What follows belongs to an exercise in optimizing a design on an open flow for small area and a short achievable clock period; a production flow would make more cautious choices. Only simulation tests tie the RTL to the original design; equivalence was not proved. Not every run is shown, and edits may drop behaviour that the tests do not exercise.

`flow/design.v`:
```
module mult_gen_0 (
    input  signed [11:0] A,
    input  signed [11:0] B,
    output signed [23:0] P
);
assign P = A * B;
endmodule
module ZeroParallel (
    input clk,
    input rst,
    input  [11:0] Xin,
    output [20:0] Xout  
);
reg signed [11:0] Xin_d;
reg signed [11:0] Xin_Reg [6:0];
wire signed [11:0] coe[3:0];
assign coe[0]= 9'd26 ;
assign coe[1]= 9'd129;
assign coe[2]= 9'd316;
assign coe[3]= 9'd478;
always @(posedge clk or posedge rst) begin:yiwei
    integer i,j;
    if(rst) begin
        Xin_d <= 'd0;
        for(i = 0;i<7;i=i+1 ) begin
            Xin_Reg[i] <= 'd0;
        end
    end
    else begin
        Xin_d <= Xin;                
        for(j = 0;j<6;j=j+1)begin
            Xin_Reg[j+1] <= Xin_Reg[j];
        end
        Xin_Reg[0] <= Xin_d;
    end
end
wire signed [12:0]Add_Reg [3:0];
assign Add_Reg[0]  = {Xin_d[11],Xin_d}+{Xin_Reg[6][11],Xin_Reg[6]};
assign Add_Reg[1]  = {Xin_Reg[0][11],Xin_Reg[0]}+{Xin_Reg[5][11],Xin_Reg[5]};
assign Add_Reg[2]  = {Xin_Reg[1][11],Xin_Reg[1]}+{Xin_Reg[4][11],Xin_Reg[4]};
assign Add_Reg[3]  = {Xin_Reg[2][11],Xin_Reg[2]}+{Xin_Reg[3][11],Xin_Reg[3]};
wire signed [20:0] Mult_Reg[3:0];
assign Mult_Reg[0] = Add_Reg[0] * coe[0]; 
assign Mult_Reg[1] = Add_Reg[1] * coe[1];
assign Mult_Reg[2] = Add_Reg[2] * coe[2];
assign Mult_Reg[3] = Add_Reg[3] * coe[3];
assign Xout = Mult_Reg[0]+Mult_Reg[1]+Mult_Reg[2]+Mult_Reg[3];
endmodule
module PoleParallel (
    input clk,
    input rst,
    input signed [11:0] Yin,
    output signed [25:0] Yout   
);
wire signed [11:0] coe[6:0];
wire signed [23:0] Mult_Reg[6:0];
assign coe[0]= 12'd272;
assign coe[1]= 12'd609;
assign coe[2]= 12'd250;
assign coe[3]= 12'd189;
assign coe[4]= 12'd49;
assign coe[5]= 12'd13;
assign coe[6]= 12'd1;
reg signed [11:0] Yin_Reg [6:0];
always @(posedge clk or posedge rst) begin:Y_pole
    integer m,n;
    if(rst) begin
        for (m = 0; m<7; m=m+1) begin
            Yin_Reg[m] <= 'd0;
        end
    end
    else begin
        for (n = 0; n<6; n=n+1) begin
            Yin_Reg[n+1] <= Yin_Reg[n];
        end
        Yin_Reg[0] <= Yin;
    end
end
genvar h;
generate
    for (h = 0; h<7; h=h+1) begin
        mult_gen_0 u0 (
        .A(Yin_Reg[h]),   
        .B(coe[h]),   
        .P(Mult_Reg[h])   
        );
    end
endgenerate
assign Yout = {{2{Mult_Reg[0][23]}},Mult_Reg[0]} 
            + {{2{Mult_Reg[1][23]}},Mult_Reg[1]}
            + {{2{Mult_Reg[2][23]}},Mult_Reg[2]}
            + {{2{Mult_Reg[3][23]}},Mult_Reg[3]}
            + {{2{Mult_Reg[4][23]}},Mult_Reg[4]}
            + {{2{Mult_Reg[5][23]}},Mult_Reg[5]}
            + {{2{Mult_Reg[6][23]}},Mult_Reg[6]};       
endmodule
`timescale 1ns / 1ps
module iir_filter(
    input clk,
    input rst,
    input signed [11:0] signal_i,
    output signed [11:0] signal_o 
    );
wire signed [11:0] Xin;   
wire signed [20:0] Xout; 
assign Xin = signal_i;
ZeroParallel ZeroParallel_initial (
    .clk (clk),
    .rst (rst),
    .Xin (Xin),
    .Xout(Xout)  
);
wire signed [11:0] Yin;
wire signed [25:0] Yout;
PoleParallel PoleParallel_initial (
    .clk  (clk),
    .rst  (rst),
    .Yin  (Yin),
    .Yout (Yout)  
);
wire signed [25:0] Ysum;
wire signed [25:0] Ydiv;
assign Ysum = {{5{Xout[20]}},Xout}-Yout;
assign Ydiv = {{9{Ysum[25]}},Ysum[25:9]};
assign Yin = rst?12'd0:Ydiv[11:0];
assign signal_o = Yin;
endmodule
```
`flow/constraint.sdc`:
```
create_clock -name core_clock -period 14.5 [get_ports {clk}]
set_input_delay 2.9000 -clock core_clock [delete_from_list [all_inputs] [get_ports {clk}]]
set_output_delay 2.9000 -clock core_clock [all_outputs]
set_load 0.01 [all_outputs]
```
`flow/run.sh`:
```
#!/bin/bash
# synth_recipe.tcl (not shown) runs the flow's synth.tcl, then flattens the netlist and writes it again
# the make line also repeats each setting of config.mk as NAME=value (left out here)
make -C /OpenROAD-flow-scripts/flow DESIGN_CONFIG=/design/flow/config.mk WORK_HOME=/design/flow/orfs CLKGATE_MAP_FILE= SYNTH_SCRIPT=/design/flow/synth_recipe.tcl finish
```
`flow/config.mk`:
```
export PLATFORM = sky130hd
export DESIGN_NAME = iir_filter
export DESIGN_NICKNAME = iir_filter
export VERILOG_FILES = /design/flow/design.v
export SDC_FILE = /design/flow/constraint.sdc
export NUM_CORES = 4
export LEC_CHECK = 0
export CAP_MARGIN = 20
export CORE_MARGIN = 2
export CORE_UTILIZATION = 40
export PLACE_DENSITY = 0.6
export SLEW_MARGIN = 20
```
==> run_results.csv, run 1 <==
group,metric,value,unit
placed_design,dp.cells,3562,
clock_network,hold_buffers,0,
clock_network,clockBufferDepth,2,
worst_hold_path,hold_path.class,"reg2reg",
grt,grtUsageMet2,0.3183,
detailed_routing,ant_nets,0,
sta,final_hold_viol_count,0,
floorplanning,fp.coreArea,68230,um^2
detailed_routing,drt_iter0_markers,661,
yosys,synth-edff-count,0,
finish,nFillCells,6421,
clock_network,clk_pin_slew,90,ps
yosys,seq_area_frac_synth,0.1642,
critical_path,crit_top_cell,"fa_1",
finish,fin_util,0.4410,
sta,layout_setup_ws,515.0,ps
clock_network,cts-root-buf,"clkbuf_16",
yosys,ys.flop_type,"dfrtp_1",
detailed_routing,avgRoutedWirePerCell,16.54,um
sta,drv_slew,0,
yosys,avgSynthCellArea,10.44,um^2
detailed_routing,avgViaCountPerCell,4.760,
detailed_routing,drc,0,
yosys,synth-seq-cells,180,
grt,grtUsageMet3,0.02514,
yosys,yosys.area.top_type,"fa_1",
grt,grt_usage,0.1832,
critical_path,r2r-end,"PoleParallel_initial.Yin_Reg[0][11]$_DFF_PP0_",
critical_path,path_max_fanout,4,
placed_design,place_hpwl,52170,um
floorplanning,initial_core_util,0.4022,
yosys,netlist_area,27440,um^2
finish,largestRegisters,"PoleParallel_initial.Yin_Reg: 84 flops, ZeroParallel_initial.Xin_Reg: 84 flops, ZeroParallel_initial.Xin_d: 12 flops",
yosys,yosysUniqueCellTypes,67,
grt,antenna_found_initial,1,
grt,grt_pass1_wl,100300,um
critical_path,slowest_stage,"fa_1",
floorplanning,die_h,265.9,um
placed_design,portBuffers,25,
critical_path,criticalPathCategory,"reg2out",
clock_network,numCtsBuffers,17,
sta,maxSlewHeadroom,0.4028,
grt,grt_pass1_vias,19380,
grt,grt_remaining_overflow,0,
sta,tightest_slew,895.7,ps
detailed_routing,dr_wl_met3,1544,um
critical_path,reg2reg_depth,42,
yosys,synth_commonest_cells,"inv_1 (793), ha_1 (527), fa_1 (438)",
sta,post-route-period-util,0.9645,
finish,design_area,30090,um^2
finish,layout.cells.non_filler,3613,
yosys,synthXorXnorAreaFrac,0.06270,
yosys,synth_fa_ha_area_frac,0.5599,
clock_network,cts_max_level,4,
worst_hold_path,hold_path.startpoint,"ZeroParallel_initial.Xin_Reg[1][11]$_DFF_PP0_",
grt,grt.busiest_layer,"met2",
yosys,syn-num-nets,3607,
sta,period_needed,13990,ps
yosys,yosys_warnings,5,
grt,grtUsageMet1,0.2388,
yosys,synth.most_common_cell,"inv_1",
yosys,synth-compound-area-share,0.06065,
grt,grt_max_degree,120,
floorplanning,placementRows,96,
floorplanning,io_pins,26,
yosys,synth_top_family_by_area,"adder cells",
placed_design,globalplace.congestion,0.9007,
critical_path,startpoint_type,"register",
critical_path,crit_path_end_kind,"output pin",
worst_hold_path,min_to,"ZeroParallel_initial.Xin_Reg[2][11]$_DFF_PP0_",
detailed_routing,highest-signal-layer,"met4",
floorplanning,fp.dieW,265.9,um
sta,finalSetupTns,0,ps
finish,drive_above_1_share,0.05828,
clock_network,insertion_delay,500,ps
clock_network,cts.sinks,180,
job,maxCapViolCount,0,
clock_network,cts_tree,"yes",
critical_path,r2r_start,"ZeroParallel_initial.Xin_Reg[1][0]$_DFF_PP0_",
finish,fin_nets,3694,
yosys,synthMuxAreaShare,0.0007296,
critical_path,required,11600,ps
sta,finalSetupViolations,0,
placed_design,place_ws,-164.6,ps
placed_design,placed_area,29020,um^2
detailed_routing,first_pass_iters,5,
sta,hold_slack,382.1,ps
yosys,async_flop_share,1.000,
outcome,outcome,"finished clean",
critical_path,critical_path_arrival,11090,ps
critical_path,crit_path_max_incr_delay,540,ps
finish,area_growth,9.663,%
sta,max_freq,0.07151,GHz
floorplanning,die_area,70710,um^2
yosys,netlist.area_leader.share,0.3196,
sta,fin_skew,16.97,ps
critical_path,r2r_slack,3860,ps
yosys,synth_top_cells_by_area,"fa_1 (32%), ha_1 (24%), dfrtp_1 (16%)",
yosys,synthSimpleGateAreaFrac,0.04218,
worst_hold_path,whs_path_depth,0,
yosys,syn_inst,2628,
-- run 1: area by class of cell --
type	instances	area [um^2]	share of cell area
inverter	794	2988	0.09930
tap	882	1104	0.03668
clock buffer	18	439.2	0.01460
antenna	3	7.507	0.0002495
multi-input combinational	1648	20240	0.6728
timing repair buffer	74	621.8	0.02067
sequential	180	4506	0.1497
clock inverter	14	181.4	0.006029
-- run 1: worst max-delay path, delay by kind of cell (launching register included) --
| kind | cells | cell delay, ps |
|---|---|---|
| compound gates | 9 | 1520 |
| fa+ha+maj | 12 | 5030 |
| simple gates | 3 | 760 |
| xor+xnor | 10 | 1990 |
| flops | 1 | 450 |
| buf+inv | 8 | 840 |
-- run 1: worst max-delay path by stage --
| stage | from | end | slack (ps) | depth (start not counted) |
|---|---|---|---|---|
| 3_5_place_dp | ZeroParallel_initial.Xin_Reg[3][0]$_DFF_PP0_ | signal_o[11] | -160 | 47 |
| 5_1_grt | ZeroParallel_initial.Xin_Reg[3][0]$_DFF_PP0_ | signal_o[11] | -100 | 46 |
| 3_3_place_gp | ZeroParallel_initial.Xin_Reg[3][0]$_DFF_PP0_ | signal_o[11] | 170 | 47 |
| 2_1_floorplan | ZeroParallel_initial.Xin_Reg[3][1]$_DFF_PP0_ | signal_o[11] | 1230 | 42 |
| 4_1_cts | ZeroParallel_initial.Xin_Reg[3][1]$_DFF_PP0_ | signal_o[10] | 30 | 45 |
| 6_report | ZeroParallel_initial.Xin_Reg[1][0]$_DFF_PP0_ | signal_o[11] | 510 | 42 |
-- run 1: layout by cell type, fill, tap and decap left out, drive strengths merged, types with 4 or more instances in the layout --
master / Yosys / final
o21a: 10 / 10
a211oi: 11 / 11
clkbuf: 4 / 18
a21boi: 8 / 8
or2: 5 / 5
a21o: 35 / 35
fa: 438 / 438
dfrtp: 180 / 180
nor4: 4 / 4
nand3: 10 / 10
and2: 9 / 9
nor2b: 13 / 13
xor2: 48 / 48
o21ai: 60 / 60
and3: 9 / 9
a31oi: 12 / 12
nor3: 23 / 23
ha: 527 / 527
a21oi: 75 / 75
nand4: 4 / 4
clkdlybuf4s50: 0 / 23
nor2: 70 / 70
buf: 2 / 50
inv: 794 / 802
or3: 9 / 9
nand2: 50 / 50
nand2b: 16 / 16
o21bai: 24 / 24
xnor2: 136 / 136
-- run 1: timing repair --
action                     in CTS  in global routing
pin swaps                       7                 39
setup endpoints to repair       3                  6
resized for setup              14                 62
buffers inserted                2                 14
Run 1, sizing map:
The bar under the picture is 100 um long.
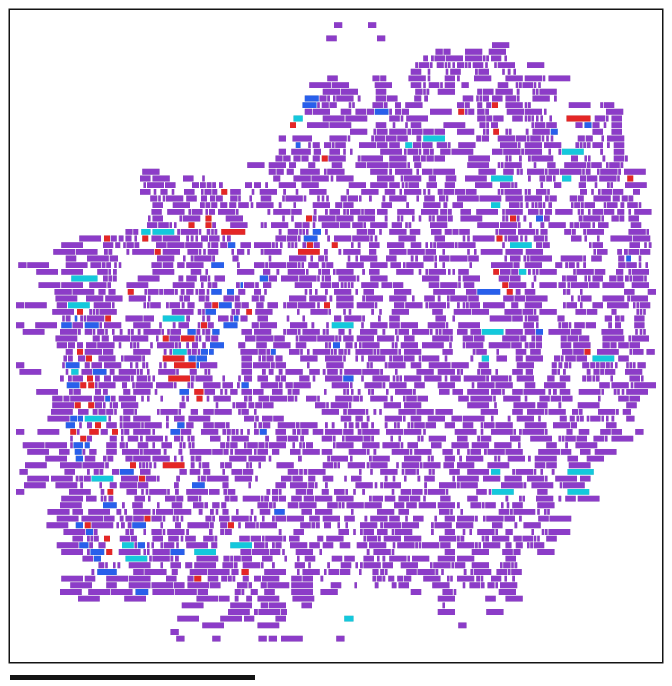
color	size	cells	share
purple	_0 and _1 cells	2569	94%
cyan	_6 and larger	31	1.1%
blue	_2 cells	66	2.4%
red	_3 and _4 cells	62	2.3%

Run 1, cells colored by class:
Fill, decap, tap and diode cells in gray.
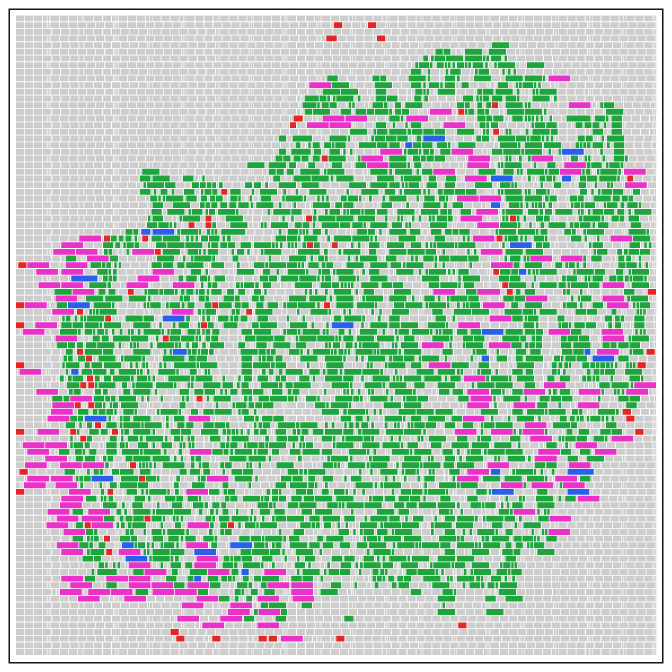
color	class	cells
magenta	flops	180
blue	clock drivers and dummy loads	32
red	other buffers and delay cells	74
green	combinational and other logic	2442

Run 1, routing view:
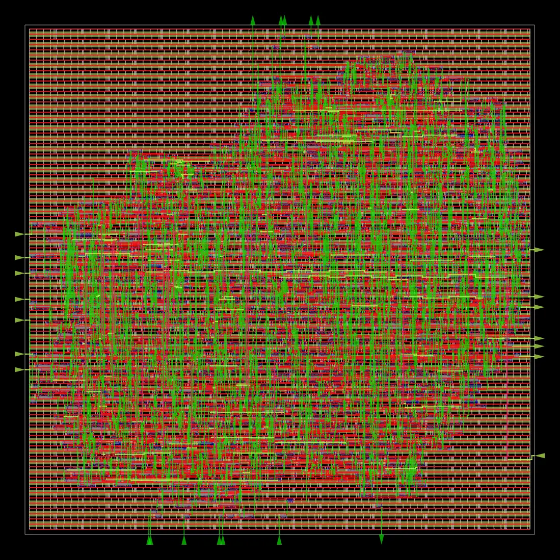
Vias: 17200
Met1 Wirelength: 26760 um
Routed Wire Length: 59750 um
met2 routed WL: 29860 um

Run 1, metal layers overlaid:
The bar under the picture is 100 um long.
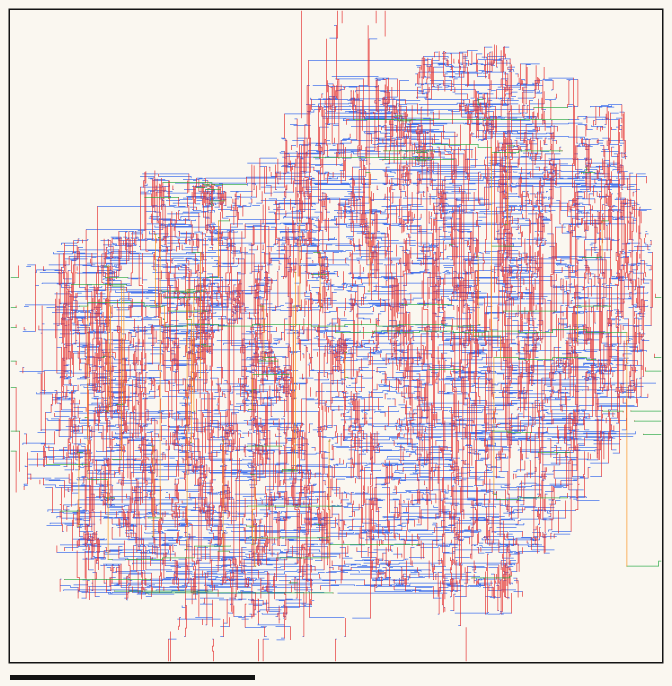

--- run 2 (changed files replaced; the others as in run 1) ---
==> flow/design.v <==
module iir_filter(
    input clk,
    input rst,
    input signed [11:0] signal_i,
    output signed [11:0] signal_o
    );
reg [11:0] yr, y1, y2, y3, y4, y5;    
reg [11:0] x1, x2, x3, x4, x5, x6;    
reg [20:0] q;
wire [12:0] p1 = {x1[11], x1} + {x4[11], x4};
wire [12:0] p2 = {x2[11], x2} + {x3[11], x3};
wire ya1, ya2;
iir_fa uya1 (.a(q[3]), .b(signal_i[0]), .c(signal_i[2]), .s(ya1), .co(ya2));
wire ya3, ya4;
assign ya3 = ~(q[4] ^ ~yr[0]);
assign ya4 = q[4] | ~yr[0];
wire ya5, ya6;
iir_fa uya5 (.a(ya3), .b(signal_i[0]), .c(signal_i[1]), .s(ya5), .co(ya6));
wire ya7, ya8;
iir_fa uya7 (.a(signal_i[3]), .b(ya2), .c(ya5), .s(ya7), .co(ya8));
wire ya9, ya10;
iir_fa uya9 (.a(q[5]), .b(~yr[1]), .c(ya4), .s(ya9), .co(ya10));
wire ya11, ya12;
iir_fa uya11 (.a(ya9), .b(signal_i[1]), .c(signal_i[2]), .s(ya11), .co(ya12));
wire ya13, ya14;
iir_fa uya13 (.a(signal_i[4]), .b(ya6), .c(ya11), .s(ya13), .co(ya14));
wire ya15, ya16;
iir_fa uya15 (.a(q[6]), .b(~yr[2]), .c(ya10), .s(ya15), .co(ya16));
wire ya17, ya18;
iir_fa uya17 (.a(ya15), .b(signal_i[2]), .c(signal_i[3]), .s(ya17), .co(ya18));
wire ya19, ya20;
iir_fa uya19 (.a(signal_i[5]), .b(ya12), .c(ya17), .s(ya19), .co(ya20));
wire ya21, ya22;
iir_fa uya21 (.a(q[7]), .b(~yr[3]), .c(ya16), .s(ya21), .co(ya22));
wire ya23, ya24;
iir_fa uya23 (.a(ya21), .b(signal_i[3]), .c(signal_i[4]), .s(ya23), .co(ya24));
wire ya25, ya26;
iir_fa uya25 (.a(signal_i[6]), .b(ya18), .c(ya23), .s(ya25), .co(ya26));
wire ya27, ya28;
assign ya27 = ~(q[8] ^ ~yr[0]);
assign ya28 = q[8] | ~yr[0];
wire ya29, ya30;
iir_fa uya29 (.a(~yr[4]), .b(ya27), .c(ya22), .s(ya29), .co(ya30));
wire ya31, ya32;
iir_fa uya31 (.a(ya29), .b(signal_i[4]), .c(signal_i[5]), .s(ya31), .co(ya32));
wire ya33, ya34;
iir_fa uya33 (.a(signal_i[7]), .b(ya24), .c(ya31), .s(ya33), .co(ya34));
wire ya35, ya36;
iir_fa uya35 (.a(~q[9]), .b(yr[1]), .c(yr[5]), .s(ya35), .co(ya36));
wire ya37, ya38;
iir_fa uya37 (.a(ya28), .b(~ya35), .c(ya30), .s(ya37), .co(ya38));
wire ya39, ya40;
iir_fa uya39 (.a(ya37), .b(signal_i[5]), .c(signal_i[6]), .s(ya39), .co(ya40));
wire ya41, ya42;
iir_fa uya41 (.a(signal_i[8]), .b(ya32), .c(ya39), .s(ya41), .co(ya42));
wire ya43, ya44;
iir_fa uya43 (.a(yr[2]), .b(yr[6]), .c(ya36), .s(ya43), .co(ya44));
wire ya45, ya46;
iir_fa uya45 (.a(q[10]), .b(ya38), .c(signal_i[6]), .s(ya45), .co(ya46));
wire ya47, ya48;
iir_fa uya47 (.a(signal_i[7]), .b(signal_i[9]), .c(ya40), .s(ya47), .co(ya48));
wire ya49, ya50;
iir_fa uya49 (.a(ya45), .b(ya42), .c(ya47), .s(ya49), .co(ya50));
wire ya51, ya52;
iir_fa uya51 (.a(~q[11]), .b(yr[3]), .c(yr[7]), .s(ya51), .co(ya52));
wire ya53, ya54;
iir_fa uya53 (.a(signal_i[7]), .b(signal_i[8]), .c(signal_i[10]), .s(ya53), .co(ya54));
wire ya55, ya56;
iir_fa uya55 (.a(ya46), .b(ya53), .c(ya48), .s(ya55), .co(ya56));
wire ya57, ya58;
iir_fa uya57 (.a(ya51), .b(ya44), .c(~ya55), .s(ya57), .co(ya58));
wire ya59, ya60;
assign ya59 = ~(q[12] ^ ~yr[4]);
assign ya60 = q[12] | ~yr[4];
wire ya61, ya62;
iir_fa uya61 (.a(yr[8]), .b(~ya59), .c(ya52), .s(ya61), .co(ya62));
wire ya63, ya64;
iir_fa uya63 (.a(signal_i[8]), .b(signal_i[9]), .c(ya54), .s(ya63), .co(ya64));
wire ya65, ya66;
iir_fa uya65 (.a(ya61), .b(signal_i[11]), .c(~ya63), .s(ya65), .co(ya66));
wire ya67, ya68;
iir_fa uya67 (.a(~ya56), .b(ya65), .c(ya58), .s(ya67), .co(ya68));
wire ya69, ya70;
assign ya69 = ~(q[13] ^ ~yr[5]);
assign ya70 = q[13] | ~yr[5];
wire ya71, ya72;
iir_fa uya71 (.a(~yr[9]), .b(ya60), .c(ya69), .s(ya71), .co(ya72));
wire ya73, ya74;
iir_fa uya73 (.a(ya71), .b(signal_i[9]), .c(signal_i[10]), .s(ya73), .co(ya74));
wire ya75, ya76;
iir_fa uya75 (.a(~ya62), .b(ya73), .c(ya64), .s(ya75), .co(ya76));
wire ya77, ya78;
iir_fa uya77 (.a(~ya75), .b(ya66), .c(ya68), .s(ya77), .co(ya78));
wire ya79, ya80;
iir_fa uya79 (.a(~q[14]), .b(yr[6]), .c(yr[10]), .s(ya79), .co(ya80));
wire ya81, ya82;
iir_fa uya81 (.a(ya70), .b(~ya79), .c(ya72), .s(ya81), .co(ya82));
wire ya83, ya84;
iir_fa uya83 (.a(ya81), .b(signal_i[10]), .c(ya74), .s(ya83), .co(ya84));
wire ya85, ya86;
iir_fa uya85 (.a(~signal_i[11]), .b(ya83), .c(ya76), .s(ya85), .co(ya86));
wire ya87, ya88;
assign ya87 = ~(q[15] ^ ~yr[7]);
assign ya88 = q[15] | ~yr[7];
wire ya89, ya90;
iir_fa uya89 (.a(yr[11]), .b(ya87), .c(~ya80), .s(ya89), .co(ya90));
wire ya91, ya92;
iir_fa uya91 (.a(ya89), .b(ya82), .c(~signal_i[11]), .s(ya91), .co(ya92));
wire ya93, ya94;
iir_fa uya93 (.a(ya91), .b(ya84), .c(ya86), .s(ya93), .co(ya94));
wire ya95, ya96;
iir_fa uya95 (.a(q[16]), .b(~yr[8]), .c(ya88), .s(ya95), .co(ya96));
wire ya97, ya98;
iir_fa uya97 (.a(ya95), .b(ya90), .c(ya92), .s(ya97), .co(ya98));
wire ya99, ya100;
assign ya99 = ~(q[17] ^ ~yr[9]);
assign ya100 = q[17] | ~yr[9];
wire ya101, ya102;
iir_fa uya101 (.a(ya99), .b(ya96), .c(ya98), .s(ya101), .co(ya102));
wire ya103, ya104;
assign ya103 = ~(q[18] ^ ~yr[10]);
assign ya104 = q[18] | ~yr[10];
wire ya105, ya106;
iir_fa uya105 (.a(ya100), .b(ya103), .c(ya102), .s(ya105), .co(ya106));
wire ya107, ya108;
iir_fa uya107 (.a(q[19]), .b(yr[11]), .c(ya104), .s(ya107), .co(ya108));
wire ya109, ya110;
assign ya109 = ~(q[20] ^ ya108);
assign ya110 = q[20] | ya108;
wire [20:0] ysum = {ya109, ya106, ya105, ya101, ya94, ya93, ~ya78, ~ya77, ~ya67, ya50, ~ya43, ya34, ya26, ya20, ya14, ya8, ya7, ya1, q[2], q[1], q[0]} + {1'b0, ya107, 1'b0, 1'b0, ya97, 1'b0, ya85, 1'b0, 1'b0, ~ya57, ya49, ya41, ya33, ya25, ya19, ya13, 1'b0, 1'b0, signal_i[1], signal_i[0], 1'b0};
wire qa1, qa2;
assign qa1 = ~(x5[0] ^ ~yr[0]);
assign qa2 = x5[0] | ~yr[0];
wire qa3, qa4;
iir_fa uqa3 (.a(y2[0]), .b(y3[0]), .c(y4[0]), .s(qa3), .co(qa4));
wire qa5, qa6;
iir_fa uqa5 (.a(y5[0]), .b(~qa1), .c(qa3), .s(qa5), .co(qa6));
wire qa7, qa8;
assign qa7 = ~(x5[1] ^ x6[0]);
assign qa8 = x5[1] | x6[0];
wire qa9, qa10;
iir_fa uqa9 (.a(yr[1]), .b(y2[1]), .c(y3[1]), .s(qa9), .co(qa10));
wire qa11, qa12;
iir_fa uqa11 (.a(y1[0]), .b(qa2), .c(qa7), .s(qa11), .co(qa12));
wire qa13, qa14;
iir_fa uqa13 (.a(y4[1]), .b(y5[1]), .c(qa4), .s(qa13), .co(qa14));
wire qa15, qa16;
iir_fa uqa15 (.a(qa9), .b(qa6), .c(qa13), .s(qa15), .co(qa16));
wire qa17, qa18;
iir_fa uqa17 (.a(~qa11), .b(p2[0]), .c(qa15), .s(qa17), .co(qa18));
wire qa19, qa20;
assign qa19 = ~(x5[2] ^ x6[1]);
assign qa20 = x5[2] | x6[1];
wire qa21, qa22;
iir_fa uqa21 (.a(yr[2]), .b(y2[2]), .c(y3[2]), .s(qa21), .co(qa22));
wire qa23, qa24;
iir_fa uqa23 (.a(y1[0]), .b(y1[1]), .c(y2[0]), .s(qa23), .co(qa24));
wire qa25, qa26;
iir_fa uqa25 (.a(y4[0]), .b(y4[2]), .c(y5[2]), .s(qa25), .co(qa26));
wire qa27, qa28;
iir_fa uqa27 (.a(qa8), .b(qa19), .c(qa23), .s(qa27), .co(qa28));
wire qa29, qa30;
iir_fa uqa29 (.a(qa10), .b(qa21), .c(qa25), .s(qa29), .co(qa30));
wire qa31, qa32;
iir_fa uqa31 (.a(qa14), .b(qa29), .c(p1[0]), .s(qa31), .co(qa32));
wire qa33, qa34;
iir_fa uqa33 (.a(p2[1]), .b(qa16), .c(qa31), .s(qa33), .co(qa34));
wire qa35, qa36;
iir_fa uqa35 (.a(qa12), .b(qa27), .c(~qa18), .s(qa35), .co(qa36));
wire qa37, qa38;
iir_fa uqa37 (.a(~qa33), .b(qa35), .c(signal_i[2]), .s(qa37), .co(qa38));
wire qa39, qa40;
iir_fa uqa39 (.a(x5[3]), .b(x6[0]), .c(x6[2]), .s(qa39), .co(qa40));
wire qa41, qa42;
iir_fa uqa41 (.a(yr[3]), .b(y2[3]), .c(y3[3]), .s(qa41), .co(qa42));
wire qa43, qa44;
iir_fa uqa43 (.a(y1[1]), .b(y1[2]), .c(y2[1]), .s(qa43), .co(qa44));
wire qa45, qa46;
iir_fa uqa45 (.a(y4[0]), .b(y4[1]), .c(y4[3]), .s(qa45), .co(qa46));
wire qa47, qa48;
iir_fa uqa47 (.a(y5[3]), .b(qa22), .c(qa26), .s(qa47), .co(qa48));
wire qa49, qa50;
iir_fa uqa49 (.a(qa20), .b(qa24), .c(qa39), .s(qa49), .co(qa50));
wire qa51, qa52;
iir_fa uqa51 (.a(qa41), .b(qa45), .c(qa30), .s(qa51), .co(qa52));
wire qa53, qa54;
iir_fa uqa53 (.a(qa43), .b(qa28), .c(qa49), .s(qa53), .co(qa54));
wire qa55, qa56;
iir_fa uqa55 (.a(qa47), .b(p1[1]), .c(p2[2]), .s(qa55), .co(qa56));
wire qa57, qa58;
iir_fa uqa57 (.a(qa51), .b(qa32), .c(qa55), .s(qa57), .co(qa58));
wire qa59, qa60;
iir_fa uqa59 (.a(qa53), .b(~qa34), .c(qa36), .s(qa59), .co(qa60));
wire qa61, qa62;
iir_fa uqa61 (.a(qa59), .b(signal_i[3]), .c(qa38), .s(qa61), .co(qa62));
wire qa63, qa64;
iir_fa uqa63 (.a(x5[4]), .b(x6[0]), .c(x6[1]), .s(qa63), .co(qa64));
wire qa65, qa66;
iir_fa uqa65 (.a(x6[3]), .b(y1[2]), .c(y1[3]), .s(qa65), .co(qa66));
wire qa67, qa68;
iir_fa uqa67 (.a(yr[4]), .b(y2[4]), .c(y3[0]), .s(qa67), .co(qa68));
wire qa69, qa70;
iir_fa uqa69 (.a(y3[4]), .b(y4[1]), .c(y4[2]), .s(qa69), .co(qa70));
wire qa71, qa72;
iir_fa uqa71 (.a(y2[2]), .b(qa40), .c(qa44), .s(qa71), .co(qa72));
wire qa73, qa74;
iir_fa uqa73 (.a(y4[4]), .b(y5[4]), .c(qa42), .s(qa73), .co(qa74));
wire qa75, qa76;
iir_fa uqa75 (.a(qa46), .b(qa67), .c(qa69), .s(qa75), .co(qa76));
wire qa77, qa78;
iir_fa uqa77 (.a(qa63), .b(qa65), .c(qa50), .s(qa77), .co(qa78));
wire qa79, qa80;
iir_fa uqa79 (.a(qa48), .b(qa73), .c(qa75), .s(qa79), .co(qa80));
wire qa81, qa82;
iir_fa uqa81 (.a(p1[2]), .b(p2[3]), .c(qa52), .s(qa81), .co(qa82));
wire qa83, qa84;
iir_fa uqa83 (.a(qa71), .b(qa77), .c(qa54), .s(qa83), .co(qa84));
wire qa85, qa86;
iir_fa uqa85 (.a(qa79), .b(qa56), .c(qa81), .s(qa85), .co(qa86));
wire qa87, qa88;
iir_fa uqa87 (.a(~qa83), .b(qa58), .c(qa85), .s(qa87), .co(qa88));
wire qa89, qa90;
iir_fa uqa89 (.a(qa60), .b(~qa87), .c(signal_i[4]), .s(qa89), .co(qa90));
wire qa91, qa92;
iir_fa uqa91 (.a(x5[5]), .b(x6[1]), .c(x6[2]), .s(qa91), .co(qa92));
wire qa93, qa94;
iir_fa uqa93 (.a(x6[4]), .b(y1[3]), .c(y1[4]), .s(qa93), .co(qa94));
wire qa95, qa96;
iir_fa uqa95 (.a(yr[0]), .b(yr[5]), .c(y2[5]), .s(qa95), .co(qa96));
wire qa97, qa98;
iir_fa uqa97 (.a(y3[0]), .b(y3[1]), .c(y3[5]), .s(qa97), .co(qa98));
wire qa99, qa100;
iir_fa uqa99 (.a(y4[2]), .b(y4[3]), .c(y4[5]), .s(qa99), .co(qa100));
wire qa101, qa102;
iir_fa uqa101 (.a(y2[3]), .b(qa64), .c(qa66), .s(qa101), .co(qa102));
wire qa103, qa104;
iir_fa uqa103 (.a(y5[5]), .b(qa68), .c(qa70), .s(qa103), .co(qa104));
wire qa105, qa106;
iir_fa uqa105 (.a(qa95), .b(qa97), .c(qa99), .s(qa105), .co(qa106));
wire qa107, qa108;
iir_fa uqa107 (.a(qa91), .b(qa93), .c(qa72), .s(qa107), .co(qa108));
wire qa109, qa110;
iir_fa uqa109 (.a(qa74), .b(qa76), .c(qa103), .s(qa109), .co(qa110));
wire qa111, qa112;
iir_fa uqa111 (.a(qa105), .b(p1[3]), .c(p2[0]), .s(qa111), .co(qa112));
wire qa113, qa114;
iir_fa uqa113 (.a(qa101), .b(qa78), .c(qa107), .s(qa113), .co(qa114));
wire qa115, qa116;
iir_fa uqa115 (.a(p2[4]), .b(qa109), .c(qa80), .s(qa115), .co(qa116));
wire qa117, qa118;
iir_fa uqa117 (.a(qa82), .b(qa111), .c(qa115), .s(qa117), .co(qa118));
wire qa119, qa120;
iir_fa uqa119 (.a(qa86), .b(qa117), .c(qa88), .s(qa119), .co(qa120));
wire qa121, qa122;
iir_fa uqa121 (.a(qa84), .b(qa113), .c(signal_i[5]), .s(qa121), .co(qa122));
wire qa123, qa124;
iir_fa uqa123 (.a(~qa119), .b(qa90), .c(qa121), .s(qa123), .co(qa124));
wire qa125, qa126;
iir_fa uqa125 (.a(x5[6]), .b(x6[2]), .c(x6[3]), .s(qa125), .co(qa126));
wire qa127, qa128;
iir_fa uqa127 (.a(x6[5]), .b(y1[4]), .c(y1[5]), .s(qa127), .co(qa128));
wire qa129, qa130;
iir_fa uqa129 (.a(yr[0]), .b(yr[1]), .c(yr[6]), .s(qa129), .co(qa130));
wire qa131, qa132;
iir_fa uqa131 (.a(y2[0]), .b(y2[6]), .c(y3[1]), .s(qa131), .co(qa132));
wire qa133, qa134;
iir_fa uqa133 (.a(y3[2]), .b(y3[6]), .c(y4[3]), .s(qa133), .co(qa134));
wire qa135, qa136;
iir_fa uqa135 (.a(y4[4]), .b(y4[6]), .c(y5[6]), .s(qa135), .co(qa136));
wire qa137, qa138;
iir_fa uqa137 (.a(y2[4]), .b(qa92), .c(qa94), .s(qa137), .co(qa138));
wire qa139, qa140;
iir_fa uqa139 (.a(qa96), .b(qa98), .c(qa100), .s(qa139), .co(qa140));
wire qa141, qa142;
iir_fa uqa141 (.a(qa129), .b(qa131), .c(qa133), .s(qa141), .co(qa142));
wire qa143, qa144;
iir_fa uqa143 (.a(qa125), .b(qa127), .c(qa102), .s(qa143), .co(qa144));
wire qa145, qa146;
iir_fa uqa145 (.a(qa135), .b(qa104), .c(qa106), .s(qa145), .co(qa146));
wire qa147, qa148;
iir_fa uqa147 (.a(qa137), .b(p1[0]), .c(qa108), .s(qa147), .co(qa148));
wire qa149, qa150;
iir_fa uqa149 (.a(qa139), .b(qa141), .c(p1[4]), .s(qa149), .co(qa150));
wire qa151, qa152;
iir_fa uqa151 (.a(p2[1]), .b(p2[5]), .c(qa110), .s(qa151), .co(qa152));
wire qa153, qa154;
iir_fa uqa153 (.a(qa143), .b(qa114), .c(qa147), .s(qa153), .co(qa154));
wire qa155, qa156;
iir_fa uqa155 (.a(qa145), .b(qa112), .c(qa149), .s(qa155), .co(qa156));
wire qa157, qa158;
iir_fa uqa157 (.a(qa116), .b(qa151), .c(qa155), .s(qa157), .co(qa158));
wire qa159, qa160;
iir_fa uqa159 (.a(qa118), .b(qa157), .c(qa120), .s(qa159), .co(qa160));
wire qa161, qa162;
iir_fa uqa161 (.a(qa153), .b(signal_i[6]), .c(qa122), .s(qa161), .co(qa162));
wire qa163, qa164;
iir_fa uqa163 (.a(~qa159), .b(qa124), .c(qa161), .s(qa163), .co(qa164));
wire qa165, qa166;
assign qa165 = ~(x5[0] ^ x5[7]);
assign qa166 = x5[0] | x5[7];
wire qa167, qa168;
iir_fa uqa167 (.a(x6[3]), .b(x6[4]), .c(x6[6]), .s(qa167), .co(qa168));
wire qa169, qa170;
iir_fa uqa169 (.a(yr[1]), .b(yr[2]), .c(yr[7]), .s(qa169), .co(qa170));
wire qa171, qa172;
iir_fa uqa171 (.a(y1[5]), .b(y1[6]), .c(y2[5]), .s(qa171), .co(qa172));
wire qa173, qa174;
iir_fa uqa173 (.a(y2[0]), .b(y2[1]), .c(y2[7]), .s(qa173), .co(qa174));
wire qa175, qa176;
iir_fa uqa175 (.a(y3[2]), .b(y3[3]), .c(y3[7]), .s(qa175), .co(qa176));
wire qa177, qa178;
iir_fa uqa177 (.a(y4[4]), .b(y4[5]), .c(y4[7]), .s(qa177), .co(qa178));
wire qa179, qa180;
iir_fa uqa179 (.a(y5[7]), .b(qa130), .c(qa132), .s(qa179), .co(qa180));
wire qa181, qa182;
iir_fa uqa181 (.a(qa165), .b(qa126), .c(qa128), .s(qa181), .co(qa182));
wire qa183, qa184;
iir_fa uqa183 (.a(qa134), .b(qa136), .c(qa169), .s(qa183), .co(qa184));
wire qa185, qa186;
iir_fa uqa185 (.a(qa173), .b(qa175), .c(qa177), .s(qa185), .co(qa186));
wire qa187, qa188;
iir_fa uqa187 (.a(qa167), .b(qa171), .c(qa138), .s(qa187), .co(qa188));
wire qa189, qa190;
iir_fa uqa189 (.a(qa140), .b(qa142), .c(qa179), .s(qa189), .co(qa190));
wire qa191, qa192;
iir_fa uqa191 (.a(qa181), .b(p1[1]), .c(qa144), .s(qa191), .co(qa192));
wire qa193, qa194;
iir_fa uqa193 (.a(qa183), .b(qa185), .c(p1[5]), .s(qa193), .co(qa194));
wire qa195, qa196;
iir_fa uqa195 (.a(p2[2]), .b(p2[6]), .c(qa146), .s(qa195), .co(qa196));
wire qa197, qa198;
iir_fa uqa197 (.a(qa187), .b(qa148), .c(qa191), .s(qa197), .co(qa198));
wire qa199, qa200;
iir_fa uqa199 (.a(qa189), .b(qa150), .c(qa152), .s(qa199), .co(qa200));
wire qa201, qa202;
iir_fa uqa201 (.a(qa193), .b(qa195), .c(qa156), .s(qa201), .co(qa202));
wire qa203, qa204;
iir_fa uqa203 (.a(qa199), .b(qa158), .c(qa201), .s(qa203), .co(qa204));
wire qa205, qa206;
iir_fa uqa205 (.a(qa154), .b(qa197), .c(signal_i[0]), .s(qa205), .co(qa206));
wire qa207, qa208;
iir_fa uqa207 (.a(signal_i[7]), .b(qa205), .c(qa162), .s(qa207), .co(qa208));
wire qa209, qa210;
iir_fa uqa209 (.a(qa203), .b(qa160), .c(~qa207), .s(qa209), .co(qa210));
wire qa211, qa212;
iir_fa uqa211 (.a(x5[1]), .b(x5[8]), .c(x6[4]), .s(qa211), .co(qa212));
wire qa213, qa214;
iir_fa uqa213 (.a(x6[5]), .b(x6[7]), .c(y1[6]), .s(qa213), .co(qa214));
wire qa215, qa216;
iir_fa uqa215 (.a(yr[2]), .b(yr[3]), .c(yr[8]), .s(qa215), .co(qa216));
wire qa217, qa218;
iir_fa uqa217 (.a(y1[0]), .b(y2[1]), .c(y2[2]), .s(qa217), .co(qa218));
wire qa219, qa220;
iir_fa uqa219 (.a(y2[8]), .b(y3[3]), .c(y3[4]), .s(qa219), .co(qa220));
wire qa221, qa222;
iir_fa uqa221 (.a(y3[8]), .b(y4[5]), .c(y4[6]), .s(qa221), .co(qa222));
wire qa223, qa224;
iir_fa uqa223 (.a(y1[7]), .b(y2[6]), .c(qa166), .s(qa223), .co(qa224));
wire qa225, qa226;
iir_fa uqa225 (.a(y4[8]), .b(y5[8]), .c(qa170), .s(qa225), .co(qa226));
wire qa227, qa228;
iir_fa uqa227 (.a(qa174), .b(qa176), .c(qa178), .s(qa227), .co(qa228));
wire qa229, qa230;
iir_fa uqa229 (.a(qa168), .b(qa172), .c(qa211), .s(qa229), .co(qa230));
wire qa231, qa232;
iir_fa uqa231 (.a(qa215), .b(qa217), .c(qa219), .s(qa231), .co(qa232));
wire qa233, qa234;
iir_fa uqa233 (.a(qa213), .b(qa223), .c(qa182), .s(qa233), .co(qa234));
wire qa235, qa236;
iir_fa uqa235 (.a(qa221), .b(qa180), .c(qa184), .s(qa235), .co(qa236));
wire qa237, qa238;
iir_fa uqa237 (.a(qa186), .b(qa225), .c(qa227), .s(qa237), .co(qa238));
wire qa239, qa240;
iir_fa uqa239 (.a(qa229), .b(p1[0]), .c(p1[2]), .s(qa239), .co(qa240));
wire qa241, qa242;
iir_fa uqa241 (.a(qa231), .b(p1[6]), .c(p2[3]), .s(qa241), .co(qa242));
wire qa243, qa244;
iir_fa uqa243 (.a(p2[7]), .b(qa190), .c(qa235), .s(qa243), .co(qa244));
wire qa245, qa246;
iir_fa uqa245 (.a(qa188), .b(qa233), .c(qa192), .s(qa245), .co(qa246));
wire qa247, qa248;
iir_fa uqa247 (.a(qa237), .b(qa194), .c(qa196), .s(qa247), .co(qa248));
wire qa249, qa250;
iir_fa uqa249 (.a(qa239), .b(qa198), .c(qa245), .s(qa249), .co(qa250));
wire qa251, qa252;
iir_fa uqa251 (.a(qa241), .b(qa243), .c(qa200), .s(qa251), .co(qa252));
wire qa253, qa254;
iir_fa uqa253 (.a(qa247), .b(qa202), .c(qa251), .s(qa253), .co(qa254));
wire qa255, qa256;
iir_fa uqa255 (.a(qa249), .b(signal_i[1]), .c(signal_i[8]), .s(qa255), .co(qa256));
wire qa257, qa258;
iir_fa uqa257 (.a(qa204), .b(qa253), .c(~qa206), .s(qa257), .co(qa258));
wire qa259, qa260;
iir_fa uqa259 (.a(qa255), .b(~qa257), .c(qa208), .s(qa259), .co(qa260));
wire qa261, qa262;
iir_fa uqa261 (.a(x5[2]), .b(x5[9]), .c(x6[5]), .s(qa261), .co(qa262));
wire qa263, qa264;
iir_fa uqa263 (.a(x6[6]), .b(x6[8]), .c(y1[7]), .s(qa263), .co(qa264));
wire qa265, qa266;
iir_fa uqa265 (.a(yr[0]), .b(yr[3]), .c(yr[4]), .s(qa265), .co(qa266));
wire qa267, qa268;
iir_fa uqa267 (.a(yr[9]), .b(y1[1]), .c(y2[2]), .s(qa267), .co(qa268));
wire qa269, qa270;
iir_fa uqa269 (.a(y2[3]), .b(y2[9]), .c(y3[4]), .s(qa269), .co(qa270));
wire qa271, qa272;
iir_fa uqa271 (.a(y3[5]), .b(y3[9]), .c(y4[6]), .s(qa271), .co(qa272));
wire qa273, qa274;
iir_fa uqa273 (.a(y4[7]), .b(y4[9]), .c(y5[9]), .s(qa273), .co(qa274));
wire qa275, qa276;
iir_fa uqa275 (.a(y1[8]), .b(y2[7]), .c(qa212), .s(qa275), .co(qa276));
wire qa277, qa278;
iir_fa uqa277 (.a(qa216), .b(qa218), .c(qa220), .s(qa277), .co(qa278));
wire qa279, qa280;
iir_fa uqa279 (.a(qa214), .b(qa261), .c(qa263), .s(qa279), .co(qa280));
wire qa281, qa282;
iir_fa uqa281 (.a(qa222), .b(qa265), .c(qa267), .s(qa281), .co(qa282));
wire qa283, qa284;
iir_fa uqa283 (.a(qa269), .b(qa271), .c(qa273), .s(qa283), .co(qa284));
wire qa285, qa286;
iir_fa uqa285 (.a(qa224), .b(qa230), .c(qa275), .s(qa285), .co(qa286));
wire qa287, qa288;
iir_fa uqa287 (.a(qa226), .b(qa228), .c(qa232), .s(qa287), .co(qa288));
wire qa289, qa290;
iir_fa uqa289 (.a(qa277), .b(qa281), .c(qa283), .s(qa289), .co(qa290));
wire qa291, qa292;
iir_fa uqa291 (.a(qa279), .b(p1[1]), .c(p1[3]), .s(qa291), .co(qa292));
wire qa293, qa294;
iir_fa uqa293 (.a(p1[7]), .b(p2[4]), .c(p2[8]), .s(qa293), .co(qa294));
wire qa295, qa296;
iir_fa uqa295 (.a(p2[0]), .b(qa234), .c(qa285), .s(qa295), .co(qa296));
wire qa297, qa298;
iir_fa uqa297 (.a(qa236), .b(qa238), .c(qa287), .s(qa297), .co(qa298));
wire qa299, qa300;
iir_fa uqa299 (.a(qa289), .b(qa242), .c(qa293), .s(qa299), .co(qa300));
wire qa301, qa302;
iir_fa uqa301 (.a(qa240), .b(qa291), .c(qa295), .s(qa301), .co(qa302));
wire qa303, qa304;
iir_fa uqa303 (.a(qa244), .b(qa297), .c(qa248), .s(qa303), .co(qa304));
wire qa305, qa306;
iir_fa uqa305 (.a(qa246), .b(qa301), .c(qa250), .s(qa305), .co(qa306));
wire qa307, qa308;
iir_fa uqa307 (.a(qa299), .b(qa252), .c(qa303), .s(qa307), .co(qa308));
wire qa309, qa310;
iir_fa uqa309 (.a(signal_i[2]), .b(signal_i[9]), .c(qa305), .s(qa309), .co(qa310));
wire qa311, qa312;
iir_fa uqa311 (.a(qa254), .b(qa307), .c(qa258), .s(qa311), .co(qa312));
wire qa313, qa314;
iir_fa uqa313 (.a(qa256), .b(qa309), .c(qa260), .s(qa313), .co(qa314));
wire qa315, qa316;
assign qa315 = ~(x5[3] ^ x5[10]);
assign qa316 = x5[3] | x5[10];
wire qa317, qa318;
iir_fa uqa317 (.a(x6[6]), .b(x6[7]), .c(x6[9]), .s(qa317), .co(qa318));
wire qa319, qa320;
iir_fa uqa319 (.a(yr[1]), .b(yr[4]), .c(yr[5]), .s(qa319), .co(qa320));
wire qa321, qa322;
iir_fa uqa321 (.a(yr[10]), .b(y1[2]), .c(y2[3]), .s(qa321), .co(qa322));
wire qa323, qa324;
iir_fa uqa323 (.a(y1[8]), .b(y1[9]), .c(y2[8]), .s(qa323), .co(qa324));
wire qa325, qa326;
iir_fa uqa325 (.a(y2[4]), .b(y2[10]), .c(y3[5]), .s(qa325), .co(qa326));
wire qa327, qa328;
iir_fa uqa327 (.a(y3[6]), .b(y3[10]), .c(y4[7]), .s(qa327), .co(qa328));
wire qa329, qa330;
iir_fa uqa329 (.a(y4[8]), .b(y4[10]), .c(y5[10]), .s(qa329), .co(qa330));
wire qa331, qa332;
iir_fa uqa331 (.a(qa315), .b(qa262), .c(qa264), .s(qa331), .co(qa332));
wire qa333, qa334;
iir_fa uqa333 (.a(qa266), .b(qa268), .c(qa270), .s(qa333), .co(qa334));
wire qa335, qa336;
iir_fa uqa335 (.a(qa272), .b(qa274), .c(qa319), .s(qa335), .co(qa336));
wire qa337, qa338;
iir_fa uqa337 (.a(qa321), .b(qa325), .c(qa327), .s(qa337), .co(qa338));
wire qa339, qa340;
iir_fa uqa339 (.a(qa317), .b(qa323), .c(qa276), .s(qa339), .co(qa340));
wire qa341, qa342;
iir_fa uqa341 (.a(qa329), .b(qa278), .c(qa282), .s(qa341), .co(qa342));
wire qa343, qa344;
iir_fa uqa343 (.a(qa284), .b(qa333), .c(qa335), .s(qa343), .co(qa344));
wire qa345, qa346;
iir_fa uqa345 (.a(qa280), .b(qa331), .c(p1[2]), .s(qa345), .co(qa346));
wire qa347, qa348;
iir_fa uqa347 (.a(qa337), .b(p1[8]), .c(p2[5]), .s(qa347), .co(qa348));
wire qa349, qa350;
iir_fa uqa349 (.a(p1[4]), .b(p2[1]), .c(qa286), .s(qa349), .co(qa350));
wire qa351, qa352;
iir_fa uqa351 (.a(p2[9]), .b(qa288), .c(qa341), .s(qa351), .co(qa352));
wire qa353, qa354;
iir_fa uqa353 (.a(qa290), .b(qa343), .c(qa294), .s(qa353), .co(qa354));
wire qa355, qa356;
iir_fa uqa355 (.a(qa339), .b(qa292), .c(qa345), .s(qa355), .co(qa356));
wire qa357, qa358;
iir_fa uqa357 (.a(qa347), .b(qa298), .c(qa351), .s(qa357), .co(qa358));
wire qa359, qa360;
iir_fa uqa359 (.a(qa296), .b(qa349), .c(qa355), .s(qa359), .co(qa360));
wire qa361, qa362;
iir_fa uqa361 (.a(qa300), .b(qa353), .c(qa357), .s(qa361), .co(qa362));
wire qa363, qa364;
iir_fa uqa363 (.a(qa302), .b(qa359), .c(signal_i[3]), .s(qa363), .co(qa364));
wire qa365, qa366;
iir_fa uqa365 (.a(qa304), .b(qa361), .c(qa308), .s(qa365), .co(qa366));
wire qa367, qa368;
iir_fa uqa367 (.a(signal_i[10]), .b(qa306), .c(qa363), .s(qa367), .co(qa368));
wire qa369, qa370;
iir_fa uqa369 (.a(qa310), .b(~qa365), .c(qa367), .s(qa369), .co(qa370));
wire qa371, qa372;
iir_fa uqa371 (.a(~qa312), .b(qa369), .c(qa314), .s(qa371), .co(qa372));
wire qa373, qa374;
assign qa373 = ~(x5[4] ^ ~x5[11]);
assign qa374 = x5[4] | ~x5[11];
wire qa375, qa376;
iir_fa uqa375 (.a(x6[7]), .b(x6[8]), .c(x6[10]), .s(qa375), .co(qa376));
wire qa377, qa378;
iir_fa uqa377 (.a(yr[2]), .b(yr[5]), .c(yr[6]), .s(qa377), .co(qa378));
wire qa379, qa380;
iir_fa uqa379 (.a(yr[11]), .b(y1[9]), .c(y1[10]), .s(qa379), .co(qa380));
wire qa381, qa382;
iir_fa uqa381 (.a(y1[3]), .b(y2[4]), .c(y2[5]), .s(qa381), .co(qa382));
wire qa383, qa384;
iir_fa uqa383 (.a(y2[9]), .b(y2[11]), .c(y3[11]), .s(qa383), .co(qa384));
wire qa385, qa386;
iir_fa uqa385 (.a(y3[6]), .b(y3[7]), .c(y4[8]), .s(qa385), .co(qa386));
wire qa387, qa388;
iir_fa uqa387 (.a(y4[11]), .b(y5[11]), .c(qa316), .s(qa387), .co(qa388));
wire qa389, qa390;
iir_fa uqa389 (.a(y4[9]), .b(qa320), .c(qa322), .s(qa389), .co(qa390));
wire qa391, qa392;
iir_fa uqa391 (.a(qa373), .b(qa318), .c(qa324), .s(qa391), .co(qa392));
wire qa393, qa394;
iir_fa uqa393 (.a(qa326), .b(qa328), .c(qa330), .s(qa393), .co(qa394));
wire qa395, qa396;
iir_fa uqa395 (.a(qa375), .b(qa379), .c(qa383), .s(qa395), .co(qa396));
wire qa397, qa398;
iir_fa uqa397 (.a(qa377), .b(qa381), .c(qa385), .s(qa397), .co(qa398));
wire qa399, qa400;
iir_fa uqa399 (.a(qa387), .b(qa332), .c(qa391), .s(qa399), .co(qa400));
wire qa401, qa402;
iir_fa uqa401 (.a(qa334), .b(qa336), .c(qa338), .s(qa401), .co(qa402));
wire qa403, qa404;
iir_fa uqa403 (.a(qa389), .b(qa393), .c(qa397), .s(qa403), .co(qa404));
wire qa405, qa406;
iir_fa uqa405 (.a(qa395), .b(p1[3]), .c(p1[5]), .s(qa405), .co(qa406));
wire qa407, qa408;
iir_fa uqa407 (.a(p1[9]), .b(p2[6]), .c(p2[10]), .s(qa407), .co(qa408));
wire qa409, qa410;
iir_fa uqa409 (.a(p2[2]), .b(qa340), .c(qa399), .s(qa409), .co(qa410));
wire qa411, qa412;
iir_fa uqa411 (.a(qa342), .b(qa401), .c(qa344), .s(qa411), .co(qa412));
wire qa413, qa414;
iir_fa uqa413 (.a(qa403), .b(qa348), .c(qa407), .s(qa413), .co(qa414));
wire qa415, qa416;
iir_fa uqa415 (.a(qa346), .b(qa350), .c(qa405), .s(qa415), .co(qa416));
wire qa417, qa418;
iir_fa uqa417 (.a(qa352), .b(qa411), .c(qa354), .s(qa417), .co(qa418));
wire qa419, qa420;
iir_fa uqa419 (.a(qa409), .b(qa356), .c(qa415), .s(qa419), .co(qa420));
wire qa421, qa422;
iir_fa uqa421 (.a(qa413), .b(qa358), .c(qa417), .s(qa421), .co(qa422));
wire qa423, qa424;
iir_fa uqa423 (.a(qa360), .b(qa419), .c(signal_i[4]), .s(qa423), .co(qa424));
wire qa425, qa426;
iir_fa uqa425 (.a(qa362), .b(signal_i[11]), .c(qa421), .s(qa425), .co(qa426));
wire qa427, qa428;
iir_fa uqa427 (.a(qa364), .b(qa423), .c(qa368), .s(qa427), .co(qa428));
wire qa429, qa430;
iir_fa uqa429 (.a(qa366), .b(qa425), .c(~qa370), .s(qa429), .co(qa430));
wire qa431, qa432;
iir_fa uqa431 (.a(qa427), .b(~qa429), .c(qa372), .s(qa431), .co(qa432));
wire qa433, qa434;
iir_fa uqa433 (.a(x5[5]), .b(x6[8]), .c(x6[9]), .s(qa433), .co(qa434));
wire qa435, qa436;
iir_fa uqa435 (.a(x6[11]), .b(yr[3]), .c(yr[6]), .s(qa435), .co(qa436));
wire qa437, qa438;
iir_fa uqa437 (.a(yr[7]), .b(y1[4]), .c(y1[11]), .s(qa437), .co(qa438));
wire qa439, qa440;
iir_fa uqa439 (.a(y2[5]), .b(y2[6]), .c(y3[7]), .s(qa439), .co(qa440));
wire qa441, qa442;
iir_fa uqa441 (.a(y3[8]), .b(y4[9]), .c(y4[10]), .s(qa441), .co(qa442));
wire qa443, qa444;
iir_fa uqa443 (.a(y1[10]), .b(y2[10]), .c(qa374), .s(qa443), .co(qa444));
wire qa445, qa446;
iir_fa uqa445 (.a(qa376), .b(qa380), .c(qa384), .s(qa445), .co(qa446));
wire qa447, qa448;
iir_fa uqa447 (.a(qa378), .b(qa382), .c(qa386), .s(qa447), .co(qa448));
wire qa449, qa450;
iir_fa uqa449 (.a(qa435), .b(qa437), .c(qa439), .s(qa449), .co(qa450));
wire qa451, qa452;
iir_fa uqa451 (.a(qa433), .b(qa388), .c(qa443), .s(qa451), .co(qa452));
wire qa453, qa454;
iir_fa uqa453 (.a(qa441), .b(qa390), .c(qa394), .s(qa453), .co(qa454));
wire qa455, qa456;
iir_fa uqa455 (.a(qa392), .b(qa396), .c(qa445), .s(qa455), .co(qa456));
wire qa457, qa458;
iir_fa uqa457 (.a(qa398), .b(qa447), .c(qa449), .s(qa457), .co(qa458));
wire qa459, qa460;
iir_fa uqa459 (.a(qa451), .b(p1[4]), .c(p1[6]), .s(qa459), .co(qa460));
wire qa461, qa462;
iir_fa uqa461 (.a(p1[10]), .b(p2[7]), .c(p2[11]), .s(qa461), .co(qa462));
wire qa463, qa464;
iir_fa uqa463 (.a(p2[3]), .b(qa400), .c(qa455), .s(qa463), .co(qa464));
wire qa465, qa466;
iir_fa uqa465 (.a(qa402), .b(qa453), .c(qa404), .s(qa465), .co(qa466));
wire qa467, qa468;
iir_fa uqa467 (.a(qa457), .b(qa408), .c(qa461), .s(qa467), .co(qa468));
wire qa469, qa470;
iir_fa uqa469 (.a(qa406), .b(qa459), .c(qa410), .s(qa469), .co(qa470));
wire qa471, qa472;
iir_fa uqa471 (.a(qa412), .b(qa465), .c(qa414), .s(qa471), .co(qa472));
wire qa473, qa474;
iir_fa uqa473 (.a(qa463), .b(qa416), .c(qa469), .s(qa473), .co(qa474));
wire qa475, qa476;
iir_fa uqa475 (.a(qa467), .b(qa418), .c(qa471), .s(qa475), .co(qa476));
wire qa477, qa478;
iir_fa uqa477 (.a(qa420), .b(qa473), .c(signal_i[5]), .s(qa477), .co(qa478));
wire qa479, qa480;
iir_fa uqa479 (.a(qa422), .b(qa475), .c(qa426), .s(qa479), .co(qa480));
wire qa481, qa482;
iir_fa uqa481 (.a(qa424), .b(qa477), .c(qa428), .s(qa481), .co(qa482));
wire qa483, qa484;
iir_fa uqa483 (.a(qa479), .b(qa430), .c(~qa481), .s(qa483), .co(qa484));
wire qa485, qa486;
assign qa485 = ~(x5[6] ^ x6[9]);
assign qa486 = x5[6] | x6[9];
wire qa487, qa488;
iir_fa uqa487 (.a(yr[4]), .b(yr[7]), .c(yr[8]), .s(qa487), .co(qa488));
wire qa489, qa490;
iir_fa uqa489 (.a(y1[5]), .b(y1[11]), .c(y2[6]), .s(qa489), .co(qa490));
wire qa491, qa492;
iir_fa uqa491 (.a(y2[7]), .b(y2[11]), .c(y3[8]), .s(qa491), .co(qa492));
wire qa493, qa494;
iir_fa uqa493 (.a(x6[10]), .b(y4[11]), .c(qa485), .s(qa493), .co(qa494));
wire qa495, qa496;
iir_fa uqa495 (.a(y3[9]), .b(y4[10]), .c(qa436), .s(qa495), .co(qa496));
wire qa497, qa498;
iir_fa uqa497 (.a(qa438), .b(qa440), .c(qa442), .s(qa497), .co(qa498));
wire qa499, qa500;
iir_fa uqa499 (.a(qa487), .b(qa489), .c(qa491), .s(qa499), .co(qa500));
wire qa501, qa502;
iir_fa uqa501 (.a(qa434), .b(qa444), .c(qa493), .s(qa501), .co(qa502));
wire qa503, qa504;
iir_fa uqa503 (.a(qa448), .b(qa450), .c(qa495), .s(qa503), .co(qa504));
wire qa505, qa506;
iir_fa uqa505 (.a(qa446), .b(qa452), .c(qa501), .s(qa505), .co(qa506));
wire qa507, qa508;
iir_fa uqa507 (.a(qa497), .b(qa499), .c(p1[11]), .s(qa507), .co(qa508));
wire qa509, qa510;
iir_fa uqa509 (.a(p1[5]), .b(p1[7]), .c(p2[4]), .s(qa509), .co(qa510));
wire qa511, qa512;
iir_fa uqa511 (.a(p2[8]), .b(qa454), .c(qa503), .s(qa511), .co(qa512));
wire qa513, qa514;
iir_fa uqa513 (.a(p2[12]), .b(qa456), .c(qa460), .s(qa513), .co(qa514));
wire qa515, qa516;
iir_fa uqa515 (.a(qa458), .b(qa462), .c(qa507), .s(qa515), .co(qa516));
wire qa517, qa518;
iir_fa uqa517 (.a(qa505), .b(qa509), .c(qa464), .s(qa517), .co(qa518));
wire qa519, qa520;
iir_fa uqa519 (.a(qa466), .b(qa511), .c(qa468), .s(qa519), .co(qa520));
wire qa521, qa522;
iir_fa uqa521 (.a(qa513), .b(qa470), .c(qa517), .s(qa521), .co(qa522));
wire qa523, qa524;
iir_fa uqa523 (.a(qa515), .b(qa472), .c(qa519), .s(qa523), .co(qa524));
wire qa525, qa526;
iir_fa uqa525 (.a(qa474), .b(qa521), .c(signal_i[6]), .s(qa525), .co(qa526));
wire qa527, qa528;
iir_fa uqa527 (.a(qa476), .b(qa523), .c(~qa478), .s(qa527), .co(qa528));
wire qa529, qa530;
iir_fa uqa529 (.a(~qa525), .b(qa527), .c(qa480), .s(qa529), .co(qa530));
wire qa531, qa532;
iir_fa uqa531 (.a(qa529), .b(~qa482), .c(qa484), .s(qa531), .co(qa532));
wire qa533, qa534;
assign qa533 = ~(x5[7] ^ x6[10]);
assign qa534 = x5[7] | x6[10];
wire qa535, qa536;
iir_fa uqa535 (.a(x6[11]), .b(yr[5]), .c(yr[8]), .s(qa535), .co(qa536));
wire qa537, qa538;
iir_fa uqa537 (.a(yr[9]), .b(y1[6]), .c(y2[7]), .s(qa537), .co(qa538));
wire qa539, qa540;
iir_fa uqa539 (.a(y2[8]), .b(y3[9]), .c(y3[10]), .s(qa539), .co(qa540));
wire qa541, qa542;
iir_fa uqa541 (.a(y4[11]), .b(qa486), .c(qa533), .s(qa541), .co(qa542));
wire qa543, qa544;
iir_fa uqa543 (.a(qa488), .b(qa490), .c(qa492), .s(qa543), .co(qa544));
wire qa545, qa546;
iir_fa uqa545 (.a(qa535), .b(qa537), .c(qa539), .s(qa545), .co(qa546));
wire qa547, qa548;
iir_fa uqa547 (.a(qa496), .b(qa498), .c(qa500), .s(qa547), .co(qa548));
wire qa549, qa550;
iir_fa uqa549 (.a(qa494), .b(qa541), .c(qa502), .s(qa549), .co(qa550));
wire qa551, qa552;
iir_fa uqa551 (.a(qa543), .b(qa545), .c(p2[9]), .s(qa551), .co(qa552));
wire qa553, qa554;
iir_fa uqa553 (.a(p1[6]), .b(p1[8]), .c(p1[12]), .s(qa553), .co(qa554));
wire qa555, qa556;
iir_fa uqa555 (.a(p2[5]), .b(qa549), .c(qa506), .s(qa555), .co(qa556));
wire qa557, qa558;
iir_fa uqa557 (.a(qa504), .b(qa547), .c(qa508), .s(qa557), .co(qa558));
wire qa559, qa560;
iir_fa uqa559 (.a(qa510), .b(qa553), .c(qa514), .s(qa559), .co(qa560));
wire qa561, qa562;
iir_fa uqa561 (.a(qa551), .b(qa512), .c(qa516), .s(qa561), .co(qa562));
wire qa563, qa564;
iir_fa uqa563 (.a(qa555), .b(qa518), .c(qa559), .s(qa563), .co(qa564));
wire qa565, qa566;
iir_fa uqa565 (.a(qa557), .b(qa520), .c(qa561), .s(qa565), .co(qa566));
wire qa567, qa568;
iir_fa uqa567 (.a(qa522), .b(signal_i[7]), .c(qa563), .s(qa567), .co(qa568));
wire qa569, qa570;
iir_fa uqa569 (.a(qa524), .b(qa565), .c(qa528), .s(qa569), .co(qa570));
wire qa571, qa572;
iir_fa uqa571 (.a(qa526), .b(qa567), .c(~qa569), .s(qa571), .co(qa572));
wire qa573, qa574;
iir_fa uqa573 (.a(qa530), .b(~qa571), .c(qa532), .s(qa573), .co(qa574));
wire qa575, qa576;
iir_fa uqa575 (.a(x6[11]), .b(yr[6]), .c(yr[9]), .s(qa575), .co(qa576));
wire qa577, qa578;
iir_fa uqa577 (.a(yr[10]), .b(y1[7]), .c(y2[8]), .s(qa577), .co(qa578));
wire qa579, qa580;
iir_fa uqa579 (.a(x5[8]), .b(y3[11]), .c(qa534), .s(qa579), .co(qa580));
wire qa581, qa582;
iir_fa uqa581 (.a(y2[9]), .b(y3[10]), .c(qa536), .s(qa581), .co(qa582));
wire qa583, qa584;
iir_fa uqa583 (.a(qa538), .b(qa540), .c(qa575), .s(qa583), .co(qa584));
wire qa585, qa586;
iir_fa uqa585 (.a(qa577), .b(qa544), .c(qa546), .s(qa585), .co(qa586));
wire qa587, qa588;
iir_fa uqa587 (.a(qa542), .b(qa579), .c(p1[7]), .s(qa587), .co(qa588));
wire qa589, qa590;
iir_fa uqa589 (.a(qa581), .b(qa583), .c(p2[10]), .s(qa589), .co(qa590));
wire qa591, qa592;
iir_fa uqa591 (.a(p1[9]), .b(p2[6]), .c(qa550), .s(qa591), .co(qa592));
wire qa593, qa594;
iir_fa uqa593 (.a(qa548), .b(qa585), .c(qa552), .s(qa593), .co(qa594));
wire qa595, qa596;
iir_fa uqa595 (.a(qa554), .b(qa587), .c(qa556), .s(qa595), .co(qa596));
wire qa597, qa598;
iir_fa uqa597 (.a(qa589), .b(qa558), .c(qa593), .s(qa597), .co(qa598));
wire qa599, qa600;
iir_fa uqa599 (.a(qa591), .b(qa560), .c(qa595), .s(qa599), .co(qa600));
wire qa601, qa602;
iir_fa uqa601 (.a(qa562), .b(qa597), .c(qa566), .s(qa601), .co(qa602));
wire qa603, qa604;
iir_fa uqa603 (.a(signal_i[8]), .b(qa564), .c(qa599), .s(qa603), .co(qa604));
wire qa605, qa606;
iir_fa uqa605 (.a(qa568), .b(~qa601), .c(qa603), .s(qa605), .co(qa606));
wire qa607, qa608;
iir_fa uqa607 (.a(qa605), .b(~qa570), .c(qa572), .s(qa607), .co(qa608));
wire qa609, qa610;
assign qa609 = ~(x5[9] ^ ~yr[7]);
assign qa610 = x5[9] | ~yr[7];
wire qa611, qa612;
iir_fa uqa611 (.a(yr[10]), .b(y1[8]), .c(y2[9]), .s(qa611), .co(qa612));
wire qa613, qa614;
iir_fa uqa613 (.a(yr[11]), .b(y3[11]), .c(qa609), .s(qa613), .co(qa614));
wire qa615, qa616;
iir_fa uqa615 (.a(y2[10]), .b(qa576), .c(qa578), .s(qa615), .co(qa616));
wire qa617, qa618;
iir_fa uqa617 (.a(qa611), .b(qa582), .c(qa584), .s(qa617), .co(qa618));
wire qa619, qa620;
iir_fa uqa619 (.a(qa580), .b(qa613), .c(p1[8]), .s(qa619), .co(qa620));
wire qa621, qa622;
iir_fa uqa621 (.a(qa615), .b(p2[11]), .c(qa586), .s(qa621), .co(qa622));
wire qa623, qa624;
iir_fa uqa623 (.a(p1[10]), .b(p2[7]), .c(qa588), .s(qa623), .co(qa624));
wire qa625, qa626;
iir_fa uqa625 (.a(qa617), .b(qa590), .c(qa621), .s(qa625), .co(qa626));
wire qa627, qa628;
iir_fa uqa627 (.a(qa619), .b(qa592), .c(qa623), .s(qa627), .co(qa628));
wire qa629, qa630;
iir_fa uqa629 (.a(qa594), .b(qa625), .c(qa598), .s(qa629), .co(qa630));
wire qa631, qa632;
iir_fa uqa631 (.a(qa596), .b(qa627), .c(signal_i[9]), .s(qa631), .co(qa632));
wire qa633, qa634;
iir_fa uqa633 (.a(qa600), .b(qa631), .c(qa604), .s(qa633), .co(qa634));
wire qa635, qa636;
iir_fa uqa635 (.a(qa629), .b(qa602), .c(~qa606), .s(qa635), .co(qa636));
wire qa637, qa638;
iir_fa uqa637 (.a(qa633), .b(~qa635), .c(qa608), .s(qa637), .co(qa638));
wire qa639, qa640;
iir_fa uqa639 (.a(x5[10]), .b(yr[11]), .c(y2[11]), .s(qa639), .co(qa640));
wire qa641, qa642;
iir_fa uqa641 (.a(yr[8]), .b(y1[9]), .c(y2[10]), .s(qa641), .co(qa642));
wire qa643, qa644;
iir_fa uqa643 (.a(qa610), .b(qa639), .c(qa614), .s(qa643), .co(qa644));
wire qa645, qa646;
iir_fa uqa645 (.a(qa612), .b(qa641), .c(qa616), .s(qa645), .co(qa646));
wire qa647, qa648;
iir_fa uqa647 (.a(qa643), .b(p1[9]), .c(p1[11]), .s(qa647), .co(qa648));
wire qa649, qa650;
iir_fa uqa649 (.a(p2[8]), .b(p2[12]), .c(qa620), .s(qa649), .co(qa650));
wire qa651, qa652;
iir_fa uqa651 (.a(qa618), .b(qa645), .c(qa622), .s(qa651), .co(qa652));
wire qa653, qa654;
iir_fa uqa653 (.a(qa647), .b(qa624), .c(qa649), .s(qa653), .co(qa654));
wire qa655, qa656;
iir_fa uqa655 (.a(qa628), .b(qa653), .c(signal_i[10]), .s(qa655), .co(qa656));
wire qa657, qa658;
iir_fa uqa657 (.a(qa626), .b(qa651), .c(qa630), .s(qa657), .co(qa658));
wire qa659, qa660;
iir_fa uqa659 (.a(qa632), .b(qa655), .c(qa634), .s(qa659), .co(qa660));
wire qa661, qa662;
iir_fa uqa661 (.a(qa657), .b(qa636), .c(~qa659), .s(qa661), .co(qa662));
wire qa663, qa664;
assign qa663 = ~(~x5[11] ^ ~yr[9]);
assign qa664 = ~x5[11] | ~yr[9];
wire qa665, qa666;
iir_fa uqa665 (.a(y2[11]), .b(qa663), .c(qa640), .s(qa665), .co(qa666));
wire qa667, qa668;
iir_fa uqa667 (.a(y1[10]), .b(qa642), .c(p1[12]), .s(qa667), .co(qa668));
wire qa669, qa670;
iir_fa uqa669 (.a(qa665), .b(qa644), .c(p1[10]), .s(qa669), .co(qa670));
wire qa671, qa672;
iir_fa uqa671 (.a(p2[9]), .b(qa648), .c(qa669), .s(qa671), .co(qa672));
wire qa673, qa674;
iir_fa uqa673 (.a(qa646), .b(qa667), .c(qa652), .s(qa673), .co(qa674));
wire qa675, qa676;
iir_fa uqa675 (.a(qa650), .b(qa671), .c(qa654), .s(qa675), .co(qa676));
wire qa677, qa678;
iir_fa uqa677 (.a(qa673), .b(signal_i[11]), .c(qa658), .s(qa677), .co(qa678));
wire qa679, qa680;
iir_fa uqa679 (.a(qa675), .b(qa656), .c(qa660), .s(qa679), .co(qa680));
wire qa681, qa682;
iir_fa uqa681 (.a(qa677), .b(qa662), .c(~qa679), .s(qa681), .co(qa682));
wire qa683, qa684;
assign qa683 = ~(~yr[10] ^ y1[11]);
assign qa684 = ~yr[10] | y1[11];
wire qa685, qa686;
iir_fa uqa685 (.a(qa664), .b(qa683), .c(qa666), .s(qa685), .co(qa686));
wire qa687, qa688;
iir_fa uqa687 (.a(p1[11]), .b(p2[10]), .c(qa685), .s(qa687), .co(qa688));
wire qa689, qa690;
iir_fa uqa689 (.a(qa670), .b(qa687), .c(qa672), .s(qa689), .co(qa690));
wire qa691, qa692;
iir_fa uqa691 (.a(qa668), .b(qa674), .c(~qa689), .s(qa691), .co(qa692));
wire qa693, qa694;
iir_fa uqa693 (.a(~qa676), .b(qa691), .c(qa678), .s(qa693), .co(qa694));
wire qa695, qa696;
iir_fa uqa695 (.a(qa693), .b(~qa680), .c(qa682), .s(qa695), .co(qa696));
wire qa697, qa698;
assign qa697 = ~(yr[11] ^ qa684);
assign qa698 = yr[11] | qa684;
wire qa699, qa700;
iir_fa uqa699 (.a(qa697), .b(p2[11]), .c(qa686), .s(qa699), .co(qa700));
wire qa701, qa702;
iir_fa uqa701 (.a(~p1[12]), .b(qa688), .c(qa699), .s(qa701), .co(qa702));
wire qa703, qa704;
iir_fa uqa703 (.a(qa701), .b(qa690), .c(~qa692), .s(qa703), .co(qa704));
wire qa705, qa706;
iir_fa uqa705 (.a(~qa703), .b(qa694), .c(qa696), .s(qa705), .co(qa706));
wire [20:0] qsum = {~qa705, ~qa695, ~qa681, qa638, qa637, ~qa574, ~qa573, ~qa531, qa432, qa431, qa371, ~qa311, ~qa210, qa164, qa163, qa123, qa62, ~qa57, qa37, signal_i[1], signal_i[0]} + {1'b0, 1'b0, 1'b0, ~qa661, 1'b0, qa607, 1'b0, 1'b0, ~qa483, 1'b0, 1'b0, qa313, qa259, ~qa209, 1'b0, 1'b0, qa89, qa61, 1'b0, ~qa17, ~qa5};
always @(posedge clk or posedge rst) begin
    if (rst) begin
        yr <= 12'd0; y1 <= 12'd0; y2 <= 12'd0; y3 <= 12'd0; y4 <= 12'd0; y5 <= 12'd0;
        x1 <= 12'd0; x2 <= 12'd0; x3 <= 12'd0; x4 <= 12'd0; x5 <= 12'd0; x6 <= 12'd0;
        q <= 21'd0;
    end else begin
        yr <= ysum[20:9]; y1 <= yr; y2 <= y1; y3 <= y2; y4 <= y3; y5 <= y4;
        x1 <= signal_i; x2 <= x1; x3 <= x2; x4 <= x3; x5 <= x4; x6 <= x5;
        q <= qsum;
    end
end
assign signal_o = rst ? 12'd0 : yr;
endmodule
module iir_fa(input a, input b, input c, output s, output co);
assign s = a ^ b ^ c;
assign co = (a & b) | (c & (a ^ b));
endmodule
==> flow/config.mk <==
export PLATFORM = sky130hd
export DESIGN_NAME = iir_filter
export DESIGN_NICKNAME = iir_filter
export VERILOG_FILES = /design/flow/design.v
export SDC_FILE = /design/flow/constraint.sdc
export NUM_CORES = 4
export LEC_CHECK = 0
export CAP_MARGIN = 20
export CORE_MARGIN = 2
export CORE_UTILIZATION = 40
export PLACE_DENSITY = 0.6
export SLEW_MARGIN = 20
export SYNTH_HIERARCHICAL = 1
Run 2, metal layers overlaid:
The bar under the picture is 50 um long.
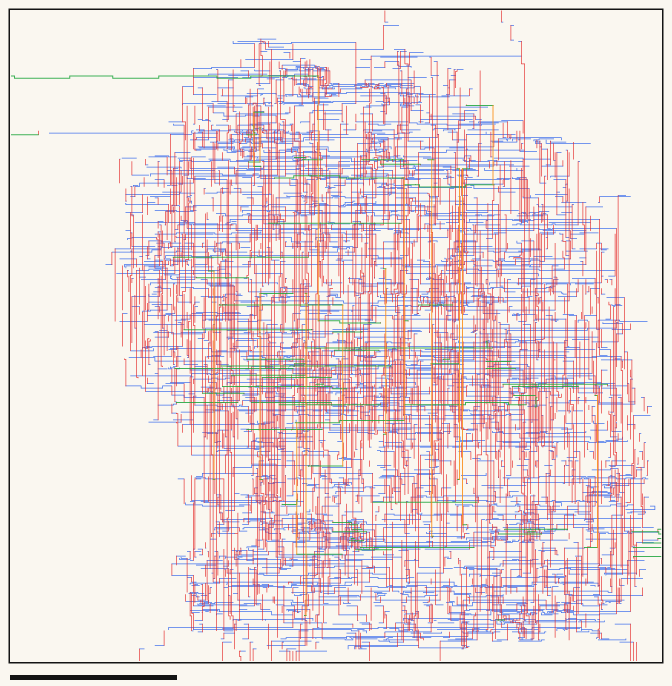
color	layer	wire length
red	metal 2	17300 um
green	metal 3	1190 um
blue	metal 1	14100 um
orange	metal 4	907 um

==> run 2 against run 1 <==
  * Still clean on timing, DRC and antenna
  * Sequential share of layout area up 10 points
  * Critical endpoint is now q[20]$_DFF_PP0_
  * Highest routed layer unchanged
==> run_results.csv, run 2 <==
group,metric,value,unit
yosys,seq_area_frac_synth,0.2796,
detailed_routing,avgRoutedWirePerCell,22.23,um
grt,grtUsageMet3,0.02798,
sta,grt_setup_unrepaired,"false",
sta,period_needed,7766,ps
clock_network,hold_buffers,0,
critical_path,crit_path_max_incr_delay,500,ps
critical_path,crit_top_cell,"fa_1",
finish,top_register,"q",
critical_path,path_max_fanout,4,
clock_network,clk_pin_slew,70,ps
sta,fin_skew,10.29,ps
yosys,synth_top_cells_by_area,"fa_1 (53%), dfrtp_1 (28%), ha_1 (5.3%)",
outcome,outcome,"finished clean",
sta,max_freq,0.1288,GHz
sta,maxSlewHeadroom,0.2982,
grt,grtUsageMet2,0.3292,
floorplanning,die_area,38240,um^2
yosys,yosys_warnings,7,
critical_path,criticalPathCategory,"reg2reg",
floorplanning,fp.coreArea,36350,um^2
yosys,synth_top_family_by_area,"adder cells",
detailed_routing,drc,0,
sta,final_hold_viol_count,0,
clock_network,cts_tree,"yes",
detailed_routing,avgViaCountPerCell,5.006,
clock_network,numCtsBuffers,17,
grt,grt_pass1_vias,8865,
yosys,synth_fa_ha_area_frac,0.5862,
yosys,async_flop_share,1.000,
clock_network,clockBufferDepth,2,
grt,grt_remaining_overflow,0,
finish,fin_nets,1493,
sta,finalSetupTns,0,ps
yosys,synth-compound-area-share,0.03521,
yosys,netlist_area,14680,um^2
yosys,synth.most_common_cell,"fa_1",
placed_design,globalplace.congestion,0.8794,
yosys,synth-seq-cells,164,
finish,nFillCells,3187,
yosys,yosys.area.top_type,"fa_1",
yosys,synth-edff-count,0,
floorplanning,io_pins,26,
placed_design,place_hpwl,28020,um
placed_design,portBuffers,25,
critical_path,cp.buffers_inverters,2,
clock_network,cts.sinks,164,
finish,fin_util,0.4452,
yosys,synthXorXnorAreaFrac,0.02805,
yosys,syn_inst,974,
grt,grtUsageMet1,0.2673,
worst_hold_path,hold_path.class,"reg2reg",
yosys,synthSimpleGateAreaFrac,0.03734,
floorplanning,placementRows,70,
sta,drv_slew,0,
grt,grt.busiest_layer,"met2",
sta,post-route-period-util,0.5356,
yosys,synth_commonest_cells,"fa_1 (391), dfrtp_1 (164), inv_1 (125)",
floorplanning,die_h,195.6,um
detailed_routing,num_vias,7544,
finish,antenna_cells,0,
yosys,netlist.area_leader.share,0.5333,
critical_path,path_delay_family,"adder cells",
finish,drive_above_1_share,0.04716,
grt,grt_max_degree,92,
critical_path,required,14820,ps
critical_path,startpoint_type,"register",
clock_network,insertion_delay,440,ps
yosys,syn-num-nets,1441,
finish,layout.cells.non_filler,1507,
floorplanning,fp.dieW,195.6,um
detailed_routing,first_pass_iters,5,
grt,grt_pass1_wl,53690,um
job,maxCapViolCount,0,
placed_design,place_ws,6546,ps
finish,most-common-layout-cells,"fa_1 (391), dfrtp_1 (164), inv_1 (124), ha_1 (62), nor2_1 (34)",
sta,tightest_slew,1045,ps
sta,layout_setup_ws,6734,ps
finish,area_growth,10.26,%
finish,final_common_cell,"fa_1",
sta,finalSetupViolations,0,
detailed_routing,ant_nets,0,
clock_network,cts_setup_buffers,0,
critical_path,crit_path_end_kind,"register",
critical_path,slowest_stage,"fa_1",
critical_path,critical_path_arrival,8090,ps
yosys,avgSynthCellArea,15.07,um^2
grt,antenna_found_initial,1,
clock_network,ctsResizeCount,0,
clock_network,cts-root-buf,"clkbuf_16",
yosys,synthMuxAreaShare,0.001364,
floorplanning,initial_core_util,0.4038,
yosys,yosysUniqueCellTypes,41,
finish,largest_register_ffs,20,
clock_network,cts_max_level,4,
placed_design,dp.cells,1475,
yosys,ys.flop_type,"dfrtp_1",
detailed_routing,drt_iter0_markers,434,
Run 2, routing view:
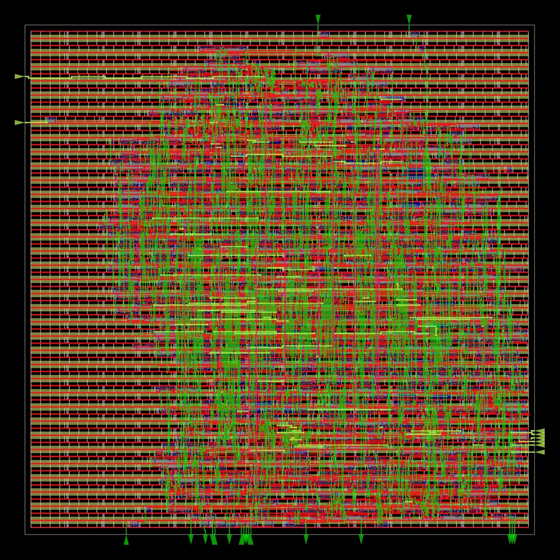
Routed Wire Length: 33510 um
total global-route track usage: 0.1967

-- run 2: cell count changes in the layout (fill, tap and decap cells not counted), sizes merged, moves of 47 or more --
cell,before,now
xnor2,136,31
o21ai,60,13
fa,438,391
ha,527,62
inv,802,128
a21oi,75,16
-- run 2: stage by stage --
step                hold WS, ps  instance area, um^2
floorplan                 353.7                14680
global route              396.5                16180
detailed placement        360.7                15580
global placement          364.7                15580
CTS                       382.6                16180
finish                    381.0                16180
-- run 2: cell families after synthesis --
| logic type | after synthesis |
|---|---|
| DFF | 164 |
| and+or+nand+nor | 109 |
| xor gates and xnor gates | 47 |
| muxes | 2 |
| adders and majority gates | 453 |
| AOI/OAI and AO/OA | 73 |
| buffers and inverters | 126 |
-- run 2: worst paths after layout --
| path | from | endpoint | slack [ps] | depth (start not counted) |
|---|---|---|---|---|
| min reg2reg | x1[0]$_DFF_PP0_ | x2[0]$_DFF_PP0_ | 380 | 0 |
| min in group asynchronous | rst | q[5]$_DFF_PP0_ | 3460 | 2 |
| max | x2[0]$_DFF_PP0_ | q[20]$_DFF_PP0_ | 6730 | 25 |
| max in group asynchronous | rst | x3[9]$_DFF_PP0_ | 9570 | 3 |
| min | x1[0]$_DFF_PP0_ | x2[0]$_DFF_PP0_ | 380 | 0 |
| max reg2reg | x2[0]$_DFF_PP0_ | q[20]$_DFF_PP0_ | 6730 | 25 |
-- run 2: layout make-up --
| type | count | area, um^2 | share of cell area |
|---|---|---|---|
| Multi-Input combinational cell | 684 | 10100 | 0.6241 |
| Sequential cell | 164 | 4104 | 0.2536 |
| Tap cell | 468 | 585.6 | 0.03618 |
| Inverter | 125 | 474.2 | 0.02930 |
| Clock buffer | 20 | 456.7 | 0.02822 |
| Timing Repair Buffer | 34 | 317.8 | 0.01964 |
| Clock inverter | 12 | 145.1 | 0.008969 |
-- run 2: metal layers --
layer	routed length (um)	vias up
li1	-	3147
met1	14080	4210
met2	17330	153
met3	1188	34
met4	907	0
met5	0	-
-- run 2: modules after synthesis, one instance, submodules excluded --
module	flops+latches	cells inside
iir_filter	164	586
iir_fa	0	1
Run 2, M2 wires:
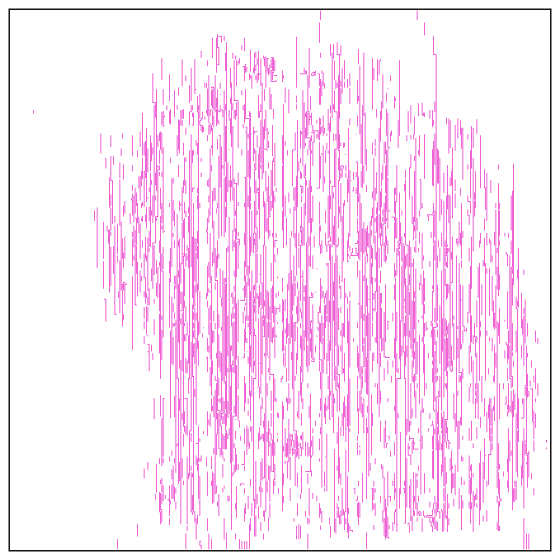

## Run 3: large edit since run 2, in outline
flow/design.v: 866 -> 924 lines; modules unchanged: 1
  iir_filter: edited, 862 -> 920 lines
Run 3, M2 wires:
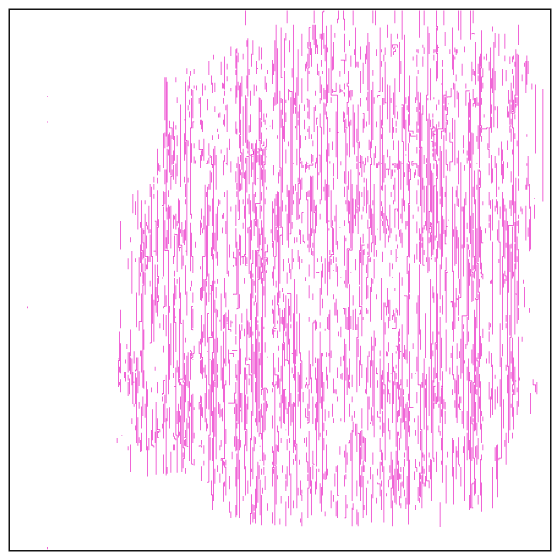
wire length on this layer	17100 um
main direction	vertical
nets with wire on the layer	1491
share of all routed wire	51%

Run 3, sizing map:
The bar under the picture is 50 um long.
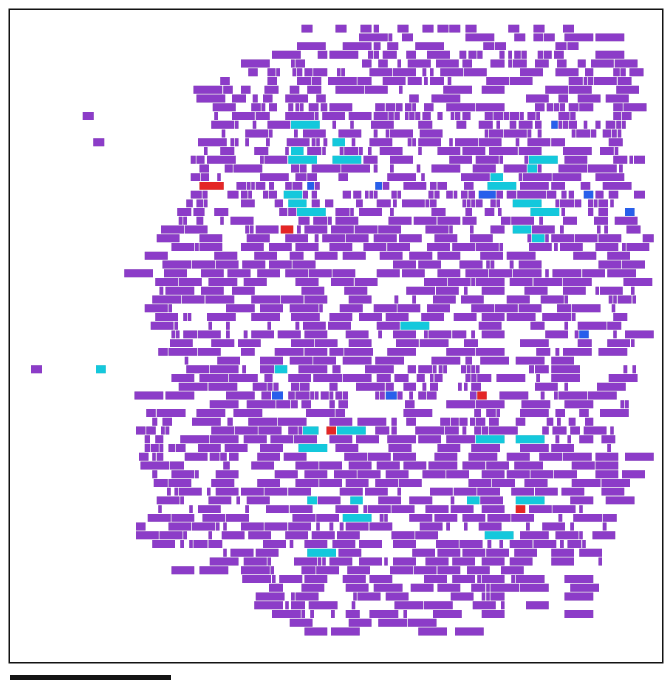
color	size	cells	share
blue	_2 cells	9	0.75%
red	_3 and _4 cells	5	0.42%
purple	_0 and _1 cells	1153	96%
cyan	_6 and larger	31	2.6%

==> run 3 against run 2 <==
  * Still clean on timing, DRC and antenna
  * Global-route usage down 0.92 points
  * Maximum frequency down 2.7%
  * Synthesized cell count is 17% higher
  * First-iteration DRC count is 6.7% higher
  * Utilization grew 0.17 points
  * Register-to-register slack worse by 220 ps
  * Highest routed layer is now met5
==> run_results.csv, run 3 <==
group,metric,value,unit
yosys,netlist_area,15840,um^2
critical_path,startpoint_type,"register",
sta,drv_slew,0,
sta,hold_slack,380.1,ps
finish,most-common-layout-cells,"fa_1 (401), inv_1 (195), dfrtp_1 (162), ha_1 (85), xnor2_1 (51)",
finish,largestRegisters,"q: 21 flops, r: 21 flops",
clock_network,cts_tree,"yes",
sta,post-route-period-util,0.5504,
critical_path,crit_path_end_kind,"register",
yosys,yosys.area.top_type,"fa_1",
detailed_routing,drc,0,
yosys,async_flop_share,1.000,
critical_path,reg2reg_depth,23,
finish,antenna_cells,0,
finish,fin_util,0.4470,
critical_path,slowest_stage,"dfrtp_1",
critical_path,r2r_slack,6520,ps
worst_hold_path,whs_path_depth,0,
finish,area_growth,9.557,%
clock_network,hold_buffers,0,
grt,grt_max_degree,84,
yosys,syn_inst,1140,
grt,grt_pass1_wl,57400,um
sta,maxSlewHeadroom,0.4564,
finish,drive_above_1_share,0.03756,
finish,fin_nets,1685,
critical_path,crit_path_max_incr_delay,570,ps
critical_path,critical_path_arrival,8350,ps
detailed_routing,avgViaCountPerCell,4.928,
floorplanning,placementRows,72,
clock_network,cts.sinks,162,
critical_path,crit_chain,"ha_1 -> inv_1 -> fa_1 -> nor2b_1 -> o21ai_0 -> a21boi_0 -> o21a_1 -> nor2_1 -> xnor2_1 -> fa_1 -> fa_1 -> fa_1 -> fa_1 -> fa_1 -> fa_1 -> fa_1 -> fa_1 -> fa_1 -> fa_1 -> nor4_1 -> nand2_1 -> o31a_1 -> xnor2_1",
finish,final_common_cell,"fa_1",
clock_network,cts-root-buf,"clkbuf_16",
clock_network,clk_pin_slew,80,ps
critical_path,cp.depth,23,
yosys,syn-num-nets,1640,
grt,grt_remaining_overflow,0,
sta,max_freq,0.1253,GHz
critical_path,cp.buffers_inverters,1,
critical_path,crit_end,"r[20]$_DFF_PP0_",
yosys,ys.flop_type,"dfrtp_1",
detailed_routing,wirelength,33630,um
sta,final_hold_viol_count,0,
finish,design_area,17350,um^2
detailed_routing,ant_nets,0,
critical_path,r2r-end,"r[20]$_DFF_PP0_",
sta,finalSetupTns,0,ps
yosys,avgSynthCellArea,13.89,um^2
sta,fin_skew,15.95,ps
placed_design,globalplace.congestion,0.8253,
placed_design,place_hpwl,27940,um
grt,antenna_found_initial,1,
yosys,synth.most_common_cell,"fa_1",
detailed_routing,avgRoutedWirePerCell,19.59,um
floorplanning,die_h,203,um
critical_path,r2r_start,"x1[0]$_DFF_PP0_",
critical_path,crit_path_start,"x1[0]$_DFF_PP0_",
clock_network,cts_max_level,4,
detailed_routing,first_pass_iters,7,
clock_network,clockBufferDepth,2,
clock_network,numCtsBuffers,17,
yosys,yosys_warnings,7,
outcome,outcome,"finished clean",
yosys,yosysUniqueCellTypes,49,
yosys,synth-seq-cells,162,
detailed_routing,drt_iter0_markers,463,
critical_path,path_delay_family,"adder cells",
sta,tightest_slew,815.4,ps
yosys,synth-edff-count,0,
placed_design,portBuffers,25,
yosys,netlist.area_leader.share,0.5068,
worst_hold_path,hold_path.class,"reg2reg",
sta,grt_setup_unrepaired,"false",
critical_path,path_max_fanout,8,
job,maxCapViolCount,0,
critical_path,required,14870,ps
clock_network,cts_setup_buffers,0,
sta,period_needed,7981,ps
grt,grt_pass1_vias,10150,
yosys,synth_top_cells_by_area,"fa_1 (51%), dfrtp_1 (26%), ha_1 (6.7%)",
yosys,seq_area_frac_synth,0.2559,
floorplanning,fp.coreArea,38830,um^2
sta,finalSetupViolations,0,
floorplanning,fp.dieW,203,um
placed_design,placed_area,16750,um^2
floorplanning,die_area,41210,um^2
clock_network,ctsResizeCount,0,
clock_network,insertion_delay,440,ps
critical_path,crit_top_cell,"fa_1",
floorplanning,io_pins,26,
critical_path,criticalPathCategory,"reg2reg",
grt,grt_usage,0.1875,
detailed_routing,num_vias,8457,
floorplanning,initial_core_util,0.4080,
yosys,synth_commonest_cells,"fa_1 (401), inv_1 (196), dfrtp_1 (162)",
run 3: cell count changes in the layout (fill, tap and decap cells not counted), moves of 6 or more:
cell | before | now
nor2b_1 | 14 | 8
nor3_1 | 15 | 7
fa_1 | 391 | 401
inv_8 | 0 | 6
o21ai_0 | 11 | 17
xor2_1 | 16 | 23
buf_4 | 9 | 0
inv_1 | 124 | 195
ha_1 | 62 | 85
xnor2_1 | 31 | 51
a21oi_1 | 14 | 28
nand2_1 | 13 | 21
run 3: layer usage:
metal	GRT usage	vias to the layer above	part of all wire
li1	-	3637	-
met1	0.2529	4641	0.44
met2	0.3169	145	0.51
met3	0.03114	32	0.036
met4	0.04953	2	0.018
met5	0	-	0.00027
run 3: metrics by stage:
| step | instances | setup WS (ps) |
|---|---|---|
| floorplan | 1140 | 7223 |
| global placement | 1684 | 6584 |
| detailed placement | 1684 | 6421 |
| CTS | 1716 | 6404 |
| global route | 1716 | 5951 |
| finish | 1716 | 6519 |
run 3: how the worst min path moves through the flow:
stage                    start               to  slack, ps
2_1_floorplan  x2[0]$_DFF_PP0_  x3[0]$_DFF_PP0_        360
3_3_place_gp   x2[4]$_DFF_PP0_  x3[4]$_DFF_PP0_        360
3_5_place_dp   x2[3]$_DFF_PP0_  x3[3]$_DFF_PP0_        360
4_1_cts        x2[3]$_DFF_PP0_  x3[3]$_DFF_PP0_        380
5_1_grt        x2[6]$_DFF_PP0_  x3[6]$_DFF_PP0_        400
6_report       x2[3]$_DFF_PP0_  x3[3]$_DFF_PP0_        380
run 3: cell type report:
type	count	area [um^2]
multi-input cells	782	11050
inverters	196	740.7
flip-flops and latches	162	4054
repair buffers	26	261.5
clock inverters	14	160.2
well taps	518	648.1
clock buffers	18	439.2
fillers	3487	21470
run 3: kinds of logic after synthesis:
group / share of synthesized area
compound gates: 0.04605
flops: 0.2559
buf+inv: 0.04645
xor+xnor: 0.04092
fa+ha+maj: 0.5739
simple gates: 0.03610
mux: 0.0006319
Run 3, metal layers overlaid:
The bar under the picture is 50 um long.
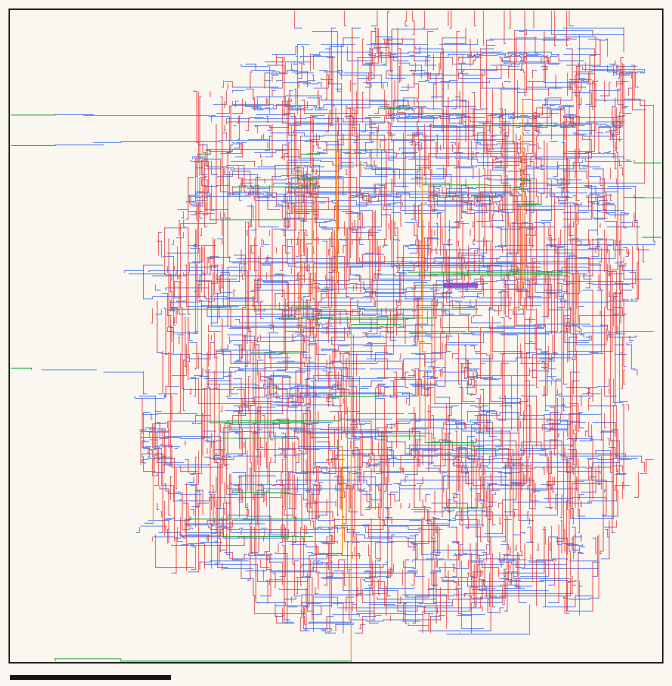

## Run 4: large edit since run 3, in outline
flow/design.v: 924 -> 892 lines; modules unchanged: 1
  iir_filter: edited, 920 -> 888 lines
Run 4, metal layers overlaid:
The bar under the picture is 50 um long.
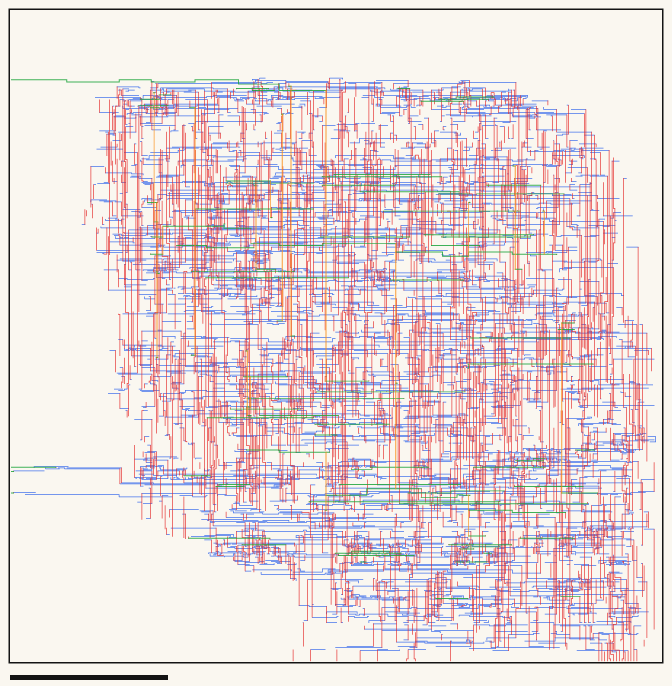
color	layer	wire length
blue	metal 1	16400 um
red	metal 2	18800 um
green	metal 3	1820 um
orange	metal 4	707 um

==> run 4 against run 3 <==
  * Still clean on timing, DRC and antenna
  * Hold slack worse by 25 ps
  * Register-to-register slack gained 990 ps
  * Area after synthesis rose by 3.0%
  * Synthesized cell count up 6.2%
  * Die area grew 3.0%
  * First-iteration DRC count rose by 53%
  * Largest cell class unchanged
  * Highest routed layer is now met4
==> run_results.csv, run 4 <==
group,metric,value,unit
yosys,seq_area_frac_synth,0.2542,
grt,grt_remaining_overflow,0,
yosys,synth.most_common_cell,"fa_1",
floorplanning,io_pins,26,
detailed_routing,dr_wl_met3,1816,um
grt,grtUsageMet2,0.3236,
critical_path,crit_path_start,"x1[0]$_DFF_PP0_",
yosys,netlist_area,16320,um^2
grt,grt_pass1_wl,61020,um
critical_path,path_max_fanout,8,
sta,period_needed,6992,ps
grt,grtUsageMet3,0.03311,
sta,drv_slew,0,
critical_path,crit_top_cell,"fa_1",
placed_design,place_hpwl,30990,um
sta,grt_setup_unrepaired,"false",
worst_hold_path,hold_path.class,"reg2reg",
finish,area_growth,9.552,%
yosys,yosysUniqueCellTypes,60,
sta,post-route-period-util,0.4822,
finish,largestRegisters,"q: 21 flops, r: 21 flops",
clock_network,clockBufferDepth,2,
critical_path,r2r_start,"x1[0]$_DFF_PP0_",
job,maxCapViolCount,0,
sta,max_freq,0.1430,GHz
finish,final_common_cell,"fa_1",
detailed_routing,wirelength,37710,um
floorplanning,fp.dieW,206,um
sta,maxSlewHeadroom,0.4968,
detailed_routing,avgRoutedWirePerCell,20.88,um
placed_design,globalplace.congestion,0.8563,
detailed_routing,drt_iter0_markers,707,
detailed_routing,highest-signal-layer,"met4",
floorplanning,fp.coreArea,40550,um^2
detailed_routing,avgViaCountPerCell,5.167,
clock_network,hold_buffers,0,
critical_path,crit_path_end_kind,"register",
yosys,syn-num-nets,1720,
finish,fin_nets,1770,
yosys,yosys_warnings,7,
critical_path,crit_path_max_incr_delay,660,ps
finish,drive_above_1_share,0.1020,
yosys,avgSynthCellArea,13.48,um^2
clock_network,clk_pin_slew,70,ps
yosys,async_flop_share,1.000,
yosys,yosys.area.top_type,"fa_1",
sta,final_hold_viol_count,0,
floorplanning,die_h,206,um
yosys,synth-seq-cells,162,
critical_path,cp.buffers_inverters,2,
critical_path,crit_chain,"ha_1 -> inv_1 -> fa_1 -> nor2b_1 -> o21ai_0 -> a21boi_0 -> o21ai_0 -> nand2_1 -> nor2_1 -> nor2_1 -> inv_1 -> fa_1 -> fa_1 -> fa_1 -> fa_1 -> ha_1 -> a2111oi_0 -> o211ai_1 -> a2111oi_2 -> o21ai_0 -> o211ai_1 -> o21bai_1 -> a21oi_1 -> xnor2_1",
critical_path,required,14880,ps
finish,antenna_cells,0,
yosys,syn_inst,1211,
clock_network,cts_max_level,4,
grt,grt_usage,0.1980,
yosys,netlist.area_leader.share,0.4599,
worst_hold_path,hold_path.startpoint,"y3[11]$_DFF_PP0_",
yosys,synth_commonest_cells,"fa_1 (375), inv_1 (143), ha_1 (120)",
critical_path,startpoint_type,"register",
critical_path,critical_path_arrival,7370,ps
clock_network,cts_setup_buffers,0,
grt,antenna_found_initial,0,
detailed_routing,dr_wl_met2,18800,um
clock_network,cts-root-buf,"clkbuf_16",
clock_network,numCtsBuffers,17,
sta,finalSetupTns,0,ps
grt,grt.busiest_layer,"met2",
detailed_routing,ant_nets,0,
floorplanning,initial_core_util,0.4025,
placed_design,place_ws,7608,ps
detailed_routing,drc,0,
floorplanning,die_area,42440,um^2
finish,most-common-layout-cells,"fa_1 (375), inv_1 (142), ha_1 (120), dfrtp_1 (86), dfstp_2 (76)",
clock_network,ctsResizeCount,0,
yosys,synth-edff-count,0,
sta,finalSetupViolations,0,
critical_path,slowest_stage,"dfrtp_1",
clock_network,insertion_delay,450,ps
detailed_routing,met1_length,16390,um
detailed_routing,first_pass_iters,5,
grt,grt_max_degree,61,
clock_network,cts.sinks,162,
grt,grt_pass1_vias,10540,
outcome,outcome,"finished clean",
sta,fin_skew,8.368,ps
detailed_routing,num_vias,9332,
clock_network,cts_tree,"yes",
grt,grtUsageMet1,0.2766,
floorplanning,placementRows,74,
sta,layout_setup_ws,7509,ps
critical_path,path_delay_family,"adder cells",
critical_path,criticalPathCategory,"reg2reg",
sta,tightest_slew,748.5,ps
yosys,ys.flop_type,"dfrtp_1",
placed_design,portBuffers,25,
yosys,synth_top_cells_by_area,"fa_1 (46%), dfrtp_1 (13%), dfstp_2 (12%)",
Run 4, sizing map:
The bar under the picture is 50 um long.
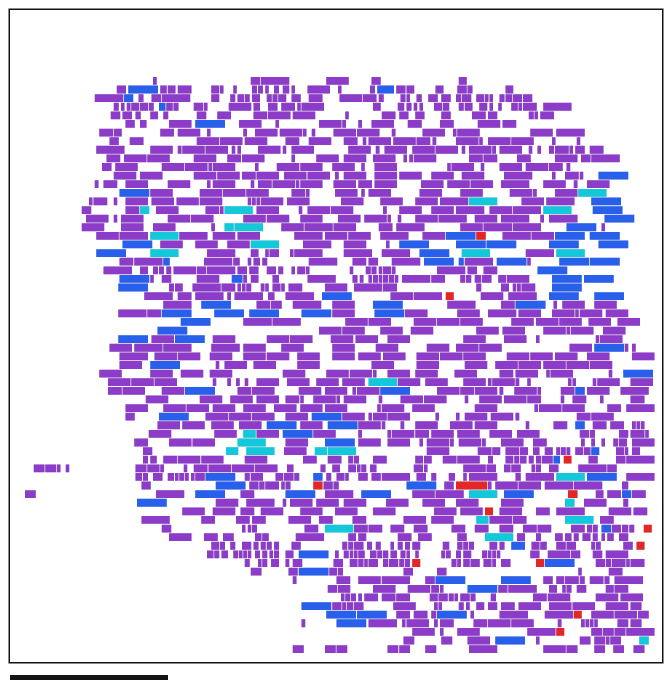
color	size	cells	share
blue	_2 cells	90	7.1%
purple	_0 and _1 cells	1144	90%
red	_3 and _4 cells	13	1.0%
cyan	_6 and larger	27	2.1%

-- run 4: cell types whose count changed after synthesis, moves of 7 or more --
cell and change:
ha_1 +35, dfrtp_1 -76, o21ai_0 +18, fa_1 -26, nor3_1 +13, nor2_1 +9
a31oi_1 -7, inv_1 -53, nand2_1 +11, dfstp_2 +76, a21oi_1 +23
-- run 4: path summary, 6_finish.rpt --
check | cells after the start | endpoint | slack [ps]
max | 24 | r[18]$_DFF_PP1_ | 7510
min | 0 | y4[11]$_DFF_PP0_ | 360
max reg2reg | 24 | r[18]$_DFF_PP1_ | 7510
min reg2reg | 0 | y4[11]$_DFF_PP0_ | 360
max in group asynchronous | 3 | r[19]$_DFF_PP0_ | 10420
min in group asynchronous | 2 | x1[2]$_DFF_PP0_ | 2880
-- run 4: final cells by class --
type                            count  area, um^2
Inverter                          143       541.8
Clock inverter                     12       110.1
Multi-Input combinational cell    904       11620
Sequential cell                   162        4149
Fill cell                        3706       22670
Clock buffer                       20       479.2
Timing Repair Buffer               33       310.3
Tap cell                          532       665.6
-- run 4: kinds of logic (layout without fill, tap and decap cells) --
kind of cell | after synthesis | count (layout) | share of synthesized area
xor gates and xnor gates | 70 | 70 | 0.03756
AOI/OAI and AO/OA | 179 | 179 | 0.07382
muxes | 1 | 1 | 0.0006133
DFF | 162 | 162 | 0.2542
and+or+nand+nor | 159 | 159 | 0.04830
adders and majority gates | 495 | 495 | 0.5519
buffers and inverters | 145 | 208 | 0.03358
-- run 4: per-module statistics from Yosys, one instance, submodules excluded --
module / flops+latches / times used / cell area, um^2
iir_fa: 0 / 372 / 20.02
iir_filter: 162 / 1 / 8875
-- run 4: per-stage QoR --
step           utilization  hold slack (ps)  area (um^2)  instances
6_report            0.4409            355.2        17880       1806
5_1_grt             0.4409            359.3        17880       1806
4_1_cts             0.4409            356.9        17880       1806
3_5_place_dp        0.4264            344.9        17290       1774
3_3_place_gp        0.4264            333.5        17290       1774
2_1_floorplan            -            331.2        16320       1211

==> screenshots <==
Cells colored by class.
Fill, decap, tap and diode cells in gray.
(a)
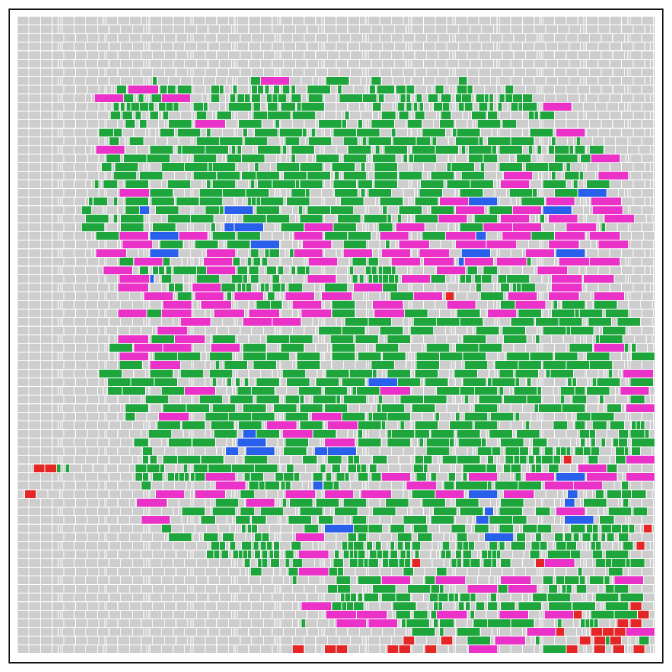
(b)
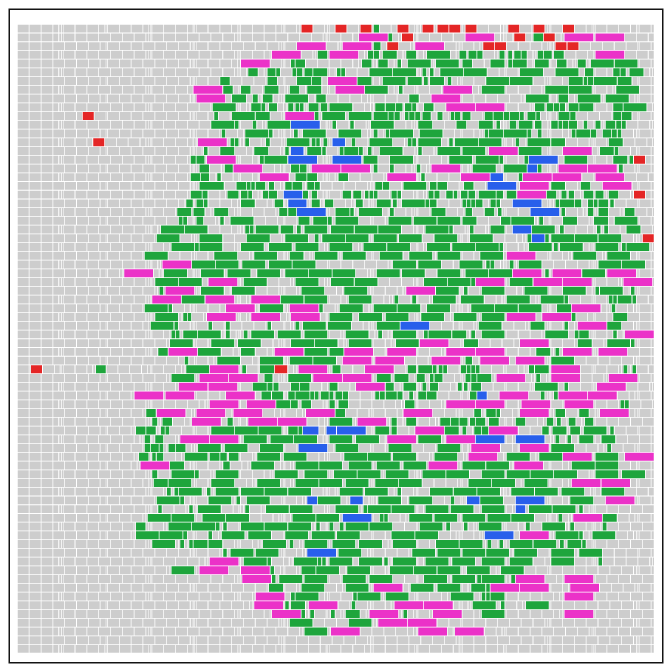
(c)
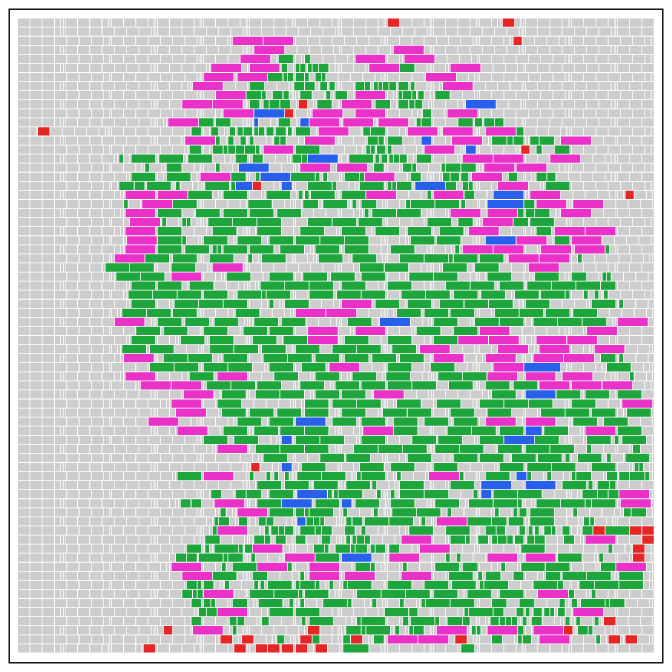
run 3 -> (b)
run 2 -> (c)
run 4 -> (a)

Key to (a):
color	class	cells
blue	clock drivers and dummy loads	32
red	other buffers and delay cells	33
magenta	flops	162
green	combinational and other logic	1047

## what the ideal ports hide
In the flow no input, the clock included, has a driving cell. The finished layouts below were timed again as built, in two steps. Step 1 assumes that a clkbuf_16 drives the clock port and a buf_2 every other input. Step 2 adds t to the input delays and takes it off the output delays; t is the mean of the earliest and latest rising clock arrival at the registers after step 1. Input paths then give back, and output paths get back, about the clock's delay inside the block. Slacks: ideal ports / drivers / drivers and shift; pairs: ideal ports / drivers.
run	t (ns)	setup WS [ns]	clock arrival spread, ns	cell pins on the clock port's net
run 1	0.550	0.515 / 0.455 / 1.005	0.018 / 0.018	1
run 2	0.490	6.734 / 6.734 / 6.562	0.011 / 0.011	1
run 3	0.489	6.519 / 6.519 / 6.519	0.016 / 0.016	1
run 4	0.499	7.509 / 7.509 / 7.509	0.008 / 0.008	1
After both steps setup and hold are still met in every run listed. For run 2, which loses most, drivers alone change the setup slack by 0.000 ns; drivers and shift together by -0.172 ns.
